Background: an optimization exercise with open tools, aiming at small area, a short achievable clock period and few clock cycles. Do not read the settings as production practice. The RTL of this run was laid out without a check of its function. Power figures rest on the tool's default switching activity, not on a simulated workload.

===== flow/design.v =====
module check #
    (
        parameter COP_NUMS = 32'd1,
        parameter PNUMS = COP_NUMS+1
    )
    (
        input wire                  CLK,
        input wire                  RST,
        input wire                  FLUSH,
        input wire                  STALL,
        input wire                  MEM_WAIT,
        input wire  [(32*PNUMS-1):0] PC,
        input wire  [(17*PNUMS-1):0] OPCODE,
        input wire  [( 5*PNUMS-1):0] RD,
        input wire  [( 5*PNUMS-1):0] RS1,
        input wire  [( 5*PNUMS-1):0] RS2,
        input wire  [(32*PNUMS-1):0] RINST,
        output wire [( 1*PNUMS-1):0] CHECK_ACCEPT,
        output wire [(32*PNUMS-1):0] CHECK_PC,
        output wire [(17*PNUMS-1):0] CHECK_OPCODE,
        output wire [( 5*PNUMS-1):0] CHECK_RD,
        output wire [( 5*PNUMS-1):0] CHECK_RS1,
        output wire [( 5*PNUMS-1):0] CHECK_RS2,
        output wire [(12*PNUMS-1):0] CHECK_CSR,
        output wire [(32*PNUMS-1):0] CHECK_IMM
    );
    reg [(32*PNUMS-1):0] pc, rinst;
    reg [(17*PNUMS-1):0] opcode;
    reg [( 5*PNUMS-1):0] rd, rs1, rs2;
    always @ (posedge CLK) begin
        if (RST || FLUSH) begin
            pc <= 'b0;
            opcode <= 'b0;
            rd <= 'b0;
            rs1 <= 'b0;
            rs2 <= 'b0;
            rinst <= { 32'b0, 32'h0000_0013 };
        end
        else if (STALL || MEM_WAIT) begin
        end
        else begin
            pc <= PC;
            opcode <= OPCODE;
            rd <= RD;
            rs1 <= RS1;
            rs2 <= RS2;
            rinst <= RINST;
        end
    end
    assign CHECK_PC     = pc;
    assign CHECK_OPCODE = opcode;
    assign CHECK_RD     = rd;
    assign CHECK_RS1    = rs1;
    assign CHECK_RS2    = rs2;
    genvar i;
    generate
        for (i = 0; i < PNUMS; i = i+1) begin
            assign CHECK_ACCEPT[i]                = CHECK_IMM[(32*(i+1)-1):(32*i)] != 32'hffff_ffff;
            assign CHECK_CSR[(12*(i+1)-1):(12*i)] = CHECK_IMM[(32*i+11):(32*i)];
            assign CHECK_IMM[(32*(i+1)-1):(32*i)] = decode_imm(rinst[(32*(i+1)-1):(32*i)]);
        end
    endgenerate
    function [31:0] decode_imm;
        input [31:0] INST;
        case (INST[6:0])
            7'b0110011: decode_imm = 32'b0;
            7'b1100111: decode_imm = { 20'b0, INST[31:20] };
            7'b0000011: decode_imm = { 20'b0, INST[31:20] };
            7'b0010011: decode_imm = { 20'b0, INST[31:20] };
            7'b0001111: decode_imm = { 20'b0, INST[31:20] };
            7'b1110011: decode_imm = { 20'b0, INST[31:20] };
            7'b0100011: decode_imm = { 20'b0, INST[31:25], INST[11:7] };
            7'b1100011: decode_imm = { 19'b0, INST[31], INST[7], INST[30:25], INST[11:8], 1'b0 };
            7'b0110111: decode_imm = { INST[31:12], 12'b0 };
            7'b0010111: decode_imm = { INST[31:12], 12'b0 };
            7'b1101111: decode_imm = { 11'b0, INST[31], INST[19:12], INST[20], INST[30:21], 1'b0 };
            default:    decode_imm = 32'hffff_ffff;
        endcase
    endfunction
endmodule
module cop_stub #
    (
        parameter COP_NUMS = 32'd1,
        parameter PNUMS    = COP_NUMS+1
    )
    (
        input wire                   CLK,
        input wire                   RST,
        input wire                   FLUSH,
        input wire                   STALL,
        input wire                   MEM_WAIT,
        input wire  [(32*PNUMS-1):0] PC,
        input wire  [( 5*PNUMS-1):0] RD,
        input wire  [( 5*PNUMS-1):0] RS1,
        input wire  [( 5*PNUMS-1):0] RS2,
        output reg  [(32*PNUMS-1):0] COP_STUB_PC,
        output reg  [( 5*PNUMS-1):0] COP_STUB_RD,
        output reg  [( 5*PNUMS-1):0] COP_STUB_RS1,
        output reg  [( 5*PNUMS-1):0] COP_STUB_RS2
    );
    always @ (posedge CLK) begin
        if (RST || FLUSH) begin
            COP_STUB_PC <= 'b0;
            COP_STUB_RD <= 'b0;
            COP_STUB_RS1 <= 'b0;
            COP_STUB_RS2 <= 'b0;
        end
        else if (STALL || MEM_WAIT) begin
        end
        else begin
            COP_STUB_PC <= PC;
            COP_STUB_RD <= RD;
            COP_STUB_RS1 <= RS1;
            COP_STUB_RS2 <= RS2;
        end
    end
endmodule
module cushion #
    (
        parameter COP_NUMS = 32'd1,
        parameter PNUMS    = COP_NUMS+1
    )
    (
        input wire                      CLK,
        input wire                      RST,
        input wire                      FLUSH,
        input wire                      MEM_WAIT,
        input wire                      MAIN_ALLOW,
        input wire                      MAIN_VALID,
        input wire  [31:0]              MAIN_PC,
        input wire                      MAIN_REG_W_EN,
        input wire  [4:0]               MAIN_REG_W_RD,
        input wire  [31:0]              MAIN_REG_W_DATA,
        input wire                      MAIN_CSR_W_EN,
        input wire  [11:0]              MAIN_CSR_W_ADDR,
        input wire  [31:0]              MAIN_CSR_W_DATA,
        input wire                      MAIN_MEM_R_EN,
        input wire  [4:0]               MAIN_MEM_R_RD,
        input wire  [31:0]              MAIN_MEM_R_ADDR,
        input wire  [3:0]               MAIN_MEM_R_STRB,
        input wire                      MAIN_MEM_R_SIGNED,
        input wire                      MAIN_MEM_W_EN,
        input wire  [31:0]              MAIN_MEM_W_ADDR,
        input wire  [3:0]               MAIN_MEM_W_STRB,
        input wire  [31:0]              MAIN_MEM_W_DATA,
        input wire                      MAIN_JMP_DO,
        input wire  [31:0]              MAIN_JMP_PC,
        input wire                      MAIN_EXC_EN,
        input wire  [3:0]               MAIN_EXC_CODE,
        input wire  [( 1*COP_NUMS-1):0] COP_ALLOW,
        input wire  [( 1*COP_NUMS-1):0] COP_VALID,
        input wire  [(32*COP_NUMS-1):0] COP_PC,
        input wire  [( 1*COP_NUMS-1):0] COP_REG_W_EN,
        input wire  [( 5*COP_NUMS-1):0] COP_REG_W_RD,
        input wire  [(32*COP_NUMS-1):0] COP_REG_W_DATA,
        input wire  [( 1*COP_NUMS-1):0] COP_EXC_EN,
        input wire  [( 4*COP_NUMS-1):0] COP_EXC_CODE,
        output wire                     CUSHION_VALID,
        output wire [31:0]              CUSHION_PC,
        output wire                     CUSHION_REG_W_EN,
        output wire [4:0]               CUSHION_REG_W_RD,
        output wire [31:0]              CUSHION_REG_W_DATA,
        output wire                     CUSHION_CSR_W_EN,
        output wire [11:0]              CUSHION_CSR_W_ADDR,
        output wire [31:0]              CUSHION_CSR_W_DATA,
        output wire                     CUSHION_MEM_R_EN,
        output wire [4:0]               CUSHION_MEM_R_RD,
        output wire [31:0]              CUSHION_MEM_R_ADDR,
        output wire [3:0]               CUSHION_MEM_R_STRB,
        output wire                     CUSHION_MEM_R_SIGNED,
        output wire                     CUSHION_MEM_W_EN,
        output wire [31:0]              CUSHION_MEM_W_ADDR,
        output wire [3:0]               CUSHION_MEM_W_STRB,
        output wire [31:0]              CUSHION_MEM_W_DATA,
        output wire                     CUSHION_JMP_DO,
        output wire [31:0]              CUSHION_JMP_PC,
        output wire                     CUSHION_EXC_EN,
        output wire [3:0]               CUSHION_EXC_CODE,
        output wire [31:0]              CUSHION_EXC_PC
    );
    reg                     main_allow, main_valid;
    reg                     main_reg_w_en, main_csr_w_en, main_mem_r_en, main_mem_r_signed, main_mem_w_en;
    reg                     main_jmp_do, main_exc_en;
    reg [31:0]              main_pc, main_reg_w_data, main_csr_w_data, main_mem_r_addr, main_mem_w_addr, main_mem_w_data, main_jmp_pc;
    reg [11:0]              main_csr_w_addr;
    reg [4:0]               main_reg_w_rd, main_mem_r_rd;
    reg [3:0]               main_mem_r_strb, main_mem_w_strb, main_exc_code;
    reg [( 1*COP_NUMS-1):0] cop_allow, cop_valid, cop_reg_w_en, cop_exc_en;
    reg [(32*COP_NUMS-1):0] cop_pc, cop_reg_w_data;
    reg [( 5*COP_NUMS-1):0] cop_reg_w_rd;
    reg [( 4*COP_NUMS-1):0] cop_exc_code;
    always @ (posedge CLK) begin
        if (RST || FLUSH) begin
            main_allow <= 1'b0;
            main_valid <= 1'b0;
            main_pc <= 32'b0;
            main_reg_w_en <= 1'b0;
            main_reg_w_rd <= 5'b0;
            main_reg_w_data <= 32'b0;
            main_csr_w_en <= 1'b0;
            main_csr_w_addr <= 12'b0;
            main_csr_w_data <= 32'b0;
            main_mem_r_en <= 1'b0;
            main_mem_r_rd <= 5'b0;
            main_mem_r_addr <= 32'b0;
            main_mem_r_strb <= 4'b0;
            main_mem_r_signed <= 1'b0;
            main_mem_w_en <= 1'b0;
            main_mem_w_addr <= 32'b0;
            main_mem_w_strb <= 4'b0;
            main_mem_w_data <= 32'b0;
            main_jmp_do <= 1'b0;
            main_jmp_pc <= 32'b0;
            main_exc_en <= 1'b0;
            main_exc_code <= 4'b0;
            cop_allow <= 'b0;
            cop_valid <= 'b0;
            cop_pc <= 'b0;
            cop_reg_w_en <= 'b0;
            cop_reg_w_rd <= 'b0;
            cop_reg_w_data <= 'b0;
            cop_exc_en <= 'b0;
            cop_exc_code <= 'b0;
        end
        else if (MEM_WAIT) begin
        end
        else begin
            main_allow <= MAIN_ALLOW;
            main_valid <= MAIN_VALID;
            main_pc <= MAIN_PC;
            main_reg_w_en <= MAIN_REG_W_EN;
            main_reg_w_rd <= MAIN_REG_W_RD;
            main_reg_w_data <= MAIN_REG_W_DATA;
            main_csr_w_en <= MAIN_CSR_W_EN;
            main_csr_w_addr <= MAIN_CSR_W_ADDR;
            main_csr_w_data <= MAIN_CSR_W_DATA;
            main_mem_r_en <= MAIN_MEM_R_EN;
            main_mem_r_rd <= MAIN_MEM_R_RD;
            main_mem_r_addr <= MAIN_MEM_R_ADDR;
            main_mem_r_strb <= MAIN_MEM_R_STRB;
            main_mem_r_signed <= MAIN_MEM_R_SIGNED;
            main_mem_w_en <= MAIN_MEM_W_EN;
            main_mem_w_addr <= MAIN_MEM_W_ADDR;
            main_mem_w_strb <= MAIN_MEM_W_STRB;
            main_mem_w_data <= MAIN_MEM_W_DATA;
            main_jmp_do <= MAIN_JMP_DO;
            main_jmp_pc <= MAIN_JMP_PC;
            main_exc_en <= MAIN_EXC_EN;
            main_exc_code <= MAIN_EXC_CODE;
            cop_allow <= COP_ALLOW;
            cop_valid <= COP_VALID;
            cop_pc <= COP_PC;
            cop_reg_w_en <= COP_REG_W_EN;
            cop_reg_w_rd <= COP_REG_W_RD;
            cop_reg_w_data <= COP_REG_W_DATA;
            cop_exc_en <= COP_EXC_EN;
            cop_exc_code <= COP_EXC_CODE;
        end
    end
    wire main_ok = !main_allow || main_valid;
    wire cop_ok = !cop_allow || cop_valid;
    wire ok   = main_ok && cop_ok;
    wire [31:0] merge_pc         = main_ok ? main_pc :
                                  (cop_ok ? cop_pc : 32'b0);
    wire        merge_reg_w_en   = main_ok ? main_reg_w_en :
                                  (cop_ok ? cop_reg_w_en : 1'b0);
    wire [4:0]  merge_reg_w_rd   = main_ok ? main_reg_w_rd :
                                  (cop_ok ? cop_reg_w_rd : 5'b0);
    wire [31:0] merge_reg_w_data = main_ok ? main_reg_w_data :
                                  (cop_ok ? cop_reg_w_data : 32'b0);
    wire        merge_exc_en     = main_ok ? main_exc_en :
                                  (cop_ok ? cop_exc_en : 1'b0);
    wire [4:0]  merge_exc_code   = main_ok ? main_exc_code :
                                  (cop_ok ? cop_exc_code : 5'b0);
    assign CUSHION_VALID         = ok;
    assign CUSHION_PC            = ok ? merge_pc : 32'b0;
    assign CUSHION_REG_W_EN      = ok ? merge_reg_w_en : 1'b0;
    assign CUSHION_REG_W_RD      = ok ? merge_reg_w_rd : 5'b0;
    assign CUSHION_REG_W_DATA    = ok ? merge_reg_w_data : 32'b0;
    assign CUSHION_CSR_W_EN      = ok ? main_csr_w_en : 1'b0;
    assign CUSHION_CSR_W_ADDR    = ok ? main_csr_w_addr : 12'b0;
    assign CUSHION_CSR_W_DATA    = ok ? main_csr_w_data : 32'b0;
    assign CUSHION_MEM_R_EN      = ok ? main_mem_r_en : 1'b0;
    assign CUSHION_MEM_R_RD      = ok ? main_mem_r_rd : 5'b0;
    assign CUSHION_MEM_R_ADDR    = ok ? main_mem_r_addr : 32'b0;
    assign CUSHION_MEM_R_STRB    = ok ? main_mem_r_strb : 4'b0;
    assign CUSHION_MEM_R_SIGNED  = ok ? main_mem_r_signed : 1'b0;
    assign CUSHION_MEM_W_EN      = ok ? main_mem_w_en : 1'b0;
    assign CUSHION_MEM_W_ADDR    = ok ? main_mem_w_addr : 32'b0;
    assign CUSHION_MEM_W_STRB    = ok ? main_mem_w_strb : 4'b0;
    assign CUSHION_MEM_W_DATA    = ok ? main_mem_w_data : 32'b0;
    assign CUSHION_JMP_DO        = ok ? main_jmp_do : 1'b0;
    assign CUSHION_JMP_PC        = ok ? main_jmp_pc : 32'b0;
    assign CUSHION_EXC_EN        = ok ? merge_exc_en : 1'b0;
    assign CUSHION_EXC_CODE      = ok ? merge_exc_code : 4'b0;
endmodule
module decode
    (
        input wire          CLK,
        input wire          RST,
        input wire          FLUSH,
        input wire          STALL,
        input wire          MEM_WAIT,
        input wire  [31:0]  PC,
        input wire  [31:0]  INST,
        output wire [31:0]  DECODE_PC,
        output wire [16:0]  DECODE_OPCODE,   
        output wire [4:0]   DECODE_RD,
        output wire [4:0]   DECODE_RS1,
        output wire [4:0]   DECODE_RS2,
        output wire [31:0]  DECODE_RINST
    );
    reg [31:0] pc, inst;
    always @ (posedge CLK) begin
        if (RST || FLUSH) begin
            pc <= 32'b0;
            inst <= 32'h0000_0013;
        end
        else if (STALL || MEM_WAIT) begin
        end
        else begin
            pc <= PC;
            inst <= INST;
        end
    end
    assign DECODE_PC       = pc;
    assign DECODE_OPCODE   = { inst[6:0], inst[14:12], inst[31:25] };
    assign DECODE_RD       = inst[11:7];
    assign DECODE_RS1      = inst[19:15];
    assign DECODE_RS2      = inst[24:20];
    assign DECODE_RINST    = inst;
endmodule
module exec
    (
        input wire          CLK,
        input wire          RST,
        input wire          FLUSH,
        input wire          STALL,
        input wire          MEM_WAIT,
        input wire          ALLOW,
        input wire  [31:0]  PC,
        input wire  [16:0]  OPCODE,
        input wire  [4:0]   RD_ADDR,
        input wire  [4:0]   RS1_ADDR,
        input wire  [31:0]  RS1_DATA,
        input wire  [4:0]   RS2_ADDR,
        input wire  [31:0]  RS2_DATA,
        input wire  [11:0]  CSR_ADDR,
        input wire  [31:0]  CSR_DATA,
        input wire  [31:0]  IMM,
        output wire         EXEC_ALLOW,
        output wire         EXEC_VALID,
        output wire [31:0]  EXEC_PC,
        output reg          EXEC_REG_W_EN,
        output reg  [4:0]   EXEC_REG_W_RD,
        output reg  [31:0]  EXEC_REG_W_DATA,
        output reg          EXEC_CSR_W_EN,
        output reg  [11:0]  EXEC_CSR_W_ADDR,
        output reg  [31:0]  EXEC_CSR_W_DATA,
        output reg          EXEC_MEM_R_EN,
        output reg  [4:0]   EXEC_MEM_R_RD,
        output reg  [31:0]  EXEC_MEM_R_ADDR,
        output reg  [3:0]   EXEC_MEM_R_STRB,
        output reg          EXEC_MEM_R_SIGNED,
        output reg          EXEC_MEM_W_EN,
        output reg  [31:0]  EXEC_MEM_W_ADDR,
        output reg  [3:0]   EXEC_MEM_W_STRB,
        output reg  [31:0]  EXEC_MEM_W_DATA,
        output reg          EXEC_JMP_DO,
        output reg  [31:0]  EXEC_JMP_PC,
        output reg          EXEC_EXC_EN,
        output reg  [3:0]   EXEC_EXC_CODE
    );
    reg         [31:0] pc, imm, rs1_data, rs2_data, csr_data;
    reg         [11:0] csr_addr;
    reg         [16:0] opcode;
    reg         [4:0]  rd_addr, rs1_addr, rs2_addr;
    reg                allow;
    wire signed [31:0] rs1_data_s, rs2_data_s;
    assign rs1_data_s = rs1_data;
    assign rs2_data_s = rs2_data;
    always @ (posedge CLK) begin
        if (RST || FLUSH) begin
            allow <= 1'b0;
            pc <= 32'b0;
            opcode <= 17'b0;
            rd_addr <= 5'b0;
            rs1_addr <= 5'b0;
            rs1_data <= 32'b0;
            rs2_addr <= 5'b0;
            rs2_data <= 32'b0;
            csr_addr <= 12'b0;
            csr_data <= 32'b0;
            imm <= 32'b0;
        end
        else if (MEM_WAIT) begin
        end
        else if (STALL) begin
            allow <= 1'b0;
            pc <= 32'b0;
            opcode <= 17'b0;
            rd_addr <= 5'b0;
            rs1_addr <= 5'b0;
            rs1_data <= 32'b0;
            rs2_addr <= 5'b0;
            rs2_data <= 32'b0;
            csr_addr <= 12'b0;
            csr_data <= 32'b0;
            imm <= 32'b0;
        end
        else begin
            allow <= ALLOW;
            pc <= PC;
            opcode <= OPCODE;
            rd_addr <= RD_ADDR;
            rs1_addr <= RS1_ADDR;
            rs1_data <= RS1_DATA;
            rs2_addr <= RS2_ADDR;
            rs2_data <= RS2_DATA;
            csr_addr <= CSR_ADDR;
            csr_data <= CSR_DATA;
            imm <= IMM;
        end
    end
    assign EXEC_ALLOW = allow;
    assign EXEC_VALID = allow;
    assign EXEC_PC    = pc;
    always @* begin
        casez (opcode)
            17'b0110011_000_0000000: begin   
                EXEC_REG_W_EN <= 1'b1;
                EXEC_REG_W_RD <= rd_addr;
                EXEC_REG_W_DATA <= rs1_data + rs2_data;
            end
            17'b0010011_000_zzzzzzz: begin   
                EXEC_REG_W_EN <= 1'b1;
                EXEC_REG_W_RD <= rd_addr;
                EXEC_REG_W_DATA <= rs1_data + { { 20{ imm[11] } }, imm[11:0] };
            end
            17'b0110011_000_0100000: begin   
                EXEC_REG_W_EN <= 1'b1;
                EXEC_REG_W_RD <= rd_addr;
                EXEC_REG_W_DATA <= rs1_data - rs2_data;
            end
            17'b0110011_111_0000000: begin   
                EXEC_REG_W_EN <= 1'b1;
                EXEC_REG_W_RD <= rd_addr;
                EXEC_REG_W_DATA <= rs1_data & rs2_data;
            end
            17'b0010011_111_zzzzzzz: begin   
                EXEC_REG_W_EN <= 1'b1;
                EXEC_REG_W_RD <= rd_addr;
                EXEC_REG_W_DATA <= rs1_data & { { 20{ imm[11] } }, imm[11:0] };
            end
            17'b0110011_110_0000000: begin   
                EXEC_REG_W_EN <= 1'b1;
                EXEC_REG_W_RD <= rd_addr;
                EXEC_REG_W_DATA <= rs1_data | rs2_data;
            end
            17'b0010011_110_zzzzzzz: begin   
                EXEC_REG_W_EN <= 1'b1;
                EXEC_REG_W_RD <= rd_addr;
                EXEC_REG_W_DATA <= rs1_data | { { 20{ imm[11] } }, imm[11:0] };
            end
            17'b0110011_100_0000000: begin   
                EXEC_REG_W_EN <= 1'b1;
                EXEC_REG_W_RD <= rd_addr;
                EXEC_REG_W_DATA <= rs1_data ^ rs2_data;
            end
            17'b0010011_100_zzzzzzz: begin   
                EXEC_REG_W_EN <= 1'b1;
                EXEC_REG_W_RD <= rd_addr;
                EXEC_REG_W_DATA <= rs1_data ^ { { 20{ imm[11] } }, imm[11:0] };
            end
            17'b0110011_001_0000000: begin   
                EXEC_REG_W_EN <= 1'b1;
                EXEC_REG_W_RD <= rd_addr;
                EXEC_REG_W_DATA <= rs1_data << (rs2_data[4:0]);
            end
            17'b0010011_001_0000000: begin   
                EXEC_REG_W_EN <= 1'b1;
                EXEC_REG_W_RD <= rd_addr;
                EXEC_REG_W_DATA <= rs1_data << (imm[4:0]);
            end
            17'b0110011_101_0100000: begin   
                EXEC_REG_W_EN <= 1'b1;
                EXEC_REG_W_RD <= rd_addr;
                EXEC_REG_W_DATA <= rs1_data_s >>> (rs2_data[4:0]);
            end
            17'b0010011_101_0100000: begin   
                EXEC_REG_W_EN <= 1'b1;
                EXEC_REG_W_RD <= rd_addr;
                EXEC_REG_W_DATA <= rs1_data_s >>> (imm[4:0]);
            end
            17'b0110011_101_0000000: begin   
                EXEC_REG_W_EN <= 1'b1;
                EXEC_REG_W_RD <= rd_addr;
                EXEC_REG_W_DATA <= rs1_data >> (rs2_data[4:0]);
            end
            17'b0010011_101_0000000: begin   
                EXEC_REG_W_EN <= 1'b1;
                EXEC_REG_W_RD <= rd_addr;
                EXEC_REG_W_DATA <= rs1_data >> (imm[4:0]);
            end
            17'b0110111_zzz_zzzzzzz: begin   
                EXEC_REG_W_EN <= 1'b1;
                EXEC_REG_W_RD <= rd_addr;
                EXEC_REG_W_DATA <= (imm[31:12]) << 12;
            end
            17'b0010111_zzz_zzzzzzz: begin   
                EXEC_REG_W_EN <= 1'b1;
                EXEC_REG_W_RD <= rd_addr;
                EXEC_REG_W_DATA <= pc + ((imm[31:12]) << 12);
            end
            17'b0110011_010_0000000: begin   
                EXEC_REG_W_EN <= 1'b1;
                EXEC_REG_W_RD <= rd_addr;
                EXEC_REG_W_DATA <= rs1_data_s < rs2_data_s ? 32'b1 : 32'b0;
            end
            17'b0110011_011_0000000: begin   
                EXEC_REG_W_EN <= 1'b1;
                EXEC_REG_W_RD <= rd_addr;
                EXEC_REG_W_DATA <= rs1_data < rs2_data ? 32'b1 : 32'b0;
            end
            17'b0010011_010_zzzzzzz: begin   
                EXEC_REG_W_EN <= 1'b1;
                EXEC_REG_W_RD <= rd_addr;
                EXEC_REG_W_DATA <= rs1_data_s < $signed({ { 20{ imm[11] } }, imm[11:0] }) ? 32'b1 : 32'b0;
            end
            17'b0010011_011_zzzzzzz: begin   
                EXEC_REG_W_EN <= 1'b1;
                EXEC_REG_W_RD <= rd_addr;
                EXEC_REG_W_DATA <= rs1_data < { { 20{ imm[11] } }, imm[11:0] } ? 32'b1 : 32'b0;
            end
            17'b1101111_zzz_zzzzzzz: begin   
                EXEC_REG_W_EN <= 1'b1;
                EXEC_REG_W_RD <= rd_addr;
                EXEC_REG_W_DATA <= pc + 32'd4;
            end
            17'b1100111_000_zzzzzzz: begin   
                EXEC_REG_W_EN <= 1'b1;
                EXEC_REG_W_RD <= rd_addr;
                EXEC_REG_W_DATA <= pc + 32'd4;
            end
            17'b0000011_000_zzzzzzz: begin   
                EXEC_REG_W_EN <= 1'b0;
                EXEC_REG_W_RD <= rd_addr;
                EXEC_REG_W_DATA <= 32'hffff_ffff;
            end
            17'b0000011_100_zzzzzzz: begin   
                EXEC_REG_W_EN <= 1'b0;
                EXEC_REG_W_RD <= rd_addr;
                EXEC_REG_W_DATA <= 32'hffff_ffff;
            end
            17'b0000011_001_zzzzzzz: begin   
                EXEC_REG_W_EN <= 1'b0;
                EXEC_REG_W_RD <= rd_addr;
                EXEC_REG_W_DATA <= 32'hffff_fff;
            end
            17'b0000011_101_zzzzzzz: begin   
                EXEC_REG_W_EN <= 1'b0;
                EXEC_REG_W_RD <= rd_addr;
                EXEC_REG_W_DATA <= 32'hffff_ffff;
            end
            17'b0000011_010_zzzzzzz: begin   
                EXEC_REG_W_EN <= 1'b0;
                EXEC_REG_W_RD <= rd_addr;
                EXEC_REG_W_DATA <= 32'hffff_ffff;
            end
            17'b1110011_011_zzzzzzz: begin  
                EXEC_REG_W_EN <= 1'b1;
                EXEC_REG_W_RD <= rd_addr;
                EXEC_REG_W_DATA <= csr_data;
            end
            17'b1110011_111_zzzzzzz: begin  
                EXEC_REG_W_EN <= 1'b1;
                EXEC_REG_W_RD <= rd_addr;
                EXEC_REG_W_DATA <= csr_data;
            end
            17'b1110011_010_zzzzzzz: begin  
                EXEC_REG_W_EN <= 1'b1;
                EXEC_REG_W_RD <= rd_addr;
                EXEC_REG_W_DATA <= csr_data;
            end
            17'b1110011_110_zzzzzzz: begin  
                EXEC_REG_W_EN <= 1'b1;
                EXEC_REG_W_RD <= rd_addr;
                EXEC_REG_W_DATA <= csr_data;
            end
            17'b1110011_001_zzzzzzz: begin  
                EXEC_REG_W_EN <= 1'b1;
                EXEC_REG_W_RD <= rd_addr;
                EXEC_REG_W_DATA <= csr_data;
            end
            17'b1110011_101_zzzzzzz: begin  
                EXEC_REG_W_EN <= 1'b1;
                EXEC_REG_W_RD <= rd_addr;
                EXEC_REG_W_DATA <= csr_data;
            end
            default: begin
                EXEC_REG_W_EN <= 1'b0;
                EXEC_REG_W_RD <= 5'b0;
                EXEC_REG_W_DATA <= 32'b0;
            end
        endcase
    end
    always @* begin
        casez (opcode[16:7])
            10'b0000011_000: begin   
                EXEC_MEM_R_EN <= 1'b1;
                EXEC_MEM_R_RD <= rd_addr;
                EXEC_MEM_R_ADDR <= rs1_data_s + $signed({ { 20{ imm[11] } }, imm[11:0] });
                EXEC_MEM_R_STRB <= 4'b0001;
                EXEC_MEM_R_SIGNED <= 1'b1;
            end
            10'b0000011_100: begin   
                EXEC_MEM_R_EN <= 1'b1;
                EXEC_MEM_R_RD <= rd_addr;
                EXEC_MEM_R_ADDR <= rs1_data_s + $signed({ { 20{ imm[11] } }, imm[11:0] });
                EXEC_MEM_R_STRB <= 4'b0001;
                EXEC_MEM_R_SIGNED <= 1'b0;
            end
            10'b0000011_001: begin   
                EXEC_MEM_R_EN <= 1'b1;
                EXEC_MEM_R_RD <= rd_addr;
                EXEC_MEM_R_ADDR <= rs1_data_s + $signed({ { 20{ imm[11] } }, imm[11:0] });
                EXEC_MEM_R_STRB <= 4'b0011;
                EXEC_MEM_R_SIGNED <= 1'b1;
            end
            10'b0000011_101: begin   
                EXEC_MEM_R_EN <= 1'b1;
                EXEC_MEM_R_RD <= rd_addr;
                EXEC_MEM_R_ADDR <= rs1_data_s + $signed({ { 20{ imm[11] } }, imm[11:0] });
                EXEC_MEM_R_STRB <= 4'b0011;
                EXEC_MEM_R_SIGNED <= 1'b0;
            end
            10'b0000011_010: begin   
                EXEC_MEM_R_EN <= 1'b1;
                EXEC_MEM_R_RD <= rd_addr;
                EXEC_MEM_R_ADDR <= rs1_data_s + $signed({ { 20{ imm[11] } }, imm[11:0] });
                EXEC_MEM_R_STRB <= 4'b1111;
                EXEC_MEM_R_SIGNED <= 1'b0;
            end
            default: begin
                EXEC_MEM_R_EN <= 1'b0;
                EXEC_MEM_R_RD <= 5'b0;
                EXEC_MEM_R_ADDR <= 32'b0;
                EXEC_MEM_R_STRB <= 4'b0;
                EXEC_MEM_R_SIGNED <= 1'b0;
            end
        endcase
    end
    always @* begin
        casez (opcode[16:7])
            10'b0100011_000: begin   
                EXEC_MEM_W_EN <= 1'b1;
                EXEC_MEM_W_ADDR <= rs1_data_s + $signed({ { 20{ imm[11] } }, imm[11:0] });
                EXEC_MEM_W_STRB <= 4'b0001;
                EXEC_MEM_W_DATA <= rs2_data;
            end
            10'b0100011_001: begin   
                EXEC_MEM_W_EN <= 1'b1;
                EXEC_MEM_W_ADDR <= rs1_data_s + $signed({ { 20{ imm[11] } }, imm[11:0] });
                EXEC_MEM_W_STRB <= 4'b0011;
                EXEC_MEM_W_DATA <= rs2_data;
            end
            10'b0100011_010: begin   
                EXEC_MEM_W_EN <= 1'b1;
                EXEC_MEM_W_ADDR <= rs1_data_s + $signed({ { 20{ imm[11] } }, imm[11:0] });
                EXEC_MEM_W_STRB <= 4'b1111;
                EXEC_MEM_W_DATA <= rs2_data;
            end
            default: begin
                EXEC_MEM_W_EN <= 1'b0;
                EXEC_MEM_W_ADDR <= 32'b0;
                EXEC_MEM_W_STRB <= 4'b0;
                EXEC_MEM_W_DATA <= 32'b0;
            end
        endcase
    end
    always @* begin
        casez (opcode[16:7])
            10'b1100011_000: begin   
                EXEC_JMP_DO <= rs1_data == rs2_data;
                EXEC_JMP_PC <= pc + { { 19{ imm[12] } }, imm[12:1], 1'b0 };
            end
            10'b1100011_001: begin   
                EXEC_JMP_DO <= rs1_data != rs2_data;
                EXEC_JMP_PC <= pc + { { 19{ imm[12] } }, imm[12:1], 1'b0 };
            end
            10'b1100011_101: begin   
                EXEC_JMP_DO <= rs1_data_s >= rs2_data_s;
                EXEC_JMP_PC <= pc + { { 19{ imm[12] } }, imm[12:1], 1'b0 };
            end
            10'b1100011_111: begin   
                EXEC_JMP_DO <= rs1_data >= rs2_data;
                EXEC_JMP_PC <= pc + { { 19{ imm[12] } }, imm[12:1], 1'b0 };
            end
            10'b1100011_100: begin   
                EXEC_JMP_DO <= rs1_data_s < rs2_data_s;
                EXEC_JMP_PC <= pc + { { 19{ imm[12] } }, imm[12:1], 1'b0 };
            end
            10'b1100011_110: begin   
                EXEC_JMP_DO <= rs1_data < rs2_data;
                EXEC_JMP_PC <= pc + { { 19{ imm[12] } }, imm[12:1], 1'b0 };
            end
            10'b1101111_zzz: begin   
                EXEC_JMP_DO <= 1'b1;
                EXEC_JMP_PC <= pc + { { 19{ imm[12] } }, imm[12:1], 1'b0 };
            end
            10'b1100111_000: begin   
                EXEC_JMP_DO <= 1'b1;
                EXEC_JMP_PC <= (rs1_data + { { 20{ imm[11] } }, imm[11:0] }) & (~32'b1);
            end
            default: begin
                EXEC_JMP_DO <= 1'b0;
                EXEC_JMP_PC <= 32'b0;
            end
        endcase
    end
    always @* begin
        casez (opcode[16:7])
            10'b1110011_011: begin  
                EXEC_CSR_W_EN <= 1'b1;
                EXEC_CSR_W_ADDR <= csr_addr;
                EXEC_CSR_W_DATA <= csr_data & (~rs1_data);
            end
            10'b1110011_111: begin  
                EXEC_CSR_W_EN <= 1'b1;
                EXEC_CSR_W_ADDR <= csr_addr;
                EXEC_CSR_W_DATA <= csr_data & { 27'h1ff_ffff, (~rs1_addr) };
            end
            10'b1110011_010: begin  
                EXEC_CSR_W_EN <= 1'b1;
                EXEC_CSR_W_ADDR <= csr_addr;
                EXEC_CSR_W_DATA <= csr_data | rs1_data;
            end
            10'b1110011_110: begin  
                EXEC_CSR_W_EN <= 1'b1;
                EXEC_CSR_W_ADDR <= csr_addr;
                EXEC_CSR_W_DATA <= csr_data | { 27'b0, rs1_addr };
            end
            10'b1110011_001: begin  
                EXEC_CSR_W_EN <= 1'b1;
                EXEC_CSR_W_ADDR <= csr_addr;
                EXEC_CSR_W_DATA <= rs1_data;
            end
            10'b1110011_101: begin  
                EXEC_CSR_W_EN <= 1'b1;
                EXEC_CSR_W_ADDR <= csr_addr;
                EXEC_CSR_W_DATA <= csr_data | { 27'b0, rs1_addr };
            end
            default: begin
                EXEC_CSR_W_EN <= 1'b0;
                EXEC_CSR_W_ADDR <= 12'b0;
                EXEC_CSR_W_DATA <= 32'b0;
            end
        endcase
    end
    always @* begin
        if (imm == 32'hffff_ffff) begin  
            EXEC_EXC_EN <= 1'b1;
            EXEC_EXC_CODE <= 4'd2;
        end
        else if (opcode == 17'b1110011_000_0000000) begin  
            EXEC_EXC_EN <= 1'b1;
            EXEC_EXC_CODE <= imm[11:0] == 12'b0 ? 4'd11 : 4'd3;
        end
        else begin
            EXEC_EXC_EN <= 1'b0;
            EXEC_EXC_CODE <= 4'b0;
        end
    end
endmodule
module fetch
    # (
        parameter START_ADDR = 32'h2000_0000
    )
    (
        input wire          CLK,
        input wire          RST,
        input wire          FLUSH,
        input wire  [31:0]  FLUSH_PC,
        input wire          STALL,
        input wire          MEM_WAIT,
        output wire         INST_RDEN,
        output wire [31:0]  INST_RIADDR,
        input  wire         INST_RVALID,
        input  wire [31:0]  INST_ROADDR,
        input  wire [31:0]  INST_RDATA,
        output wire [31:0]  FETCH_PC,
        output wire [31:0]  FETCH_INST
    );
    reg  [31:0] pc;
    always @ (posedge CLK) begin
        if (RST)
            pc <= START_ADDR;
        else if (FLUSH)
            pc <= FLUSH_PC;
        else if (STALL || MEM_WAIT) begin
        end
        else
            pc <= pc + 32'd4;
    end
    reg [31:0] cache_pc, cache_inst;
    always @ (posedge CLK) begin
        if (RST || FLUSH) begin
            cache_pc <= FLUSH_PC;
            cache_inst <= 32'h0000_0013;
        end
        else if (INST_RVALID) begin
            cache_pc <= INST_ROADDR;
            cache_inst <= INST_RDATA;
        end
    end
    assign INST_RDEN    = !(FLUSH || STALL || MEM_WAIT);
    assign INST_RIADDR  = pc;
    assign FETCH_PC     = INST_RVALID ? INST_ROADDR : cache_pc;
    assign FETCH_INST   = INST_RVALID ? INST_RDATA : cache_inst;
endmodule
module mread
    (
        input wire          CLK,
        input wire          RST,
        input wire          FLUSH,
        input wire          MEM_WAIT,
        output wire         DATA_RDEN,
        output wire [31:0]  DATA_RIADDR,
        input wire  [31:0]  DATA_ROADDR,
        input wire          DATA_RVALID,
        input wire  [31:0]  DATA_RDATA,
        input wire  [4:0]   REG_W_RD,
        input wire  [31:0]  REG_W_DATA,
        input wire          CSR_W_EN,
        input wire  [11:0]  CSR_W_ADDR,
        input wire  [31:0]  CSR_W_DATA,
        input wire          MEM_R_EN,
        input wire  [4:0]   MEM_R_RD,
        input wire  [31:0]  MEM_R_ADDR,
        input wire  [3:0]   MEM_R_STRB,
        input wire          MEM_R_SIGNED,
        input wire          MEM_W_EN,
        input wire  [31:0]  MEM_W_ADDR,
        input wire  [3:0]   MEM_W_STRB,
        input wire  [31:0]  MEM_W_DATA,
        input wire          JMP_DO,
        input wire  [31:0]  JMP_PC,
        output wire [4:0]   MEMR_REG_W_RD,
        output wire [31:0]  MEMR_REG_W_DATA,
        output wire         MEMR_CSR_W_EN,
        output wire [11:0]  MEMR_CSR_W_ADDR,
        output wire [31:0]  MEMR_CSR_W_DATA,
        output wire         MEMR_MEM_W_EN,
        output wire [3:0]   MEMR_MEM_W_STRB,
        output wire [31:0]  MEMR_MEM_W_ADDR,
        output wire [31:0]  MEMR_MEM_W_DATA,
        output wire         MEMR_JMP_DO,
        output wire [31:0]  MEMR_JMP_PC
    );
    assign DATA_RDEN    = MEM_R_EN;
    assign DATA_RIADDR  = MEM_R_ADDR;
    reg         csr_w_en, mem_r_en, mem_r_signed, mem_w_en, jmp_do;
    reg [31:0]  reg_w_data, csr_w_data, mem_r_addr, mem_w_addr, mem_w_data, jmp_pc;
    reg [11:0]  csr_w_addr;
    reg [4:0]   reg_w_rd, mem_r_rd;
    reg [3:0]   mem_r_strb, mem_w_strb;
    always @ (posedge CLK) begin
        if (RST || FLUSH) begin
            reg_w_rd <= 5'b0;
            reg_w_data <= 32'b0;
            csr_w_en <= 1'b0;
            csr_w_addr <= 12'b0;
            csr_w_data <= 32'b0;
            mem_r_en <= 1'b0;
            mem_r_rd <= 5'b0;
            mem_r_addr <= 32'b0;
            mem_r_strb <= 4'b0;
            mem_r_signed <= 1'b0;
            mem_w_en <= 1'b0;
            mem_w_addr <= 32'b0;
            mem_w_strb <= 4'b0;
            mem_w_data <= 32'b0;
            jmp_do <= 1'b0;
            jmp_pc <= 32'b0;
        end
        else if (MEM_WAIT) begin
        end
        else begin
            reg_w_rd <= REG_W_RD;
            reg_w_data <= REG_W_DATA;
            csr_w_en <= CSR_W_EN;
            csr_w_addr <= CSR_W_ADDR;
            csr_w_data <= CSR_W_DATA;
            mem_r_en <= MEM_R_EN;
            mem_r_rd <= MEM_R_RD;
            mem_r_addr <= MEM_R_ADDR;
            mem_r_strb <= MEM_R_STRB;
            mem_r_signed <= MEM_R_SIGNED;
            mem_w_en <= MEM_W_EN;
            mem_w_addr <= MEM_W_ADDR;
            mem_w_strb <= MEM_W_STRB;
            mem_w_data <= MEM_W_DATA;
            jmp_do <= JMP_DO;
            jmp_pc <= JMP_PC;
        end
    end
    assign MEMR_REG_W_RD     = mem_r_en ? mem_r_rd : reg_w_rd;
    assign MEMR_REG_W_DATA   = mem_r_en ? gen_rdata(DATA_RDATA, mem_r_addr, mem_r_strb, mem_r_signed) : reg_w_data;
    assign MEMR_CSR_W_EN     = csr_w_en;
    assign MEMR_CSR_W_ADDR   = csr_w_addr;
    assign MEMR_CSR_W_DATA   = csr_w_data;
    assign MEMR_MEM_W_EN     = mem_w_en;
    assign MEMR_MEM_W_STRB   = mem_w_strb;
    assign MEMR_MEM_W_ADDR   = mem_w_addr;
    assign MEMR_MEM_W_DATA   = mem_w_data;
    assign MEMR_JMP_DO       = jmp_do;
    assign MEMR_JMP_PC       = jmp_pc;
    function [31:0] gen_rdata;
        input [31:0]    DATA;
        input [31:0]    ADDR;
        input [3:0]     STRB;
        input           SIGNED;
        case ((STRB << ADDR[1:0]))
            4'b0001: gen_rdata = SIGNED ? { { 24{ DATA[ 7] } }, DATA[ 7: 0] } : { 24'b0, DATA[ 7: 0] };
            4'b0010: gen_rdata = SIGNED ? { { 24{ DATA[15] } }, DATA[15: 8] } : { 24'b0, DATA[15: 8] };
            4'b0100: gen_rdata = SIGNED ? { { 24{ DATA[23] } }, DATA[23:16] } : { 24'b0, DATA[23:16] };
            4'b1000: gen_rdata = SIGNED ? { { 24{ DATA[31] } }, DATA[31:24] } : { 24'b0, DATA[31:24] };
            4'b0011: gen_rdata = SIGNED ? { { 16{ DATA[15] } }, DATA[15: 0] } : { 15'b0, DATA[15: 0] };
            4'b0110: gen_rdata = SIGNED ? { { 16{ DATA[23] } }, DATA[23: 8] } : { 15'b0, DATA[23: 8] };
            4'b1100: gen_rdata = SIGNED ? { { 16{ DATA[31] } }, DATA[31:16] } : { 15'b0, DATA[31:16] };
            default: gen_rdata = DATA;
        endcase
    endfunction
endmodule
module pool #
    (
        parameter COP_NUMS = 32'd1,
        parameter PNUMS = COP_NUMS+1
    )
    (
        input wire                   CLK,
        input wire                   RST,
        input wire                   FLUSH,
        input wire                   STALL,
        input wire                   MEM_WAIT,
        input wire [31:0]            PC,
        input wire [16:0]            OPCODE,
        input wire [4:0]             RD,
        input wire [4:0]             RS1,
        input wire [4:0]             RS2,
        input wire [31:0]            RINST,
        output wire [(32*PNUMS-1):0] POOL_PC,
        output wire [(17*PNUMS-1):0] POOL_OPCODE,
        output wire [( 5*PNUMS-1):0] POOL_RD,
        output wire [( 5*PNUMS-1):0] POOL_RS1,
        output wire [( 5*PNUMS-1):0] POOL_RS2,
        output wire [(32*PNUMS-1):0] POOL_RINST
    );
    reg  [31:0] pc, rinst;
    reg  [16:0] opcode;
    reg  [4:0]  rd, rs1, rs2;
    always @ (posedge CLK) begin
        if (RST || FLUSH) begin
            pc <= 32'b0;
            opcode <= 17'b0;
            rd <= 5'b0;
            rs1 <= 5'b0;
            rs2 <= 5'b0;
            rinst <= 32'h0000_0013;
        end
        else if (STALL || MEM_WAIT) begin
        end
        else begin
            pc <= PC;
            opcode <= OPCODE;
            rd <= RD;
            rs1 <= RS1;
            rs2 <= RS2;
            rinst <= RINST;
        end
    end
    assign POOL_PC     = { 32'b0, pc };
    assign POOL_OPCODE = { 17'h1C000, opcode };
    assign POOL_RD     = { 5'b0, rd };
    assign POOL_RS1    = { 5'b0, rs1 };
    assign POOL_RS2    = { 5'b0, rs2 };
    assign POOL_RINST  = { 32'hffff_ffff, rinst };
endmodule
module schedule #
    (
        parameter COP_NUMS = 32'd1,
        parameter PNUMS    = COP_NUMS+1
    )
    (
        input wire                      CLK,
        input wire                      RST,
        input wire                      FLUSH,
        input wire                      STALL,
        input wire                      MEM_WAIT,
        input wire  [( 1*PNUMS-1):0]    MAIN_ACCEPT,
        input wire  [(32*PNUMS-1):0]    MAIN_PC,
        input wire  [(17*PNUMS-1):0]    MAIN_OPCODE,
        input wire  [( 5*PNUMS-1):0]    MAIN_RD,
        input wire  [( 5*PNUMS-1):0]    MAIN_RS1,
        input wire  [( 5*PNUMS-1):0]    MAIN_RS2,
        input wire  [(12*PNUMS-1):0]    MAIN_CSR,
        input wire  [(32*PNUMS-1):0]    MAIN_IMM,
        input wire  [( 1*PNUMS-1):0]    COP_ACCEPT,
        input wire  [(32*PNUMS-1):0]    COP_PC,
        input wire  [( 5*PNUMS-1):0]    COP_RD,
        input wire  [( 5*PNUMS-1):0]    COP_RS1,
        input wire  [( 5*PNUMS-1):0]    COP_RS2,
        output wire                     SCHEDULE_MAIN_ALLOW,
        output wire [31:0]              SCHEDULE_MAIN_PC,
        output wire [16:0]              SCHEDULE_MAIN_OPCODE,
        output wire [4:0]               SCHEDULE_MAIN_RD,
        output wire [4:0]               SCHEDULE_MAIN_RS1,
        output wire [4:0]               SCHEDULE_MAIN_RS2,
        output wire [11:0]              SCHEDULE_MAIN_CSR,
        output wire [31:0]              SCHEDULE_MAIN_IMM,
        output wire [( 1*COP_NUMS-1):0] SCHEDULE_COP_ALLOW,
        output wire [( 5*COP_NUMS-1):0] SCHEDULE_COP_RD
    );
    reg [( 1*PNUMS-1):0] main_accept;
    reg [(32*PNUMS-1):0] main_pc, main_imm;
    reg [(12*PNUMS-1):0] main_csr;
    reg [(17*PNUMS-1):0] main_opcode;
    reg [( 5*PNUMS-1):0] main_rd, main_rs1, main_rs2;
    reg [( 1*PNUMS-1):0] cop_accept;
    reg [(32*PNUMS-1):0] cop_pc;
    reg [( 5*PNUMS-1):0] cop_rd, cop_rs1, cop_rs2;
    always @ (posedge CLK) begin
        if (RST || FLUSH) begin
            main_accept <= 'b0;
            main_pc <= 'b0;
            main_opcode <= 'b0;
            main_rd <= 'b0;
            main_rs1 <= 'b0;
            main_rs2 <= 'b0;
            main_csr <= 'b0;
            main_imm <= 'b0;
            cop_accept <= 'b0;
            cop_pc <= 'b0;
            cop_rd <= 'b0;
            cop_rs1 <= 'b0;
            cop_rs2 <= 'b0;
        end
        else if (STALL || MEM_WAIT) begin
        end
        else begin
            main_accept <= MAIN_ACCEPT;
            main_pc <= MAIN_PC;
            main_opcode <= MAIN_OPCODE;
            main_rd <= MAIN_RD;
            main_rs1 <= MAIN_RS1;
            main_rs2 <= MAIN_RS2;
            main_csr <= MAIN_CSR;
            main_imm <= MAIN_IMM;
            cop_accept <= COP_ACCEPT;
            cop_pc <= COP_PC;
            cop_rd <= COP_RD;
            cop_rs1 <= COP_RS1;
            cop_rs2 <= COP_RS2;
        end
    end
    assign SCHEDULE_MAIN_ALLOW  = !cop_accept[0] && main_accept[0];
    assign SCHEDULE_MAIN_PC     = main_pc[31:0];
    assign SCHEDULE_MAIN_OPCODE = main_opcode[16:0];
    assign SCHEDULE_MAIN_RD     = main_rd[4:0];
    assign SCHEDULE_MAIN_RS1    = main_rs1[4:0];
    assign SCHEDULE_MAIN_RS2    = main_rs2[4:0];
    assign SCHEDULE_MAIN_CSR    = main_csr[11:0];
    assign SCHEDULE_MAIN_IMM    = main_imm[31:0];
    assign SCHEDULE_COP_ALLOW   = cop_accept[0];
    assign SCHEDULE_COP_RD      = cop_rd[4:0];
endmodule
module reg_std_csr
    (
        input wire          CLK,
        input wire          RST,
        input wire          FLUSH,
        input wire          STALL,
        input wire          MEM_WAIT,
        input wire          TRAP_EN,
        input wire  [31:0]  TRAP_CODE,
        input wire  [31:0]  TRAP_PC,
        output wire [1:0]   TRAP_VEC_MODE,
        output wire [31:0]  TRAP_VEC_BASE,
        output wire         INT_ALLOW,
        input wire  [11:0]  RADDR,
        output reg          RVALID,
        output reg  [31:0]  RDATA,
        input wire          WREN,
        input wire  [11:0]  WADDR,
        input wire  [31:0]  WDATA,
        input wire  [11:0]  FWD_CSR_ADDR,
        input wire          FWD_EXEC_EN,
        input wire  [11:0]  FWD_EXEC_ADDR,
        input wire  [31:0]  FWD_EXEC_DATA,
        input wire          FWD_CUSHION_EN,
        input wire  [11:0]  FWD_CUSHION_ADDR,
        input wire  [31:0]  FWD_CUSHION_DATA
    );
    assign TRAP_VEC_MODE = mtvec[1:0];
    assign TRAP_VEC_BASE = { mtvec[31:2], 2'b0 };
    assign INT_ALLOW     = mstatus[3];
    reg  [11:0] raddr, waddr, fwd_csr_addr, fwd_exec_addr, fwd_cushion_addr;
    reg  [31:0] wdata, fwd_exec_data, fwd_cushion_data;
    reg         fwd_exec_en, fwd_cushion_en;
    always @ (posedge CLK) begin
        if (RST || FLUSH) begin
            raddr <= 12'b0;
            waddr <= 12'b0;
            wdata <= 32'b0;
            fwd_csr_addr <= 12'b0;
            fwd_exec_addr <= 12'b0;
            fwd_exec_data <= 32'b0;
            fwd_exec_en <= 1'b0;
            fwd_cushion_addr <= 12'b0;
            fwd_cushion_data <= 32'b0;
            fwd_cushion_en <= 1'b0;
        end
        else if (STALL) begin
            waddr <= WADDR;
            wdata <= WDATA;
            fwd_csr_addr <= 12'b0;
            fwd_exec_addr <= FWD_EXEC_ADDR;
            fwd_exec_data <= FWD_EXEC_DATA;
            fwd_exec_en <= FWD_EXEC_EN;
            fwd_cushion_addr <= FWD_CUSHION_ADDR;
            fwd_cushion_data <= FWD_CUSHION_DATA;
            fwd_cushion_en <= FWD_CUSHION_EN;
        end
        else if (MEM_WAIT) begin
        end
        else begin
            raddr <= RADDR;
            waddr <= WADDR;
            wdata <= WDATA;
            fwd_csr_addr <= FWD_CSR_ADDR;
            fwd_exec_addr <= FWD_EXEC_ADDR;
            fwd_exec_data <= FWD_EXEC_DATA;
            fwd_exec_en <= FWD_EXEC_EN;
            fwd_cushion_addr <= FWD_CUSHION_ADDR;
            fwd_cushion_data <= FWD_CUSHION_DATA;
            fwd_cushion_en <= FWD_CUSHION_EN;
        end
    end
    reg [31:0] mstatus, mtvec, mscratch, mepc, mcause;
    always @* begin
        case (raddr)
            12'b0:              RVALID <= 1'b1;
            fwd_csr_addr:       RVALID <= 1'b0;
            fwd_exec_addr:      RVALID <= fwd_exec_en;
            fwd_cushion_addr:   RVALID <= fwd_cushion_en;
            default:            RVALID <= 1'b1;
        endcase
    end
    always @* begin
        case (raddr)
            12'b0:              RDATA <= 32'b0;
            fwd_exec_addr:      RDATA <= fwd_exec_data;
            fwd_cushion_addr:   RDATA <= fwd_cushion_data;
            waddr:              RDATA <= wdata;
            12'h300:            RDATA <= mstatus;
            12'h305:            RDATA <= mtvec;
            12'h340:            RDATA <= mscratch;
            12'h341:            RDATA <= mepc;
            12'h342:            RDATA <= mcause;
            default:            RDATA <= 32'b0;
        endcase
    end
    always @ (posedge CLK) begin
        if (RST) begin
            mstatus <= 32'b0;
            mtvec <= 32'b0;
            mscratch <= 32'b0;
            mepc <= 32'b0;
            mcause <= 32'b0;
        end
        else if (TRAP_EN) begin
            mstatus <= { 24'b0, mstatus[3], 7'b0 };
            mcause <= TRAP_CODE;
            mepc <= TRAP_PC;
        end
        else begin
            case (WADDR)
                12'h300: mstatus <= WDATA;
                12'h305: mtvec <= WDATA;
                12'h340: mscratch <= WDATA;
                12'h341: mepc <= WDATA;
                12'h342: mcause <= WDATA;
                default: ;
            endcase
        end
    end
endmodule
module reg_std_rv32i
    (
        input wire          CLK,
        input wire          RST,
        input wire          FLUSH,
        input wire          STALL,
        input wire          MEM_WAIT,
        input wire  [4:0]   A_RADDR,
        output wire         A_RVALID,
        output wire [31:0]  A_RDATA,
        input wire  [4:0]   B_RADDR,
        output wire         B_RVALID,
        output wire [31:0]  B_RDATA,
        input wire  [4:0]   C_RADDR,
        output wire         C_RVALID,
        output wire [31:0]  C_RDATA,
        input wire  [4:0]   D_RADDR,
        output wire         D_RVALID,
        output wire [31:0]  D_RDATA,
        input wire  [4:0]   WADDR,
        input wire  [31:0]  WDATA,
        input wire  [4:0]   FWD_REG_ADDR,
        input wire          FWD_EXEC_EN,
        input wire  [4:0]   FWD_EXEC_ADDR,
        input wire  [31:0]  FWD_EXEC_DATA,
        input wire          FWD_CUSHION_EN,
        input wire  [4:0]   FWD_CUSHION_ADDR,
        input wire  [31:0]  FWD_CUSHION_DATA
    );
    reg  [4:0]  a_raddr, b_raddr, c_raddr, d_raddr;
    reg  [4:0]  waddr, fwd_reg_addr, fwd_exec_addr, fwd_cushion_addr;
    reg  [31:0] wdata, fwd_exec_data, fwd_cushion_data;
    reg         fwd_exec_en, fwd_cushion_en;
    always @ (posedge CLK) begin
        if (RST || FLUSH) begin
            a_raddr <= 5'b0;
            b_raddr <= 5'b0;
            c_raddr <= 5'b0;
            d_raddr <= 5'b0;
            waddr <= 5'b0;
            wdata <= 32'b0;
            fwd_reg_addr <= 5'b0;
            fwd_exec_addr <= 5'b0;
            fwd_exec_data <= 32'b0;
            fwd_exec_en <= 1'b0;
            fwd_cushion_addr <= 5'b0;
            fwd_cushion_data <= 32'b0;
            fwd_cushion_en <= 1'b0;
        end
        else if (STALL) begin
            waddr <= WADDR;
            wdata <= WDATA;
            fwd_reg_addr <= 5'b0;
            fwd_exec_addr <= FWD_EXEC_ADDR;
            fwd_exec_data <= FWD_EXEC_DATA;
            fwd_exec_en <= FWD_EXEC_EN;
            fwd_cushion_addr <= FWD_CUSHION_ADDR;
            fwd_cushion_data <= FWD_CUSHION_DATA;
            fwd_cushion_en <= FWD_CUSHION_EN;
        end
        else if (MEM_WAIT) begin
        end
        else begin
            a_raddr <= A_RADDR;
            b_raddr <= B_RADDR;
            c_raddr <= C_RADDR;
            d_raddr <= D_RADDR;
            waddr <= WADDR;
            wdata <= WDATA;
            fwd_reg_addr <= FWD_REG_ADDR;
            fwd_exec_addr <= FWD_EXEC_ADDR;
            fwd_exec_data <= FWD_EXEC_DATA;
            fwd_exec_en <= FWD_EXEC_EN;
            fwd_cushion_addr <= FWD_CUSHION_ADDR;
            fwd_cushion_data <= FWD_CUSHION_DATA;
            fwd_cushion_en <= FWD_CUSHION_EN;
        end
    end
    reg [31:0] registers [0:31];
    assign A_RVALID = forwarding_check(a_raddr, fwd_reg_addr, fwd_exec_addr, fwd_exec_en, fwd_cushion_addr, fwd_cushion_en);
    assign A_RDATA  = forwarding(a_raddr, registers[a_raddr], fwd_exec_addr, fwd_exec_data, fwd_cushion_addr, fwd_cushion_data, waddr, wdata);
    assign B_RVALID = forwarding_check(b_raddr, fwd_reg_addr, fwd_exec_addr, fwd_exec_en, fwd_cushion_addr, fwd_cushion_en);
    assign B_RDATA  = forwarding(b_raddr, registers[b_raddr], fwd_exec_addr, fwd_exec_data, fwd_cushion_addr, fwd_cushion_data, waddr, wdata);
    assign C_RVALID = forwarding_check(c_raddr, fwd_reg_addr, fwd_exec_addr, fwd_exec_en, fwd_cushion_addr, fwd_cushion_en);
    assign C_RDATA  = forwarding(c_raddr, registers[c_raddr], fwd_exec_addr, fwd_exec_data, fwd_cushion_addr, fwd_cushion_data, waddr, wdata);
    assign D_RVALID = forwarding_check(d_raddr, fwd_reg_addr, fwd_exec_addr, fwd_exec_en, fwd_cushion_addr, fwd_cushion_en);
    assign D_RDATA  = forwarding(d_raddr, registers[d_raddr], fwd_exec_addr, fwd_exec_data, fwd_cushion_addr, fwd_cushion_data, waddr, wdata);
    function forwarding_check;
        input [4:0]     target_addr;
        input [4:0]     reg_addr;
        input [4:0]     exec_addr;
        input           exec_en;
        input [4:0]     cushion_addr;
        input           cushion_en;
        case (target_addr)
            5'b0:           forwarding_check = 1'b1;
            reg_addr:       forwarding_check = 1'b0;
            exec_addr:      forwarding_check = exec_en;
            cushion_addr:   forwarding_check = cushion_en;
            default:        forwarding_check = 1'b1;
        endcase
    endfunction
    function [31:0] forwarding;
        input [4:0]     target_addr;
        input [31:0]    target_data;
        input [4:0]     exec_addr;
        input [31:0]    exec_data;
        input [4:0]     cushion_addr;
        input [31:0]    cushion_data;
        input [4:0]     memr_addr;
        input [31:0]    memr_data;
        case (target_addr)
            5'b0:           forwarding = 32'b0;
            exec_addr:      forwarding = exec_data;
            cushion_addr:   forwarding = cushion_data;
            memr_addr:      forwarding = memr_data;
            default:        forwarding = target_data;
        endcase
    endfunction
    always @ (posedge CLK) begin
        if (RST)
            registers[0] <= 32'b0;
        else if (WADDR != 5'b0)
            registers[WADDR] <= WDATA;
    end
endmodule
module trap
    (
        input wire          CLK,
        input wire          RST,
        input wire          FLUSH,
        input wire          MEM_WAIT,
        input wire          INT_ALLOW,
        input wire          INT_EN,
        input wire  [3:0]   INT_CODE,
        input wire  [1:0]   TRAP_VEC_MODE,
        input wire  [31:0]  TRAP_VEC_BASE,
        output wire [31:0]  TRAP_PC,
        output wire         TRAP_EN,
        output wire [31:0]  TRAP_CODE,
        output wire [31:0]  TRAP_JMP_TO,
        input wire  [31:0]  FETCH_PC,
        input wire  [31:0]  DECODE_PC,
        input wire  [31:0]  CHECK_PC,
        input wire  [31:0]  SCHEDULE_PC,
        input wire  [31:0]  EXEC_PC,
        input wire  [31:0]  CUSHION_PC,
        input wire          CUSHION_EXC_EN,
        input wire  [3:0]   CUSHION_EXC_CODE
    );
    reg         cushion_exc_en, int_allow, int_en;
    reg [1:0]   trap_vec_mode;
    reg [3:0]   cushion_exc_code, int_code;
    reg [31:0]  fetch_pc, decode_pc, check_pc, schedule_pc, exec_pc, cushion_pc, trap_vec_base;
    always @ (posedge CLK) begin
        if (RST || FLUSH) begin
            fetch_pc <= 32'b0;
            decode_pc <= 32'b0;
            check_pc <= 32'b0;
            schedule_pc <= 32'b0;
            exec_pc <= 32'b0;
            cushion_pc <= 32'b0;
            cushion_exc_en <= 1'b0;
            cushion_exc_code <= 4'b0;
            int_allow <= 1'b0;
            int_en <= 1'b0;
            int_code <= 4'b0;
            trap_vec_mode <= 2'b0;
            trap_vec_base <= 32'b0;
        end
        else if (MEM_WAIT) begin
        end
        else begin
            fetch_pc <= FETCH_PC;
            decode_pc <= DECODE_PC;
            check_pc <= CHECK_PC;
            schedule_pc <= SCHEDULE_PC;
            exec_pc <= EXEC_PC;
            cushion_pc <= CUSHION_PC;
            cushion_exc_en <= CUSHION_EXC_EN;
            cushion_exc_code <= CUSHION_EXC_CODE;
            int_allow <= INT_ALLOW;
            int_en <= INT_EN;
            int_code <= INT_CODE;
            trap_vec_mode <= TRAP_VEC_MODE;
            trap_vec_base <= TRAP_VEC_BASE;
        end
    end
    assign TRAP_PC     = cushion_pc     != 32'b0 ? cushion_pc : (
                         exec_pc        != 32'b0 ? exec_pc : (
                         schedule_pc    != 32'b0 ? schedule_pc : (
                         check_pc       != 32'b0 ? check_pc : (
                         decode_pc      != 32'b0 ? decode_pc : fetch_pc ))));
    assign TRAP_EN     = cushion_exc_en || (int_en && int_allow);
    assign TRAP_CODE   = cushion_exc_en ? { 28'b0, cushion_exc_code } : { 1'b0, 27'b0, int_code };
    assign TRAP_JMP_TO = cushion_exc_en ? calc_jmp_to(trap_vec_mode, trap_vec_base, cushion_exc_code) :
                                          calc_jmp_to(trap_vec_mode, trap_vec_base, int_code);
    function [31:0] calc_jmp_to;
        input [1:0]  TRAP_VEC_MODE;
        input [31:0] TRAP_VEC_BASE;
        input [3:0]  TRAP_CODE;
        if (TRAP_VEC_MODE == 2'b0)
            calc_jmp_to = TRAP_VEC_BASE;
        else
            calc_jmp_to = TRAP_VEC_BASE + { 26'b0, TRAP_CODE, 2'b0 };
    endfunction
endmodule
module main
    # (
        parameter START_ADDR = 32'h0,
        parameter COP_NUMS   = 32'd1,
        parameter PNUMS      = COP_NUMS+1
    )
    (
        input wire                      CLK,
        input wire                      RST,
        output wire                     INST_RDEN,
        output wire [31:0]              INST_RIADDR,
        input wire  [31:0]              INST_ROADDR,
        input wire                      INST_RVALID,
        input wire  [31:0]              INST_RDATA,
        output wire                     DATA_RDEN,
        output wire [31:0]              DATA_RIADDR,
        input wire  [31:0]              DATA_ROADDR,
        input wire                      DATA_RVALID,
        input wire  [31:0]              DATA_RDATA,
        output wire                     DATA_WREN,
        output wire [3:0]               DATA_WSTRB,
        output wire [31:0]              DATA_WADDR,
        output wire [31:0]              DATA_WDATA,
        input wire                      MEM_WAIT,
        input wire                      INT_EN,
        input wire  [3:0]               INT_CODE,
        output wire                     COP_FLUSH,
        output wire                     COP_STALL,
        output wire [(32*PNUMS-1):0]    COP_C_O_PC,
        output wire [(16*PNUMS-1):0]    COP_C_O_OPCODE,
        output wire [(32*PNUMS-1):0]    COP_C_O_RINST,
        input wire  [( 1*PNUMS-1):0]    COP_C_I_ACCEPT,
        output wire [( 1*COP_NUMS-1):0] COP_E_O_ALLOW,
        output wire [( 5*COP_NUMS-1):0] COP_E_O_RD,
        output wire [(32*COP_NUMS-1):0] COP_E_O_RS1_DATA,
        output wire [(32*COP_NUMS-1):0] COP_E_O_RS2_DATA,
        input wire  [( 1*COP_NUMS-1):0] COP_E_I_ALLOW,
        input wire  [( 1*COP_NUMS-1):0] COP_E_I_VALID,
        input wire  [(32*COP_NUMS-1):0] COP_E_I_PC,
        input wire  [( 1*COP_NUMS-1):0] COP_E_I_REG_W_EN,
        input wire  [( 5*COP_NUMS-1):0] COP_E_I_REG_W_RD,
        input wire  [(32*COP_NUMS-1):0] COP_E_I_REG_W_DATA,
        input wire  [( 1*COP_NUMS-1):0] COP_E_I_EXC_EN,
        input wire  [( 4*COP_NUMS-1):0] COP_E_I_EXC_CODE
    );
    wire        flush    = trap_en || memr_jmp_do;
    wire [31:0] flush_pc = trap_en ? trap_jmp_to : memr_jmp_pc;
    wire        stall    = !schedule_main_rs1_valid || !schedule_main_rs2_valid ||
                           !schedule_cop_rs1_valid || !schedule_cop_rs2_valid ||
                           !schedule_main_csr_valid ||
                           !cushion_valid;
    assign COP_FLUSH     = flush;
    assign COP_STALL     = stall;
    wire [31:0] fetch_pc, fetch_inst;
    fetch # (
        .START_ADDR (START_ADDR)
    ) fetch (
        .CLK        (CLK),
        .RST        (RST),
        .FLUSH      (flush),
        .FLUSH_PC   (flush_pc),
        .STALL      (stall),
        .MEM_WAIT   (MEM_WAIT),
        .INST_RDEN  (INST_RDEN),
        .INST_RIADDR(INST_RIADDR),
        .INST_RVALID(INST_RVALID),
        .INST_ROADDR(INST_ROADDR),
        .INST_RDATA (INST_RDATA),
        .FETCH_PC   (fetch_pc),
        .FETCH_INST (fetch_inst)
    );
    wire [31:0] decode_pc, decode_rinst;
    wire [16:0] decode_opcode;
    wire [4:0]  decode_rd, decode_rs1, decode_rs2;
    decode decode (
        .CLK            (CLK),
        .RST            (RST),
        .FLUSH          (flush),
        .STALL          (stall),
        .MEM_WAIT       (MEM_WAIT),
        .PC             (fetch_pc),
        .INST           (fetch_inst),
        .DECODE_PC      (decode_pc),
        .DECODE_OPCODE  (decode_opcode),
        .DECODE_RD      (decode_rd),
        .DECODE_RS1     (decode_rs1),
        .DECODE_RS2     (decode_rs2),
        .DECODE_RINST   (decode_rinst)
    );
    wire [(32*PNUMS-1):0] pool_pc, pool_rinst;
    wire [(17*PNUMS-1):0] pool_opcode;
    wire [( 5*PNUMS-1):0] pool_rd, pool_rs1, pool_rs2;
    pool # (
        .COP_NUMS       (COP_NUMS)
    ) pool (
        .CLK            (CLK),
        .RST            (RST),
        .FLUSH          (flush),
        .STALL          (stall),
        .MEM_WAIT       (MEM_WAIT),
        .PC             (decode_pc),
        .OPCODE         (decode_opcode),
        .RD             (decode_rd),
        .RS1            (decode_rs1),
        .RS2            (decode_rs2),
        .RINST          (decode_rinst),
        .POOL_PC        (pool_pc),
        .POOL_OPCODE    (pool_opcode),
        .POOL_RD        (pool_rd),
        .POOL_RS1       (pool_rs1),
        .POOL_RS2       (pool_rs2),
        .POOL_RINST     (pool_rinst)
    );
    wire [( 1*PNUMS-1):0] check_accept;
    wire [(32*PNUMS-1):0] check_pc, check_imm;
    wire [(12*PNUMS-1):0] check_csr;
    wire [(17*PNUMS-1):0] check_opcode;
    wire [( 5*PNUMS-1):0] check_rd, check_rs1, check_rs2;
    check # (
        .COP_NUMS       (COP_NUMS)
    ) check (
        .CLK            (CLK),
        .RST            (RST),
        .FLUSH          (flush),
        .STALL          (stall),
        .MEM_WAIT       (MEM_WAIT),
        .PC             (pool_pc),
        .OPCODE         (pool_opcode),
        .RD             (pool_rd),
        .RS1            (pool_rs1),
        .RS2            (pool_rs2),
        .RINST          (pool_rinst),
        .CHECK_ACCEPT   (check_accept),
        .CHECK_PC       (check_pc),
        .CHECK_OPCODE   (check_opcode),
        .CHECK_RD       (check_rd),
        .CHECK_RS1      (check_rs1),
        .CHECK_RS2      (check_rs2),
        .CHECK_CSR      (check_csr),
        .CHECK_IMM      (check_imm)
    );
    wire [(32*PNUMS-1):0] cop_stub_pc;
    wire [( 5*PNUMS-1):0] cop_stub_rd, cop_stub_rs1, cop_stub_rs2;
    assign COP_C_O_PC     = pool_pc;
    assign COP_C_O_OPCODE = pool_opcode;
    assign COP_C_O_RINST  = pool_rinst;
    cop_stub # (
        .COP_NUMS       (COP_NUMS)
    ) cop_stub (
        .CLK            (CLK),
        .RST            (RST),
        .FLUSH          (flush),
        .STALL          (stall),
        .MEM_WAIT       (MEM_WAIT),
        .PC             (pool_pc),
        .RD             (pool_rd),
        .RS1            (pool_rs1),
        .RS2            (pool_rs2),
        .COP_STUB_PC    (cop_stub_pc),
        .COP_STUB_RD    (cop_stub_rd),
        .COP_STUB_RS1   (cop_stub_rs1),
        .COP_STUB_RS2   (cop_stub_rs2)
    );
    wire                     schedule_main_allow;
    wire [31:0]              schedule_main_pc, schedule_main_imm;
    wire [11:0]              schedule_main_csr;
    wire [16:0]              schedule_main_opcode;
    wire [4:0]               schedule_main_rd, schedule_main_rs1, schedule_main_rs2;
    wire [( 1*COP_NUMS-1):0] schedule_cop_allow;
    wire [( 5*COP_NUMS-1):0] schedule_cop_rd;
    schedule # (
        .COP_NUMS               (COP_NUMS)
    ) schedule (
        .CLK                    (CLK),
        .RST                    (RST),
        .FLUSH                  (flush),
        .STALL                  (stall),
        .MEM_WAIT               (MEM_WAIT),
        .MAIN_ACCEPT            (check_accept),
        .MAIN_PC                (check_pc),
        .MAIN_OPCODE            (check_opcode),
        .MAIN_RD                (check_rd),
        .MAIN_RS1               (check_rs1),
        .MAIN_RS2               (check_rs2),
        .MAIN_CSR               (check_csr),
        .MAIN_IMM               (check_imm),
        .COP_ACCEPT             (COP_C_I_ACCEPT),
        .COP_PC                 (cop_stub_pc),
        .COP_RD                 (cop_stub_rd),
        .COP_RS1                (cop_stub_rs1),
        .COP_RS2                (cop_stub_rs2),
        .SCHEDULE_MAIN_ALLOW    (schedule_main_allow),
        .SCHEDULE_MAIN_PC       (schedule_main_pc),
        .SCHEDULE_MAIN_OPCODE   (schedule_main_opcode),
        .SCHEDULE_MAIN_RD       (schedule_main_rd),
        .SCHEDULE_MAIN_RS1      (schedule_main_rs1),
        .SCHEDULE_MAIN_RS2      (schedule_main_rs2),
        .SCHEDULE_MAIN_CSR      (schedule_main_csr),
        .SCHEDULE_MAIN_IMM      (schedule_main_imm),
        .SCHEDULE_COP_ALLOW     (schedule_cop_allow),
        .SCHEDULE_COP_RD        (schedule_cop_rd)
    );
    wire [1:0]  trap_vec_mode;
    wire [31:0] trap_vec_base;
    wire        int_allow;
    wire [31:0] schedule_main_csr_data;
    wire        schedule_main_csr_valid;
    reg_std_csr reg_std_csr_0 (
        .CLK                (CLK),
        .RST                (RST),
        .FLUSH              (flush),
        .STALL              (stall),
        .MEM_WAIT           (MEM_WAIT),
        .TRAP_EN            (trap_en),
        .TRAP_CODE          (trap_code),
        .TRAP_PC            (trap_pc),
        .TRAP_VEC_MODE      (trap_vec_mode),
        .TRAP_VEC_BASE      (trap_vec_base),
        .INT_ALLOW          (int_allow),
        .RADDR              (check_csr[11:0]),
        .RVALID             (schedule_main_csr_valid),
        .RDATA              (schedule_main_csr_data),
        .WREN               (memr_csr_w_en),
        .WADDR              (memr_csr_w_addr),
        .WDATA              (memr_csr_w_data),
        .FWD_CSR_ADDR       (schedule_main_csr),
        .FWD_EXEC_EN        (exec_csr_w_en),
        .FWD_EXEC_ADDR      (exec_csr_w_addr),
        .FWD_EXEC_DATA      (exec_csr_w_data),
        .FWD_CUSHION_EN     (cushion_csr_w_en),
        .FWD_CUSHION_ADDR   (cushion_csr_w_addr),
        .FWD_CUSHION_DATA   (cushion_csr_w_data)
    );
    wire [31:0] schedule_main_rs1_data, schedule_main_rs2_data;
    wire        schedule_main_rs1_valid, schedule_main_rs2_valid;
    wire [31:0] schedule_cop_rs1_data, schedule_cop_rs2_data;
    wire        schedule_cop_rs1_valid, schedule_cop_rs2_valid;
    reg_std_rv32i reg_std_rv32i_0 (
        .CLK                (CLK),
        .RST                (RST),
        .FLUSH              (flush),
        .STALL              (stall),
        .MEM_WAIT           (MEM_WAIT),
        .A_RADDR            (check_rs1[4:0]),
        .A_RVALID           (schedule_main_rs1_valid),
        .A_RDATA            (schedule_main_rs1_data),
        .B_RADDR            (check_rs2[4:0]),
        .B_RVALID           (schedule_main_rs2_valid),
        .B_RDATA            (schedule_main_rs2_data),
        .C_RADDR            (cop_stub_rs1[4:0]),
        .C_RVALID           (schedule_cop_rs1_valid),
        .C_RDATA            (schedule_cop_rs1_data),
        .D_RADDR            (cop_stub_rs2[4:0]),
        .D_RVALID           (schedule_cop_rs2_valid),
        .D_RDATA            (schedule_cop_rs2_data),
        .WADDR              (memr_reg_w_rd),
        .WDATA              (memr_reg_w_data),
        .FWD_REG_ADDR       (schedule_main_rd),
        .FWD_EXEC_EN        (exec_reg_w_en),
        .FWD_EXEC_ADDR      (exec_reg_w_rd),
        .FWD_EXEC_DATA      (exec_reg_w_data),
        .FWD_CUSHION_EN     (cushion_reg_w_en),
        .FWD_CUSHION_ADDR   (cushion_reg_w_rd),
        .FWD_CUSHION_DATA   (cushion_reg_w_data)
    );
    wire        exec_allow, exec_valid, exec_reg_w_en, exec_mem_r_en, exec_mem_r_signed, exec_csr_w_en, exec_mem_w_en, exec_jmp_do, exec_exc_en;
    wire [31:0] exec_pc, exec_reg_w_data, exec_csr_w_data, exec_mem_r_addr, exec_mem_w_addr, exec_mem_w_data, exec_jmp_pc;
    wire [11:0] exec_csr_w_addr;
    wire [4:0]  exec_reg_w_rd, exec_mem_r_rd;
    wire [3:0]  exec_mem_r_strb, exec_mem_w_strb, exec_exc_code;
    exec exec (
        .CLK                (CLK),
        .RST                (RST),
        .FLUSH              (flush),
        .STALL              (stall),
        .MEM_WAIT           (MEM_WAIT),
        .ALLOW              (schedule_main_allow),
        .PC                 (schedule_main_pc),
        .OPCODE             (schedule_main_opcode),
        .RD_ADDR            (schedule_main_rd),
        .RS1_ADDR           (schedule_main_rs1),
        .RS1_DATA           (schedule_main_rs1_data),
        .RS2_ADDR           (schedule_main_rs2),
        .RS2_DATA           (schedule_main_rs2_data),
        .CSR_ADDR           (schedule_main_csr),
        .CSR_DATA           (schedule_main_csr_data),
        .IMM                (schedule_main_imm),
        .EXEC_ALLOW         (exec_allow),
        .EXEC_VALID         (exec_valid),
        .EXEC_PC            (exec_pc),
        .EXEC_REG_W_EN      (exec_reg_w_en),
        .EXEC_REG_W_RD      (exec_reg_w_rd),
        .EXEC_REG_W_DATA    (exec_reg_w_data),
        .EXEC_CSR_W_EN      (exec_csr_w_en),
        .EXEC_CSR_W_ADDR    (exec_csr_w_addr),
        .EXEC_CSR_W_DATA    (exec_csr_w_data),
        .EXEC_MEM_R_EN      (exec_mem_r_en),
        .EXEC_MEM_R_RD      (exec_mem_r_rd),
        .EXEC_MEM_R_ADDR    (exec_mem_r_addr),
        .EXEC_MEM_R_STRB    (exec_mem_r_strb),
        .EXEC_MEM_R_SIGNED  (exec_mem_r_signed),
        .EXEC_MEM_W_EN      (exec_mem_w_en),
        .EXEC_MEM_W_ADDR    (exec_mem_w_addr),
        .EXEC_MEM_W_STRB    (exec_mem_w_strb),
        .EXEC_MEM_W_DATA    (exec_mem_w_data),
        .EXEC_JMP_DO        (exec_jmp_do),
        .EXEC_JMP_PC        (exec_jmp_pc),
        .EXEC_EXC_EN        (exec_exc_en),
        .EXEC_EXC_CODE      (exec_exc_code)
    );
    assign COP_E_O_ALLOW    = schedule_cop_allow;
    assign COP_E_O_RD       = schedule_cop_rd;
    assign COP_E_O_RS1_DATA = schedule_cop_rs1_data;
    assign COP_E_O_RS2_DATA = schedule_cop_rs2_data;
    wire        cushion_valid, cushion_reg_w_en, cushion_mem_r_en, cushion_mem_r_signed, cushion_csr_w_en, cushion_mem_w_en, cushion_jmp_do, cushion_exc_en;
    wire [31:0] cushion_pc, cushion_reg_w_data, cushion_csr_w_data, cushion_mem_r_addr, cushion_mem_w_addr, cushion_mem_w_data, cushion_jmp_pc;
    wire [11:0] cushion_csr_w_addr;
    wire [4:0]  cushion_reg_w_rd, cushion_mem_r_rd;
    wire [3:0]  cushion_mem_r_strb, cushion_mem_w_strb, cushion_exc_code;
    cushion # (
        .COP_NUMS               (COP_NUMS)
    ) cushion (
        .CLK                    (CLK),
        .RST                    (RST),
        .FLUSH                  (flush),
        .MEM_WAIT               (MEM_WAIT),
        .MAIN_ALLOW             (exec_allow),
        .MAIN_VALID             (exec_valid),
        .MAIN_PC                (exec_pc),
        .MAIN_REG_W_EN          (exec_reg_w_en),
        .MAIN_REG_W_RD          (exec_reg_w_rd),
        .MAIN_REG_W_DATA        (exec_reg_w_data),
        .MAIN_CSR_W_EN          (exec_csr_w_en),
        .MAIN_CSR_W_ADDR        (exec_csr_w_addr),
        .MAIN_CSR_W_DATA        (exec_csr_w_data),
        .MAIN_MEM_R_EN          (exec_mem_r_en),
        .MAIN_MEM_R_RD          (exec_mem_r_rd),
        .MAIN_MEM_R_ADDR        (exec_mem_r_addr),
        .MAIN_MEM_R_STRB        (exec_mem_r_strb),
        .MAIN_MEM_R_SIGNED      (exec_mem_r_signed),
        .MAIN_MEM_W_EN          (exec_mem_w_en),
        .MAIN_MEM_W_ADDR        (exec_mem_w_addr),
        .MAIN_MEM_W_STRB        (exec_mem_w_strb),
        .MAIN_MEM_W_DATA        (exec_mem_w_data),
        .MAIN_JMP_DO            (exec_jmp_do),
        .MAIN_JMP_PC            (exec_jmp_pc),
        .MAIN_EXC_EN            (exec_exc_en),
        .MAIN_EXC_CODE          (exec_exc_code),
        .COP_ALLOW              (COP_E_I_ALLOW),
        .COP_VALID              (COP_E_I_VALID),
        .COP_PC                 (COP_E_I_PC),
        .COP_REG_W_EN           (COP_E_I_REG_W_EN),
        .COP_REG_W_RD           (COP_E_I_REG_W_RD),
        .COP_REG_W_DATA         (COP_E_I_REG_W_DATA),
        .COP_EXC_EN             (COP_E_I_EXC_EN),
        .COP_EXC_CODE           (COP_E_I_EXC_CODE),
        .CUSHION_VALID          (cushion_valid),
        .CUSHION_PC             (cushion_pc),
        .CUSHION_REG_W_EN       (cushion_reg_w_en),
        .CUSHION_REG_W_RD       (cushion_reg_w_rd),
        .CUSHION_REG_W_DATA     (cushion_reg_w_data),
        .CUSHION_CSR_W_EN       (cushion_csr_w_en),
        .CUSHION_CSR_W_ADDR     (cushion_csr_w_addr),
        .CUSHION_CSR_W_DATA     (cushion_csr_w_data),
        .CUSHION_MEM_R_EN       (cushion_mem_r_en),
        .CUSHION_MEM_R_RD       (cushion_mem_r_rd),
        .CUSHION_MEM_R_ADDR     (cushion_mem_r_addr),
        .CUSHION_MEM_R_STRB     (cushion_mem_r_strb),
        .CUSHION_MEM_R_SIGNED   (cushion_mem_r_signed),
        .CUSHION_MEM_W_EN       (cushion_mem_w_en),
        .CUSHION_MEM_W_ADDR     (cushion_mem_w_addr),
        .CUSHION_MEM_W_STRB     (cushion_mem_w_strb),
        .CUSHION_MEM_W_DATA     (cushion_mem_w_data),
        .CUSHION_JMP_DO         (cushion_jmp_do),
        .CUSHION_JMP_PC         (cushion_jmp_pc),
        .CUSHION_EXC_EN         (cushion_exc_en),
        .CUSHION_EXC_CODE       (cushion_exc_code)
    );
    wire        memr_csr_w_en, memr_mem_w_en, memr_jmp_do;
    wire [31:0] memr_reg_w_data, memr_csr_w_data, memr_mem_w_addr, memr_mem_w_data, memr_jmp_pc;
    wire [11:0] memr_csr_w_addr;
    wire [4:0]  memr_reg_w_rd;
    wire [3:0]  memr_mem_w_strb;
    mread mread (
        .CLK                    (CLK),
        .RST                    (RST),
        .FLUSH                  (flush),
        .MEM_WAIT               (MEM_WAIT),
        .DATA_RDEN              (DATA_RDEN),
        .DATA_RIADDR            (DATA_RIADDR),
        .DATA_ROADDR            (DATA_ROADDR),
        .DATA_RVALID            (DATA_RVALID),
        .DATA_RDATA             (DATA_RDATA),
        .REG_W_RD               (cushion_reg_w_rd),
        .REG_W_DATA             (cushion_reg_w_data),
        .CSR_W_EN               (cushion_csr_w_en),
        .CSR_W_ADDR             (cushion_csr_w_addr),
        .CSR_W_DATA             (cushion_csr_w_data),
        .MEM_R_EN               (cushion_mem_r_en),
        .MEM_R_RD               (cushion_mem_r_rd),
        .MEM_R_ADDR             (cushion_mem_r_addr),
        .MEM_R_STRB             (cushion_mem_r_strb),
        .MEM_R_SIGNED           (cushion_mem_r_signed),
        .MEM_W_EN               (cushion_mem_w_en),
        .MEM_W_ADDR             (cushion_mem_w_addr),
        .MEM_W_STRB             (cushion_mem_w_strb),
        .MEM_W_DATA             (cushion_mem_w_data),
        .JMP_DO                 (cushion_jmp_do),
        .JMP_PC                 (cushion_jmp_pc),
        .MEMR_REG_W_RD          (memr_reg_w_rd),
        .MEMR_REG_W_DATA        (memr_reg_w_data),
        .MEMR_CSR_W_EN          (memr_csr_w_en),
        .MEMR_CSR_W_ADDR        (memr_csr_w_addr),
        .MEMR_CSR_W_DATA        (memr_csr_w_data),
        .MEMR_MEM_W_EN          (memr_mem_w_en),
        .MEMR_MEM_W_STRB        (memr_mem_w_strb),
        .MEMR_MEM_W_ADDR        (memr_mem_w_addr),
        .MEMR_MEM_W_DATA        (memr_mem_w_data),
        .MEMR_JMP_DO            (memr_jmp_do),
        .MEMR_JMP_PC            (memr_jmp_pc)
    );
    wire        trap_en;
    wire [31:0] trap_pc, trap_code, trap_jmp_to;
    trap trap (
        .CLK                (CLK),
        .RST                (RST),
        .FLUSH              (flush),
        .MEM_WAIT           (MEM_WAIT),
        .INT_ALLOW          (int_allow),
        .INT_EN             (INT_EN),
        .INT_CODE           (INT_CODE),
        .TRAP_VEC_MODE      (trap_vec_mode),
        .TRAP_VEC_BASE      (trap_vec_base),
        .TRAP_PC            (trap_pc),
        .TRAP_EN            (trap_en),
        .TRAP_CODE          (trap_code),
        .TRAP_JMP_TO        (trap_jmp_to),
        .FETCH_PC           (fetch_pc),
        .DECODE_PC          (decode_pc),
        .CHECK_PC           (check_pc[31:0]),
        .SCHEDULE_PC        (schedule_main_pc),
        .EXEC_PC            (exec_pc),
        .CUSHION_PC         (cushion_pc),
        .CUSHION_EXC_EN     (cushion_exc_en),
        .CUSHION_EXC_CODE   (cushion_exc_code)
    );
    assign DATA_WREN  = flush ? 1'b0 : memr_mem_w_en;
    assign DATA_WSTRB = flush ? 4'b0 : memr_mem_w_strb;
    assign DATA_WADDR = flush ? 32'b0 : memr_mem_w_addr;
    assign DATA_WDATA = flush ? 32'b0 : memr_mem_w_data;
endmodule
module mmu
    (
        input wire          CLK,
        input wire          RST,
        output wire         MEM_INST_RDEN,
        output wire [31:0]  MEM_INST_RIADDR,
        input wire  [31:0]  MEM_INST_ROADDR,
        input wire          MEM_INST_RVALID,
        input wire  [31:0]  MEM_INST_RDATA,
        output wire         MEM_DATA_RDEN,
        output wire [31:0]  MEM_DATA_RIADDR,
        input wire  [31:0]  MEM_DATA_ROADDR,
        input wire          MEM_DATA_RVALID,
        input wire  [31:0]  MEM_DATA_RDATA,
        output wire         MEM_DATA_WREN,
        output wire [3:0]   MEM_DATA_WSTRB,
        output wire [31:0]  MEM_DATA_WADDR,
        output wire [31:0]  MEM_DATA_WDATA,
        input wire          MEM_WAIT,
        input wire          MAIN_INST_RDEN,
        input wire  [31:0]  MAIN_INST_RIADDR,
        output wire [31:0]  MAIN_INST_ROADDR,
        output wire         MAIN_INST_RVALID,
        output wire [31:0]  MAIN_INST_RDATA,
        input wire          MAIN_DATA_RDEN,
        input wire  [31:0]  MAIN_DATA_RIADDR,
        output wire [31:0]  MAIN_DATA_ROADDR,
        output wire         MAIN_DATA_RVALID,
        output wire [31:0]  MAIN_DATA_RDATA,
        input wire          MAIN_DATA_WREN,
        input wire  [3:0]   MAIN_DATA_WSTRB,
        input wire  [31:0]  MAIN_DATA_WADDR,
        input wire  [31:0]  MAIN_DATA_WDATA,
        output wire         MMU_WAIT
    );
    assign MEM_INST_RDEN    = MAIN_INST_RDEN;
    assign MEM_INST_RIADDR  = MAIN_INST_RIADDR;
    assign MAIN_INST_ROADDR = MEM_INST_ROADDR;
    assign MAIN_INST_RVALID = MEM_INST_RVALID;
    assign MAIN_INST_RDATA  = MEM_INST_RDATA;
    assign MEM_DATA_RDEN    = MAIN_DATA_RDEN;
    assign MEM_DATA_RIADDR  = MAIN_DATA_RIADDR;
    assign MAIN_DATA_ROADDR = MEM_DATA_ROADDR;
    assign MAIN_DATA_RVALID = MEM_DATA_RVALID;
    assign MAIN_DATA_RDATA  = MEM_DATA_RDATA;
    assign MEM_DATA_WREN    = MAIN_DATA_WREN;
    assign MEM_DATA_WSTRB   = MAIN_DATA_WSTRB;
    assign MEM_DATA_WADDR   = MAIN_DATA_WADDR;
    assign MEM_DATA_WDATA   = MAIN_DATA_WDATA;
    assign MMU_WAIT         = MEM_WAIT;
endmodule
module core
    # (
        parameter HART_ID    = 32'h0,
        parameter START_ADDR = 32'h0,
        parameter COP_NUMS   = 32'd1,
        parameter PNUMS      = COP_NUMS+1
    )
    (
        input wire                      CLK,
        input wire                      RST,
        output wire                     INST_RDEN,
        output wire [31:0]              INST_RIADDR,
        input wire  [31:0]              INST_ROADDR,
        input wire                      INST_RVALID,
        input wire  [31:0]              INST_RDATA,
        output wire                     DATA_RDEN,
        output wire [31:0]              DATA_RIADDR,
        input wire  [31:0]              DATA_ROADDR,
        input wire                      DATA_RVALID,
        input wire  [31:0]              DATA_RDATA,
        output wire                     DATA_WREN,
        output wire [3:0]               DATA_WSTRB,
        output wire [31:0]              DATA_WADDR,
        output wire [31:0]              DATA_WDATA,
        input wire                      MEM_WAIT,
        input wire                      INT_EN,
        input wire  [3:0]               INT_CODE,
        output wire                     COP_FLUSH,
        output wire                     COP_STALL,
        output wire [(32*PNUMS-1):0]    COP_C_O_PC,
        output wire [(16*PNUMS-1):0]    COP_C_O_OPCODE,
        output wire [(32*PNUMS-1):0]    COP_C_O_RINST,
        input wire  [( 1*PNUMS-1):0]    COP_C_I_ACCEPT,
        output wire [( 1*COP_NUMS-1):0] COP_E_O_ALLOW,
        output wire [( 5*COP_NUMS-1):0] COP_E_O_RD,
        output wire [(32*COP_NUMS-1):0] COP_E_O_RS1_DATA,
        output wire [(32*COP_NUMS-1):0] COP_E_O_RS2_DATA,
        input wire  [( 1*COP_NUMS-1):0] COP_E_I_ALLOW,
        input wire  [( 1*COP_NUMS-1):0] COP_E_I_VALID,
        input wire  [(32*COP_NUMS-1):0] COP_E_I_PC,
        input wire  [( 1*COP_NUMS-1):0] COP_E_I_REG_W_EN,
        input wire  [( 5*COP_NUMS-1):0] COP_E_I_REG_W_RD,
        input wire  [(32*COP_NUMS-1):0] COP_E_I_REG_W_DATA,
        input wire  [( 1*COP_NUMS-1):0] COP_E_I_EXC_EN,
        input wire  [( 4*COP_NUMS-1):0] COP_E_I_EXC_CODE
    );
    wire mmu_wait;
    mmu mmu (
        .CLK                (CLK),
        .RST                (RST),
        .MEM_INST_RDEN      (INST_RDEN),
        .MEM_INST_RIADDR    (INST_RIADDR),
        .MEM_INST_ROADDR    (INST_ROADDR),
        .MEM_INST_RVALID    (INST_RVALID),
        .MEM_INST_RDATA     (INST_RDATA),
        .MEM_DATA_RDEN      (DATA_RDEN),
        .MEM_DATA_RIADDR    (DATA_RIADDR),
        .MEM_DATA_ROADDR    (DATA_ROADDR),
        .MEM_DATA_RVALID    (DATA_RVALID),
        .MEM_DATA_RDATA     (DATA_RDATA),
        .MEM_DATA_WREN      (DATA_WREN),
        .MEM_DATA_WSTRB     (DATA_WSTRB),
        .MEM_DATA_WADDR     (DATA_WADDR),
        .MEM_DATA_WDATA     (DATA_WDATA),
        .MEM_WAIT           (MEM_WAIT),
        .MAIN_INST_RDEN     (inst_rden),
        .MAIN_INST_RIADDR   (inst_riaddr),
        .MAIN_INST_ROADDR   (inst_roaddr),
        .MAIN_INST_RVALID   (inst_rvalid),
        .MAIN_INST_RDATA    (inst_rdata),
        .MAIN_DATA_RDEN     (data_rden),
        .MAIN_DATA_RIADDR   (data_riaddr),
        .MAIN_DATA_ROADDR   (data_roaddr),
        .MAIN_DATA_RVALID   (data_rvalid),
        .MAIN_DATA_RDATA    (data_rdata),
        .MAIN_DATA_WREN     (data_wren),
        .MAIN_DATA_WSTRB    (data_wstrb),
        .MAIN_DATA_WADDR    (data_waddr),
        .MAIN_DATA_WDATA    (data_wdata),
        .MMU_WAIT           (mmu_wait)
    );
    wire        inst_rden, inst_rvalid;
    wire [31:0] inst_riaddr, inst_roaddr, inst_rdata;
    wire        data_rden, data_rvalid, data_wren;
    wire [3:0]  data_wstrb;
    wire [31:0] data_riaddr, data_roaddr, data_rdata, data_waddr, data_wdata;
    main # (
        .START_ADDR         (START_ADDR),
        .COP_NUMS           (COP_NUMS)
    ) main (
        .CLK                (CLK),
        .RST                (RST),
        .INST_RDEN          (inst_rden),
        .INST_RIADDR        (inst_riaddr),
        .INST_ROADDR        (inst_roaddr),
        .INST_RVALID        (inst_rvalid),
        .INST_RDATA         (inst_rdata),
        .DATA_RDEN          (data_rden),
        .DATA_RIADDR        (data_riaddr),
        .DATA_ROADDR        (data_roaddr),
        .DATA_RVALID        (data_rvalid),
        .DATA_RDATA         (data_rdata),
        .DATA_WREN          (data_wren),
        .DATA_WSTRB         (data_wstrb),
        .DATA_WADDR         (data_waddr),
        .DATA_WDATA         (data_wdata),
        .MEM_WAIT           (mmu_wait),
        .INT_EN             (INT_EN),
        .INT_CODE           (INT_CODE),
        .COP_FLUSH          (COP_FLUSH),
        .COP_STALL          (COP_STALL),
        .COP_C_O_PC         (COP_C_O_PC),
        .COP_C_O_OPCODE     (COP_C_O_OPCODE),
        .COP_C_O_RINST      (COP_C_O_RINST),
        .COP_C_I_ACCEPT     (COP_C_I_ACCEPT),
        .COP_E_O_ALLOW      (COP_E_O_ALLOW),
        .COP_E_O_RD         (COP_E_O_RD),
        .COP_E_O_RS1_DATA   (COP_E_O_RS1_DATA),
        .COP_E_O_RS2_DATA   (COP_E_O_RS2_DATA),
        .COP_E_I_ALLOW      (COP_E_I_ALLOW),
        .COP_E_I_VALID      (COP_E_I_VALID),
        .COP_E_I_PC         (COP_E_I_PC),
        .COP_E_I_REG_W_EN   (COP_E_I_REG_W_EN),
        .COP_E_I_REG_W_RD   (COP_E_I_REG_W_RD),
        .COP_E_I_REG_W_DATA (COP_E_I_REG_W_DATA),
        .COP_E_I_EXC_EN     (COP_E_I_EXC_EN),
        .COP_E_I_EXC_CODE   (COP_E_I_EXC_CODE)
    );
endmodule
module sasanqua_core
    (
        input wire          CLK,
        input wire          RST,
        output wire         INST_RDEN,
        output wire [31:0]  INST_RIADDR,
        input wire  [31:0]  INST_ROADDR,
        input wire          INST_RVALID,
        input wire  [31:0]  INST_RDATA,
        output wire         DATA_RDEN,
        output wire [31:0]  DATA_RIADDR,
        input wire  [31:0]  DATA_ROADDR,
        input wire          DATA_RVALID,
        input wire  [31:0]  DATA_RDATA,
        output wire         DATA_WREN,
        output wire [3:0]   DATA_WSTRB,
        output wire [31:0]  DATA_WADDR,
        output wire [31:0]  DATA_WDATA
    );
    wire        cop_flush, cop_stall;
    wire [63:0] cop_c_o_pc, cop_c_o_rinst;
    wire [31:0] cop_c_o_opcode;
    wire        cop_e_o_allow;
    wire [4:0]  cop_e_o_rd;
    wire [31:0] cop_e_o_rs1_data, cop_e_o_rs2_data;
    core # (
        .HART_ID            (0),
        .START_ADDR         (32'h0),
        .COP_NUMS           (1)
    ) core (
        .CLK                (CLK),
        .RST                (RST),
        .INST_RDEN          (INST_RDEN),
        .INST_RIADDR        (INST_RIADDR),
        .INST_ROADDR        (INST_ROADDR),
        .INST_RVALID        (INST_RVALID),
        .INST_RDATA         (INST_RDATA),
        .DATA_RDEN          (DATA_RDEN),
        .DATA_RIADDR        (DATA_RIADDR),
        .DATA_ROADDR        (DATA_ROADDR),
        .DATA_RVALID        (DATA_RVALID),
        .DATA_RDATA         (DATA_RDATA),
        .DATA_WREN          (DATA_WREN),
        .DATA_WSTRB         (DATA_WSTRB),
        .DATA_WADDR         (DATA_WADDR),
        .DATA_WDATA         (DATA_WDATA),
        .MEM_WAIT           (1'b0),
        .INT_EN             (1'b0),
        .INT_CODE           (4'b0),
        .COP_FLUSH          (cop_flush),
        .COP_STALL          (cop_stall),
        .COP_C_O_PC         (cop_c_o_pc),
        .COP_C_O_OPCODE     (cop_c_o_opcode),
        .COP_C_O_RINST      (cop_c_o_rinst),
        .COP_C_I_ACCEPT     (2'b0),
        .COP_E_O_ALLOW      (cop_e_o_allow),
        .COP_E_O_RD         (cop_e_o_rd),
        .COP_E_O_RS1_DATA   (cop_e_o_rs1_data),
        .COP_E_O_RS2_DATA   (cop_e_o_rs2_data),
        .COP_E_I_ALLOW      (1'b0),
        .COP_E_I_VALID      (1'b0),
        .COP_E_I_PC         (32'b0),
        .COP_E_I_REG_W_EN   (1'b0),
        .COP_E_I_REG_W_RD   (5'b0),
        .COP_E_I_REG_W_DATA (32'b0),
        .COP_E_I_EXC_EN     (1'b0),
        .COP_E_I_EXC_CODE   (4'b0)
    );
endmodule

===== flow/run.sh =====
#!/bin/bash
# synth_recipe.tcl (not shown) runs the flow's synth.tcl, then flattens the netlist and writes it again
# the make line also repeats each setting of config.mk as NAME=value (left out here)
make -C /OpenROAD-flow-scripts/flow DESIGN_CONFIG=/design/flow/config.mk WORK_HOME=/design/flow/orfs CLKGATE_MAP_FILE= SYNTH_SCRIPT=/design/flow/synth_recipe.tcl finish

===== flow/config.mk =====
export PLATFORM = sky130hd
export DESIGN_NAME = sasanqua_core
export DESIGN_NICKNAME = sasanqua_core
export VERILOG_FILES = /design/flow/design.v
export SDC_FILE = /design/flow/constraint.sdc
export NUM_CORES = 4
export LEC_CHECK = 0
export CAP_MARGIN = 20
export CORE_MARGIN = 2
export CORE_UTILIZATION = 40
export PLACE_DENSITY = 0.6
export SLEW_MARGIN = 20

===== flow/constraint.sdc =====
create_clock -name core_clock -period 8.0 [get_ports {CLK}]
set_input_delay 1.6000 -clock core_clock [delete_from_list [all_inputs] [get_ports {CLK}]]
set_output_delay 1.6000 -clock core_clock [all_outputs]
set_load 0.01 [all_outputs]

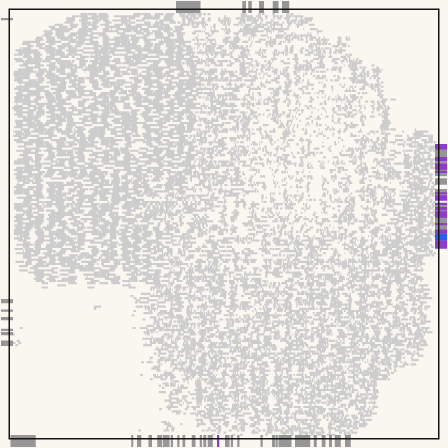
**Above:** pin placement.
Pins as bars across the die edge, other pins in grey.
Key: purple = DATA_RIADDR [pins 32, direction output, edge 31 right, 1 bottom]; red = DATA_WREN [pins 1, direction output, edge right]; blue = DATA_WSTRB [pins 4, direction output, edge right]
die span in x: 545 um
I/O Buffers: 233
Die Y: 545 um

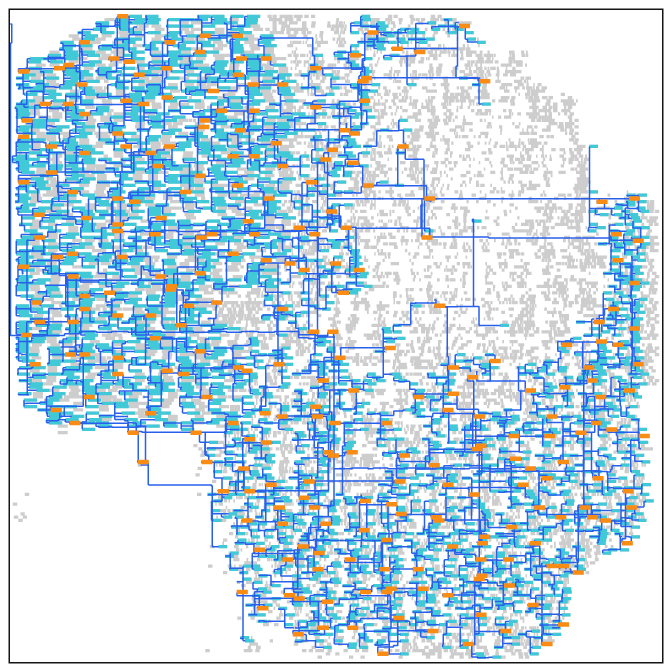
**Above:** clock wires, drivers and flops.
Key: cyan = flip-flops [count 2,504]; blue = clock wires [length 31.2 mm]; orange = clock-net drivers [count 273]
Position of the flops: spread over the die.

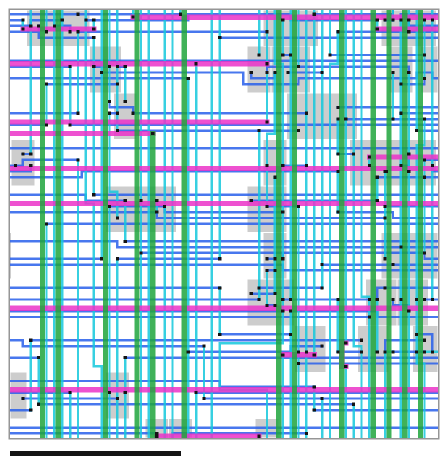
**Above:** layout detail.
The bar under the picture is 10 um long. Window x 396 to 421, y 396 to 421 um. Cells in grey, sequential cells in the stronger grey; small squares are vias.
Key: cyan = M2; blue = M1; magenta = M3; green = M4
Sequential cells in the window: 0. 26 logic cells have their middle in the window. Most frequent: a21oi_1 (4), nand2_1 (4).

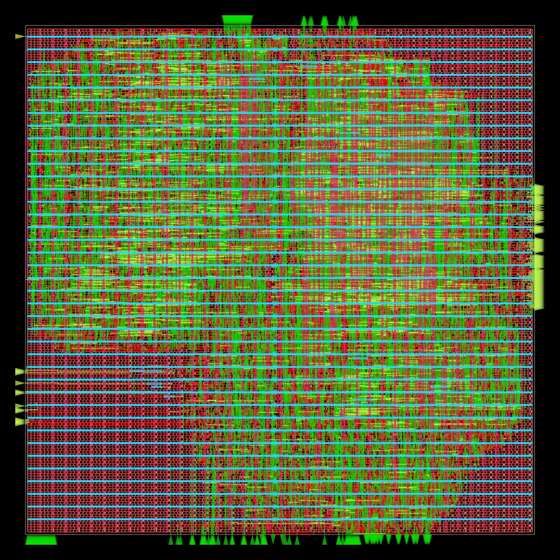
**Above:** top view of the die.
Final Non-Filler Cells: 14,400
die area: 297,000 sq um

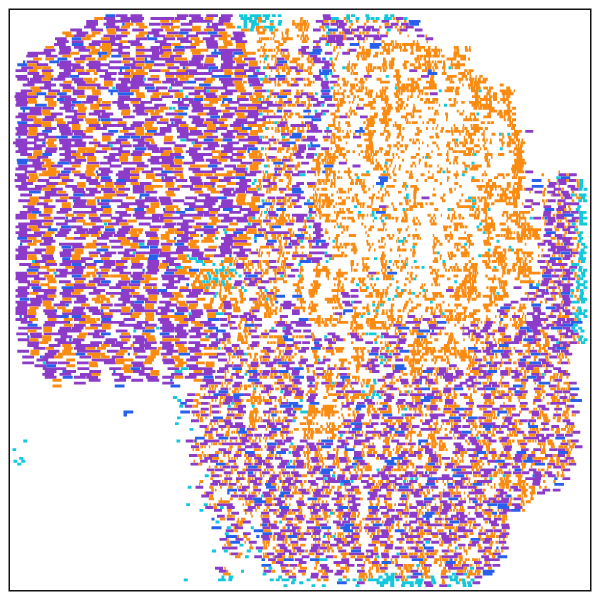
**Above:** cells coloured by class.
Key: blue = clock drivers and dummy loads [cells 481, share of their area 7.2%]; purple = registers [cells 2,504, share of their area 47%]; cyan = remaining buffers and delay cells [cells 507, share of their area 3.5%]; orange = remaining logic cells [cells 7,031, share of their area 42%]

==> results.yml <==
logic_synthesis:
  synth-xor-area-share: 0.0189
  synth.distinct_cells: 105
  muxShareOfSynthArea: 0.175
  synthTopCellsByArea: "edfxtp_1 (26%), dfxtp_1 (25%), mux4_2 (12%), mux2i_1 (4.9%), nor2_1 (3.3%)"
  synth_edf_count: 1024
  synth_nets: 10600
  synth_top_area_frac: 0.262
  synth_compound_area_frac: 0.114
  synth_seq_area_share: 0.515
  ys_top_cells_by_count: "dfxtp_1 (1,480), nor2_1 (1,044), edfxtp_1 (1,024), nand2_1 (843), a21oi_1 (687)"
  synth-simple-area-share: 0.125
  syn_area_sq_um: 117000
  synth_most_common_cell: "dfxtp_1"
  synthFlopType: "dfxtp_1"
setup_path:
  worstPathMaxFanout: 65
  crit_end: "INST_RDEN"
  crit_type: "flip-flop to output pin"
  crit_required_ns: 6.40
  cp_top_family: "simple AND/OR/NAND/NOR gates"
  worst-path-buf-inv: 2
  worstReg2RegEnd: "core.main.cushion.main_reg_w_data[19]$_SDFF_PN0_"
  cpMaxStageDelayCell: "dfxtp_1"
  end_kind: "output pin"
  start_kind: "flip-flop"
  startpoint: "core.main.schedule.main_imm[2]$_SDFFE_PN0P_"
  cp.depth: 9
  reg2reg_from: "core.main.exec.opcode[10]$_SDFF_PP0_"
  ff2ff_path_depth: 11
timing:
  setup-tns-final_ns: 0
  holdWs_ns: 0.379
  setup_violations: 0
  timing.final.ws_setup_ns: 1.90
  slew_headroom: 0.146
  hold_viol: 0
  tightest_slew_ns: 1.27
  max_freq_mhz: 164
clock_network:
  clk-insertion-delay-late_ns: 0.91
  cts_sinks: 2504
  cts_tree: "built"
  post-cts-setup-buffers: 0
  cts_hold_buf: 0
  cts_made_buffers: 273
  cts_htree_levels: 5
  cts_buffer_depth: 4
  ctsRootBufferMaster: "clkbuf_16"
floorplanning:
  start_util: 0.402
  num_io_pins: 267
  row_count: 198
  tap-cell-count: 3900
  core_sq_um: 291000
place:
  gp_congestion: 1.05
  dpl.hpwl_um: 298000
  dpl_worst_slack_ns: 2.61
  placed_cell_area_sq_um: 124000
pwr:
  switching_share: 0.379
  p_total_uw: 42600
  p_sw_uw: 16200
  leakage_uw: 0.0455
  power_clock_uw: 13200
  powerDensity_nw_per_um2: 319
  power_leader: "registers"
  seqPwrFrac: 0.359
  internal_power_uw: 26500
  seq-power_uw: 15300
final_layout:
  multi_input_gates: 6858
  buf_share: 0.0338
  n_all_inverters: 173
  largest_reg_flops: 1024
  largestClassByArea: "sequential cells"
  seqCellArea_sq_um: 60400
  fin_area_sq_um: 134000
  nets: 10600
  mostFrequentLayoutCells: "dfxtp_1 (1,467), edfxtp_1 (1,024), nor2_1 (1,004), nand2_1 (835), a21oi_1 (686)"
  top_register: "core.main.reg_std_rv32i_0.registers"
  multi_input_area_share: 0.403
  nFillCells: 26400
  multi_input_area_sq_um: 53800
global_route:
  use_met3: 0.0553
  globalRouteMet2Util: 0.449
  grt_pass1_vias: 85000
  grt_pass1_wl_um: 615000
  grt_max_degree: 196
  use_met1: 0.366
  grt-busiest-layer: "met2"
  overflow: 0
  track_usage: 0.282
route:
  drt_wl_total_um: 434000
  drt-met1-wl_um: 171000
  drc: 0
  ant_nets: 0
  route.met3.wl_um: 38500
  first_pass_iters: 9
  wl_met2_um: 199000
  routedWlPerCell_um: 30.1
min_path:
  hp-start: "core.main.cushion.main_jmp_pc[20]$_SDFF_PN0_"
  hold_class: "flip-flop to flip-flop"
  holdPathEnd: "core.main.mread.jmp_pc[20]$_SDFF_PN0_"
  worstHoldPathCells: 1
status:
  status: "no timing/DRC/antenna violations"
job:
  drv_cap: 0

what the ideal ports hide:
Ports are ideal in the flow. The routed layout listed here was re-timed in OpenROAD.
Step 1: set_driving_cell puts a clkbuf_16 on CLK and a buf_2 on each other input, an assumption about the parent block.
Step 2 adds t to the input delays and takes it off the output delays; t is the mean of the earliest and latest rising clock arrival at the registers after step 1. Input paths then give back, and output paths get back, about the clock's delay inside the block.
a / b / c = no drivers / after step 1 / after step 2; a / b = the first two.
t (ns): 0.958
setup WS [ns]: 1.903 / 1.807 / 2.253
worst setup path after step 2: register to register
pins driven straight from the clock port: 1
After both steps setup and hold are still met in this run. The setup slack of this run moves by -0.096 ns with the drivers and by +0.350 ns with both steps.
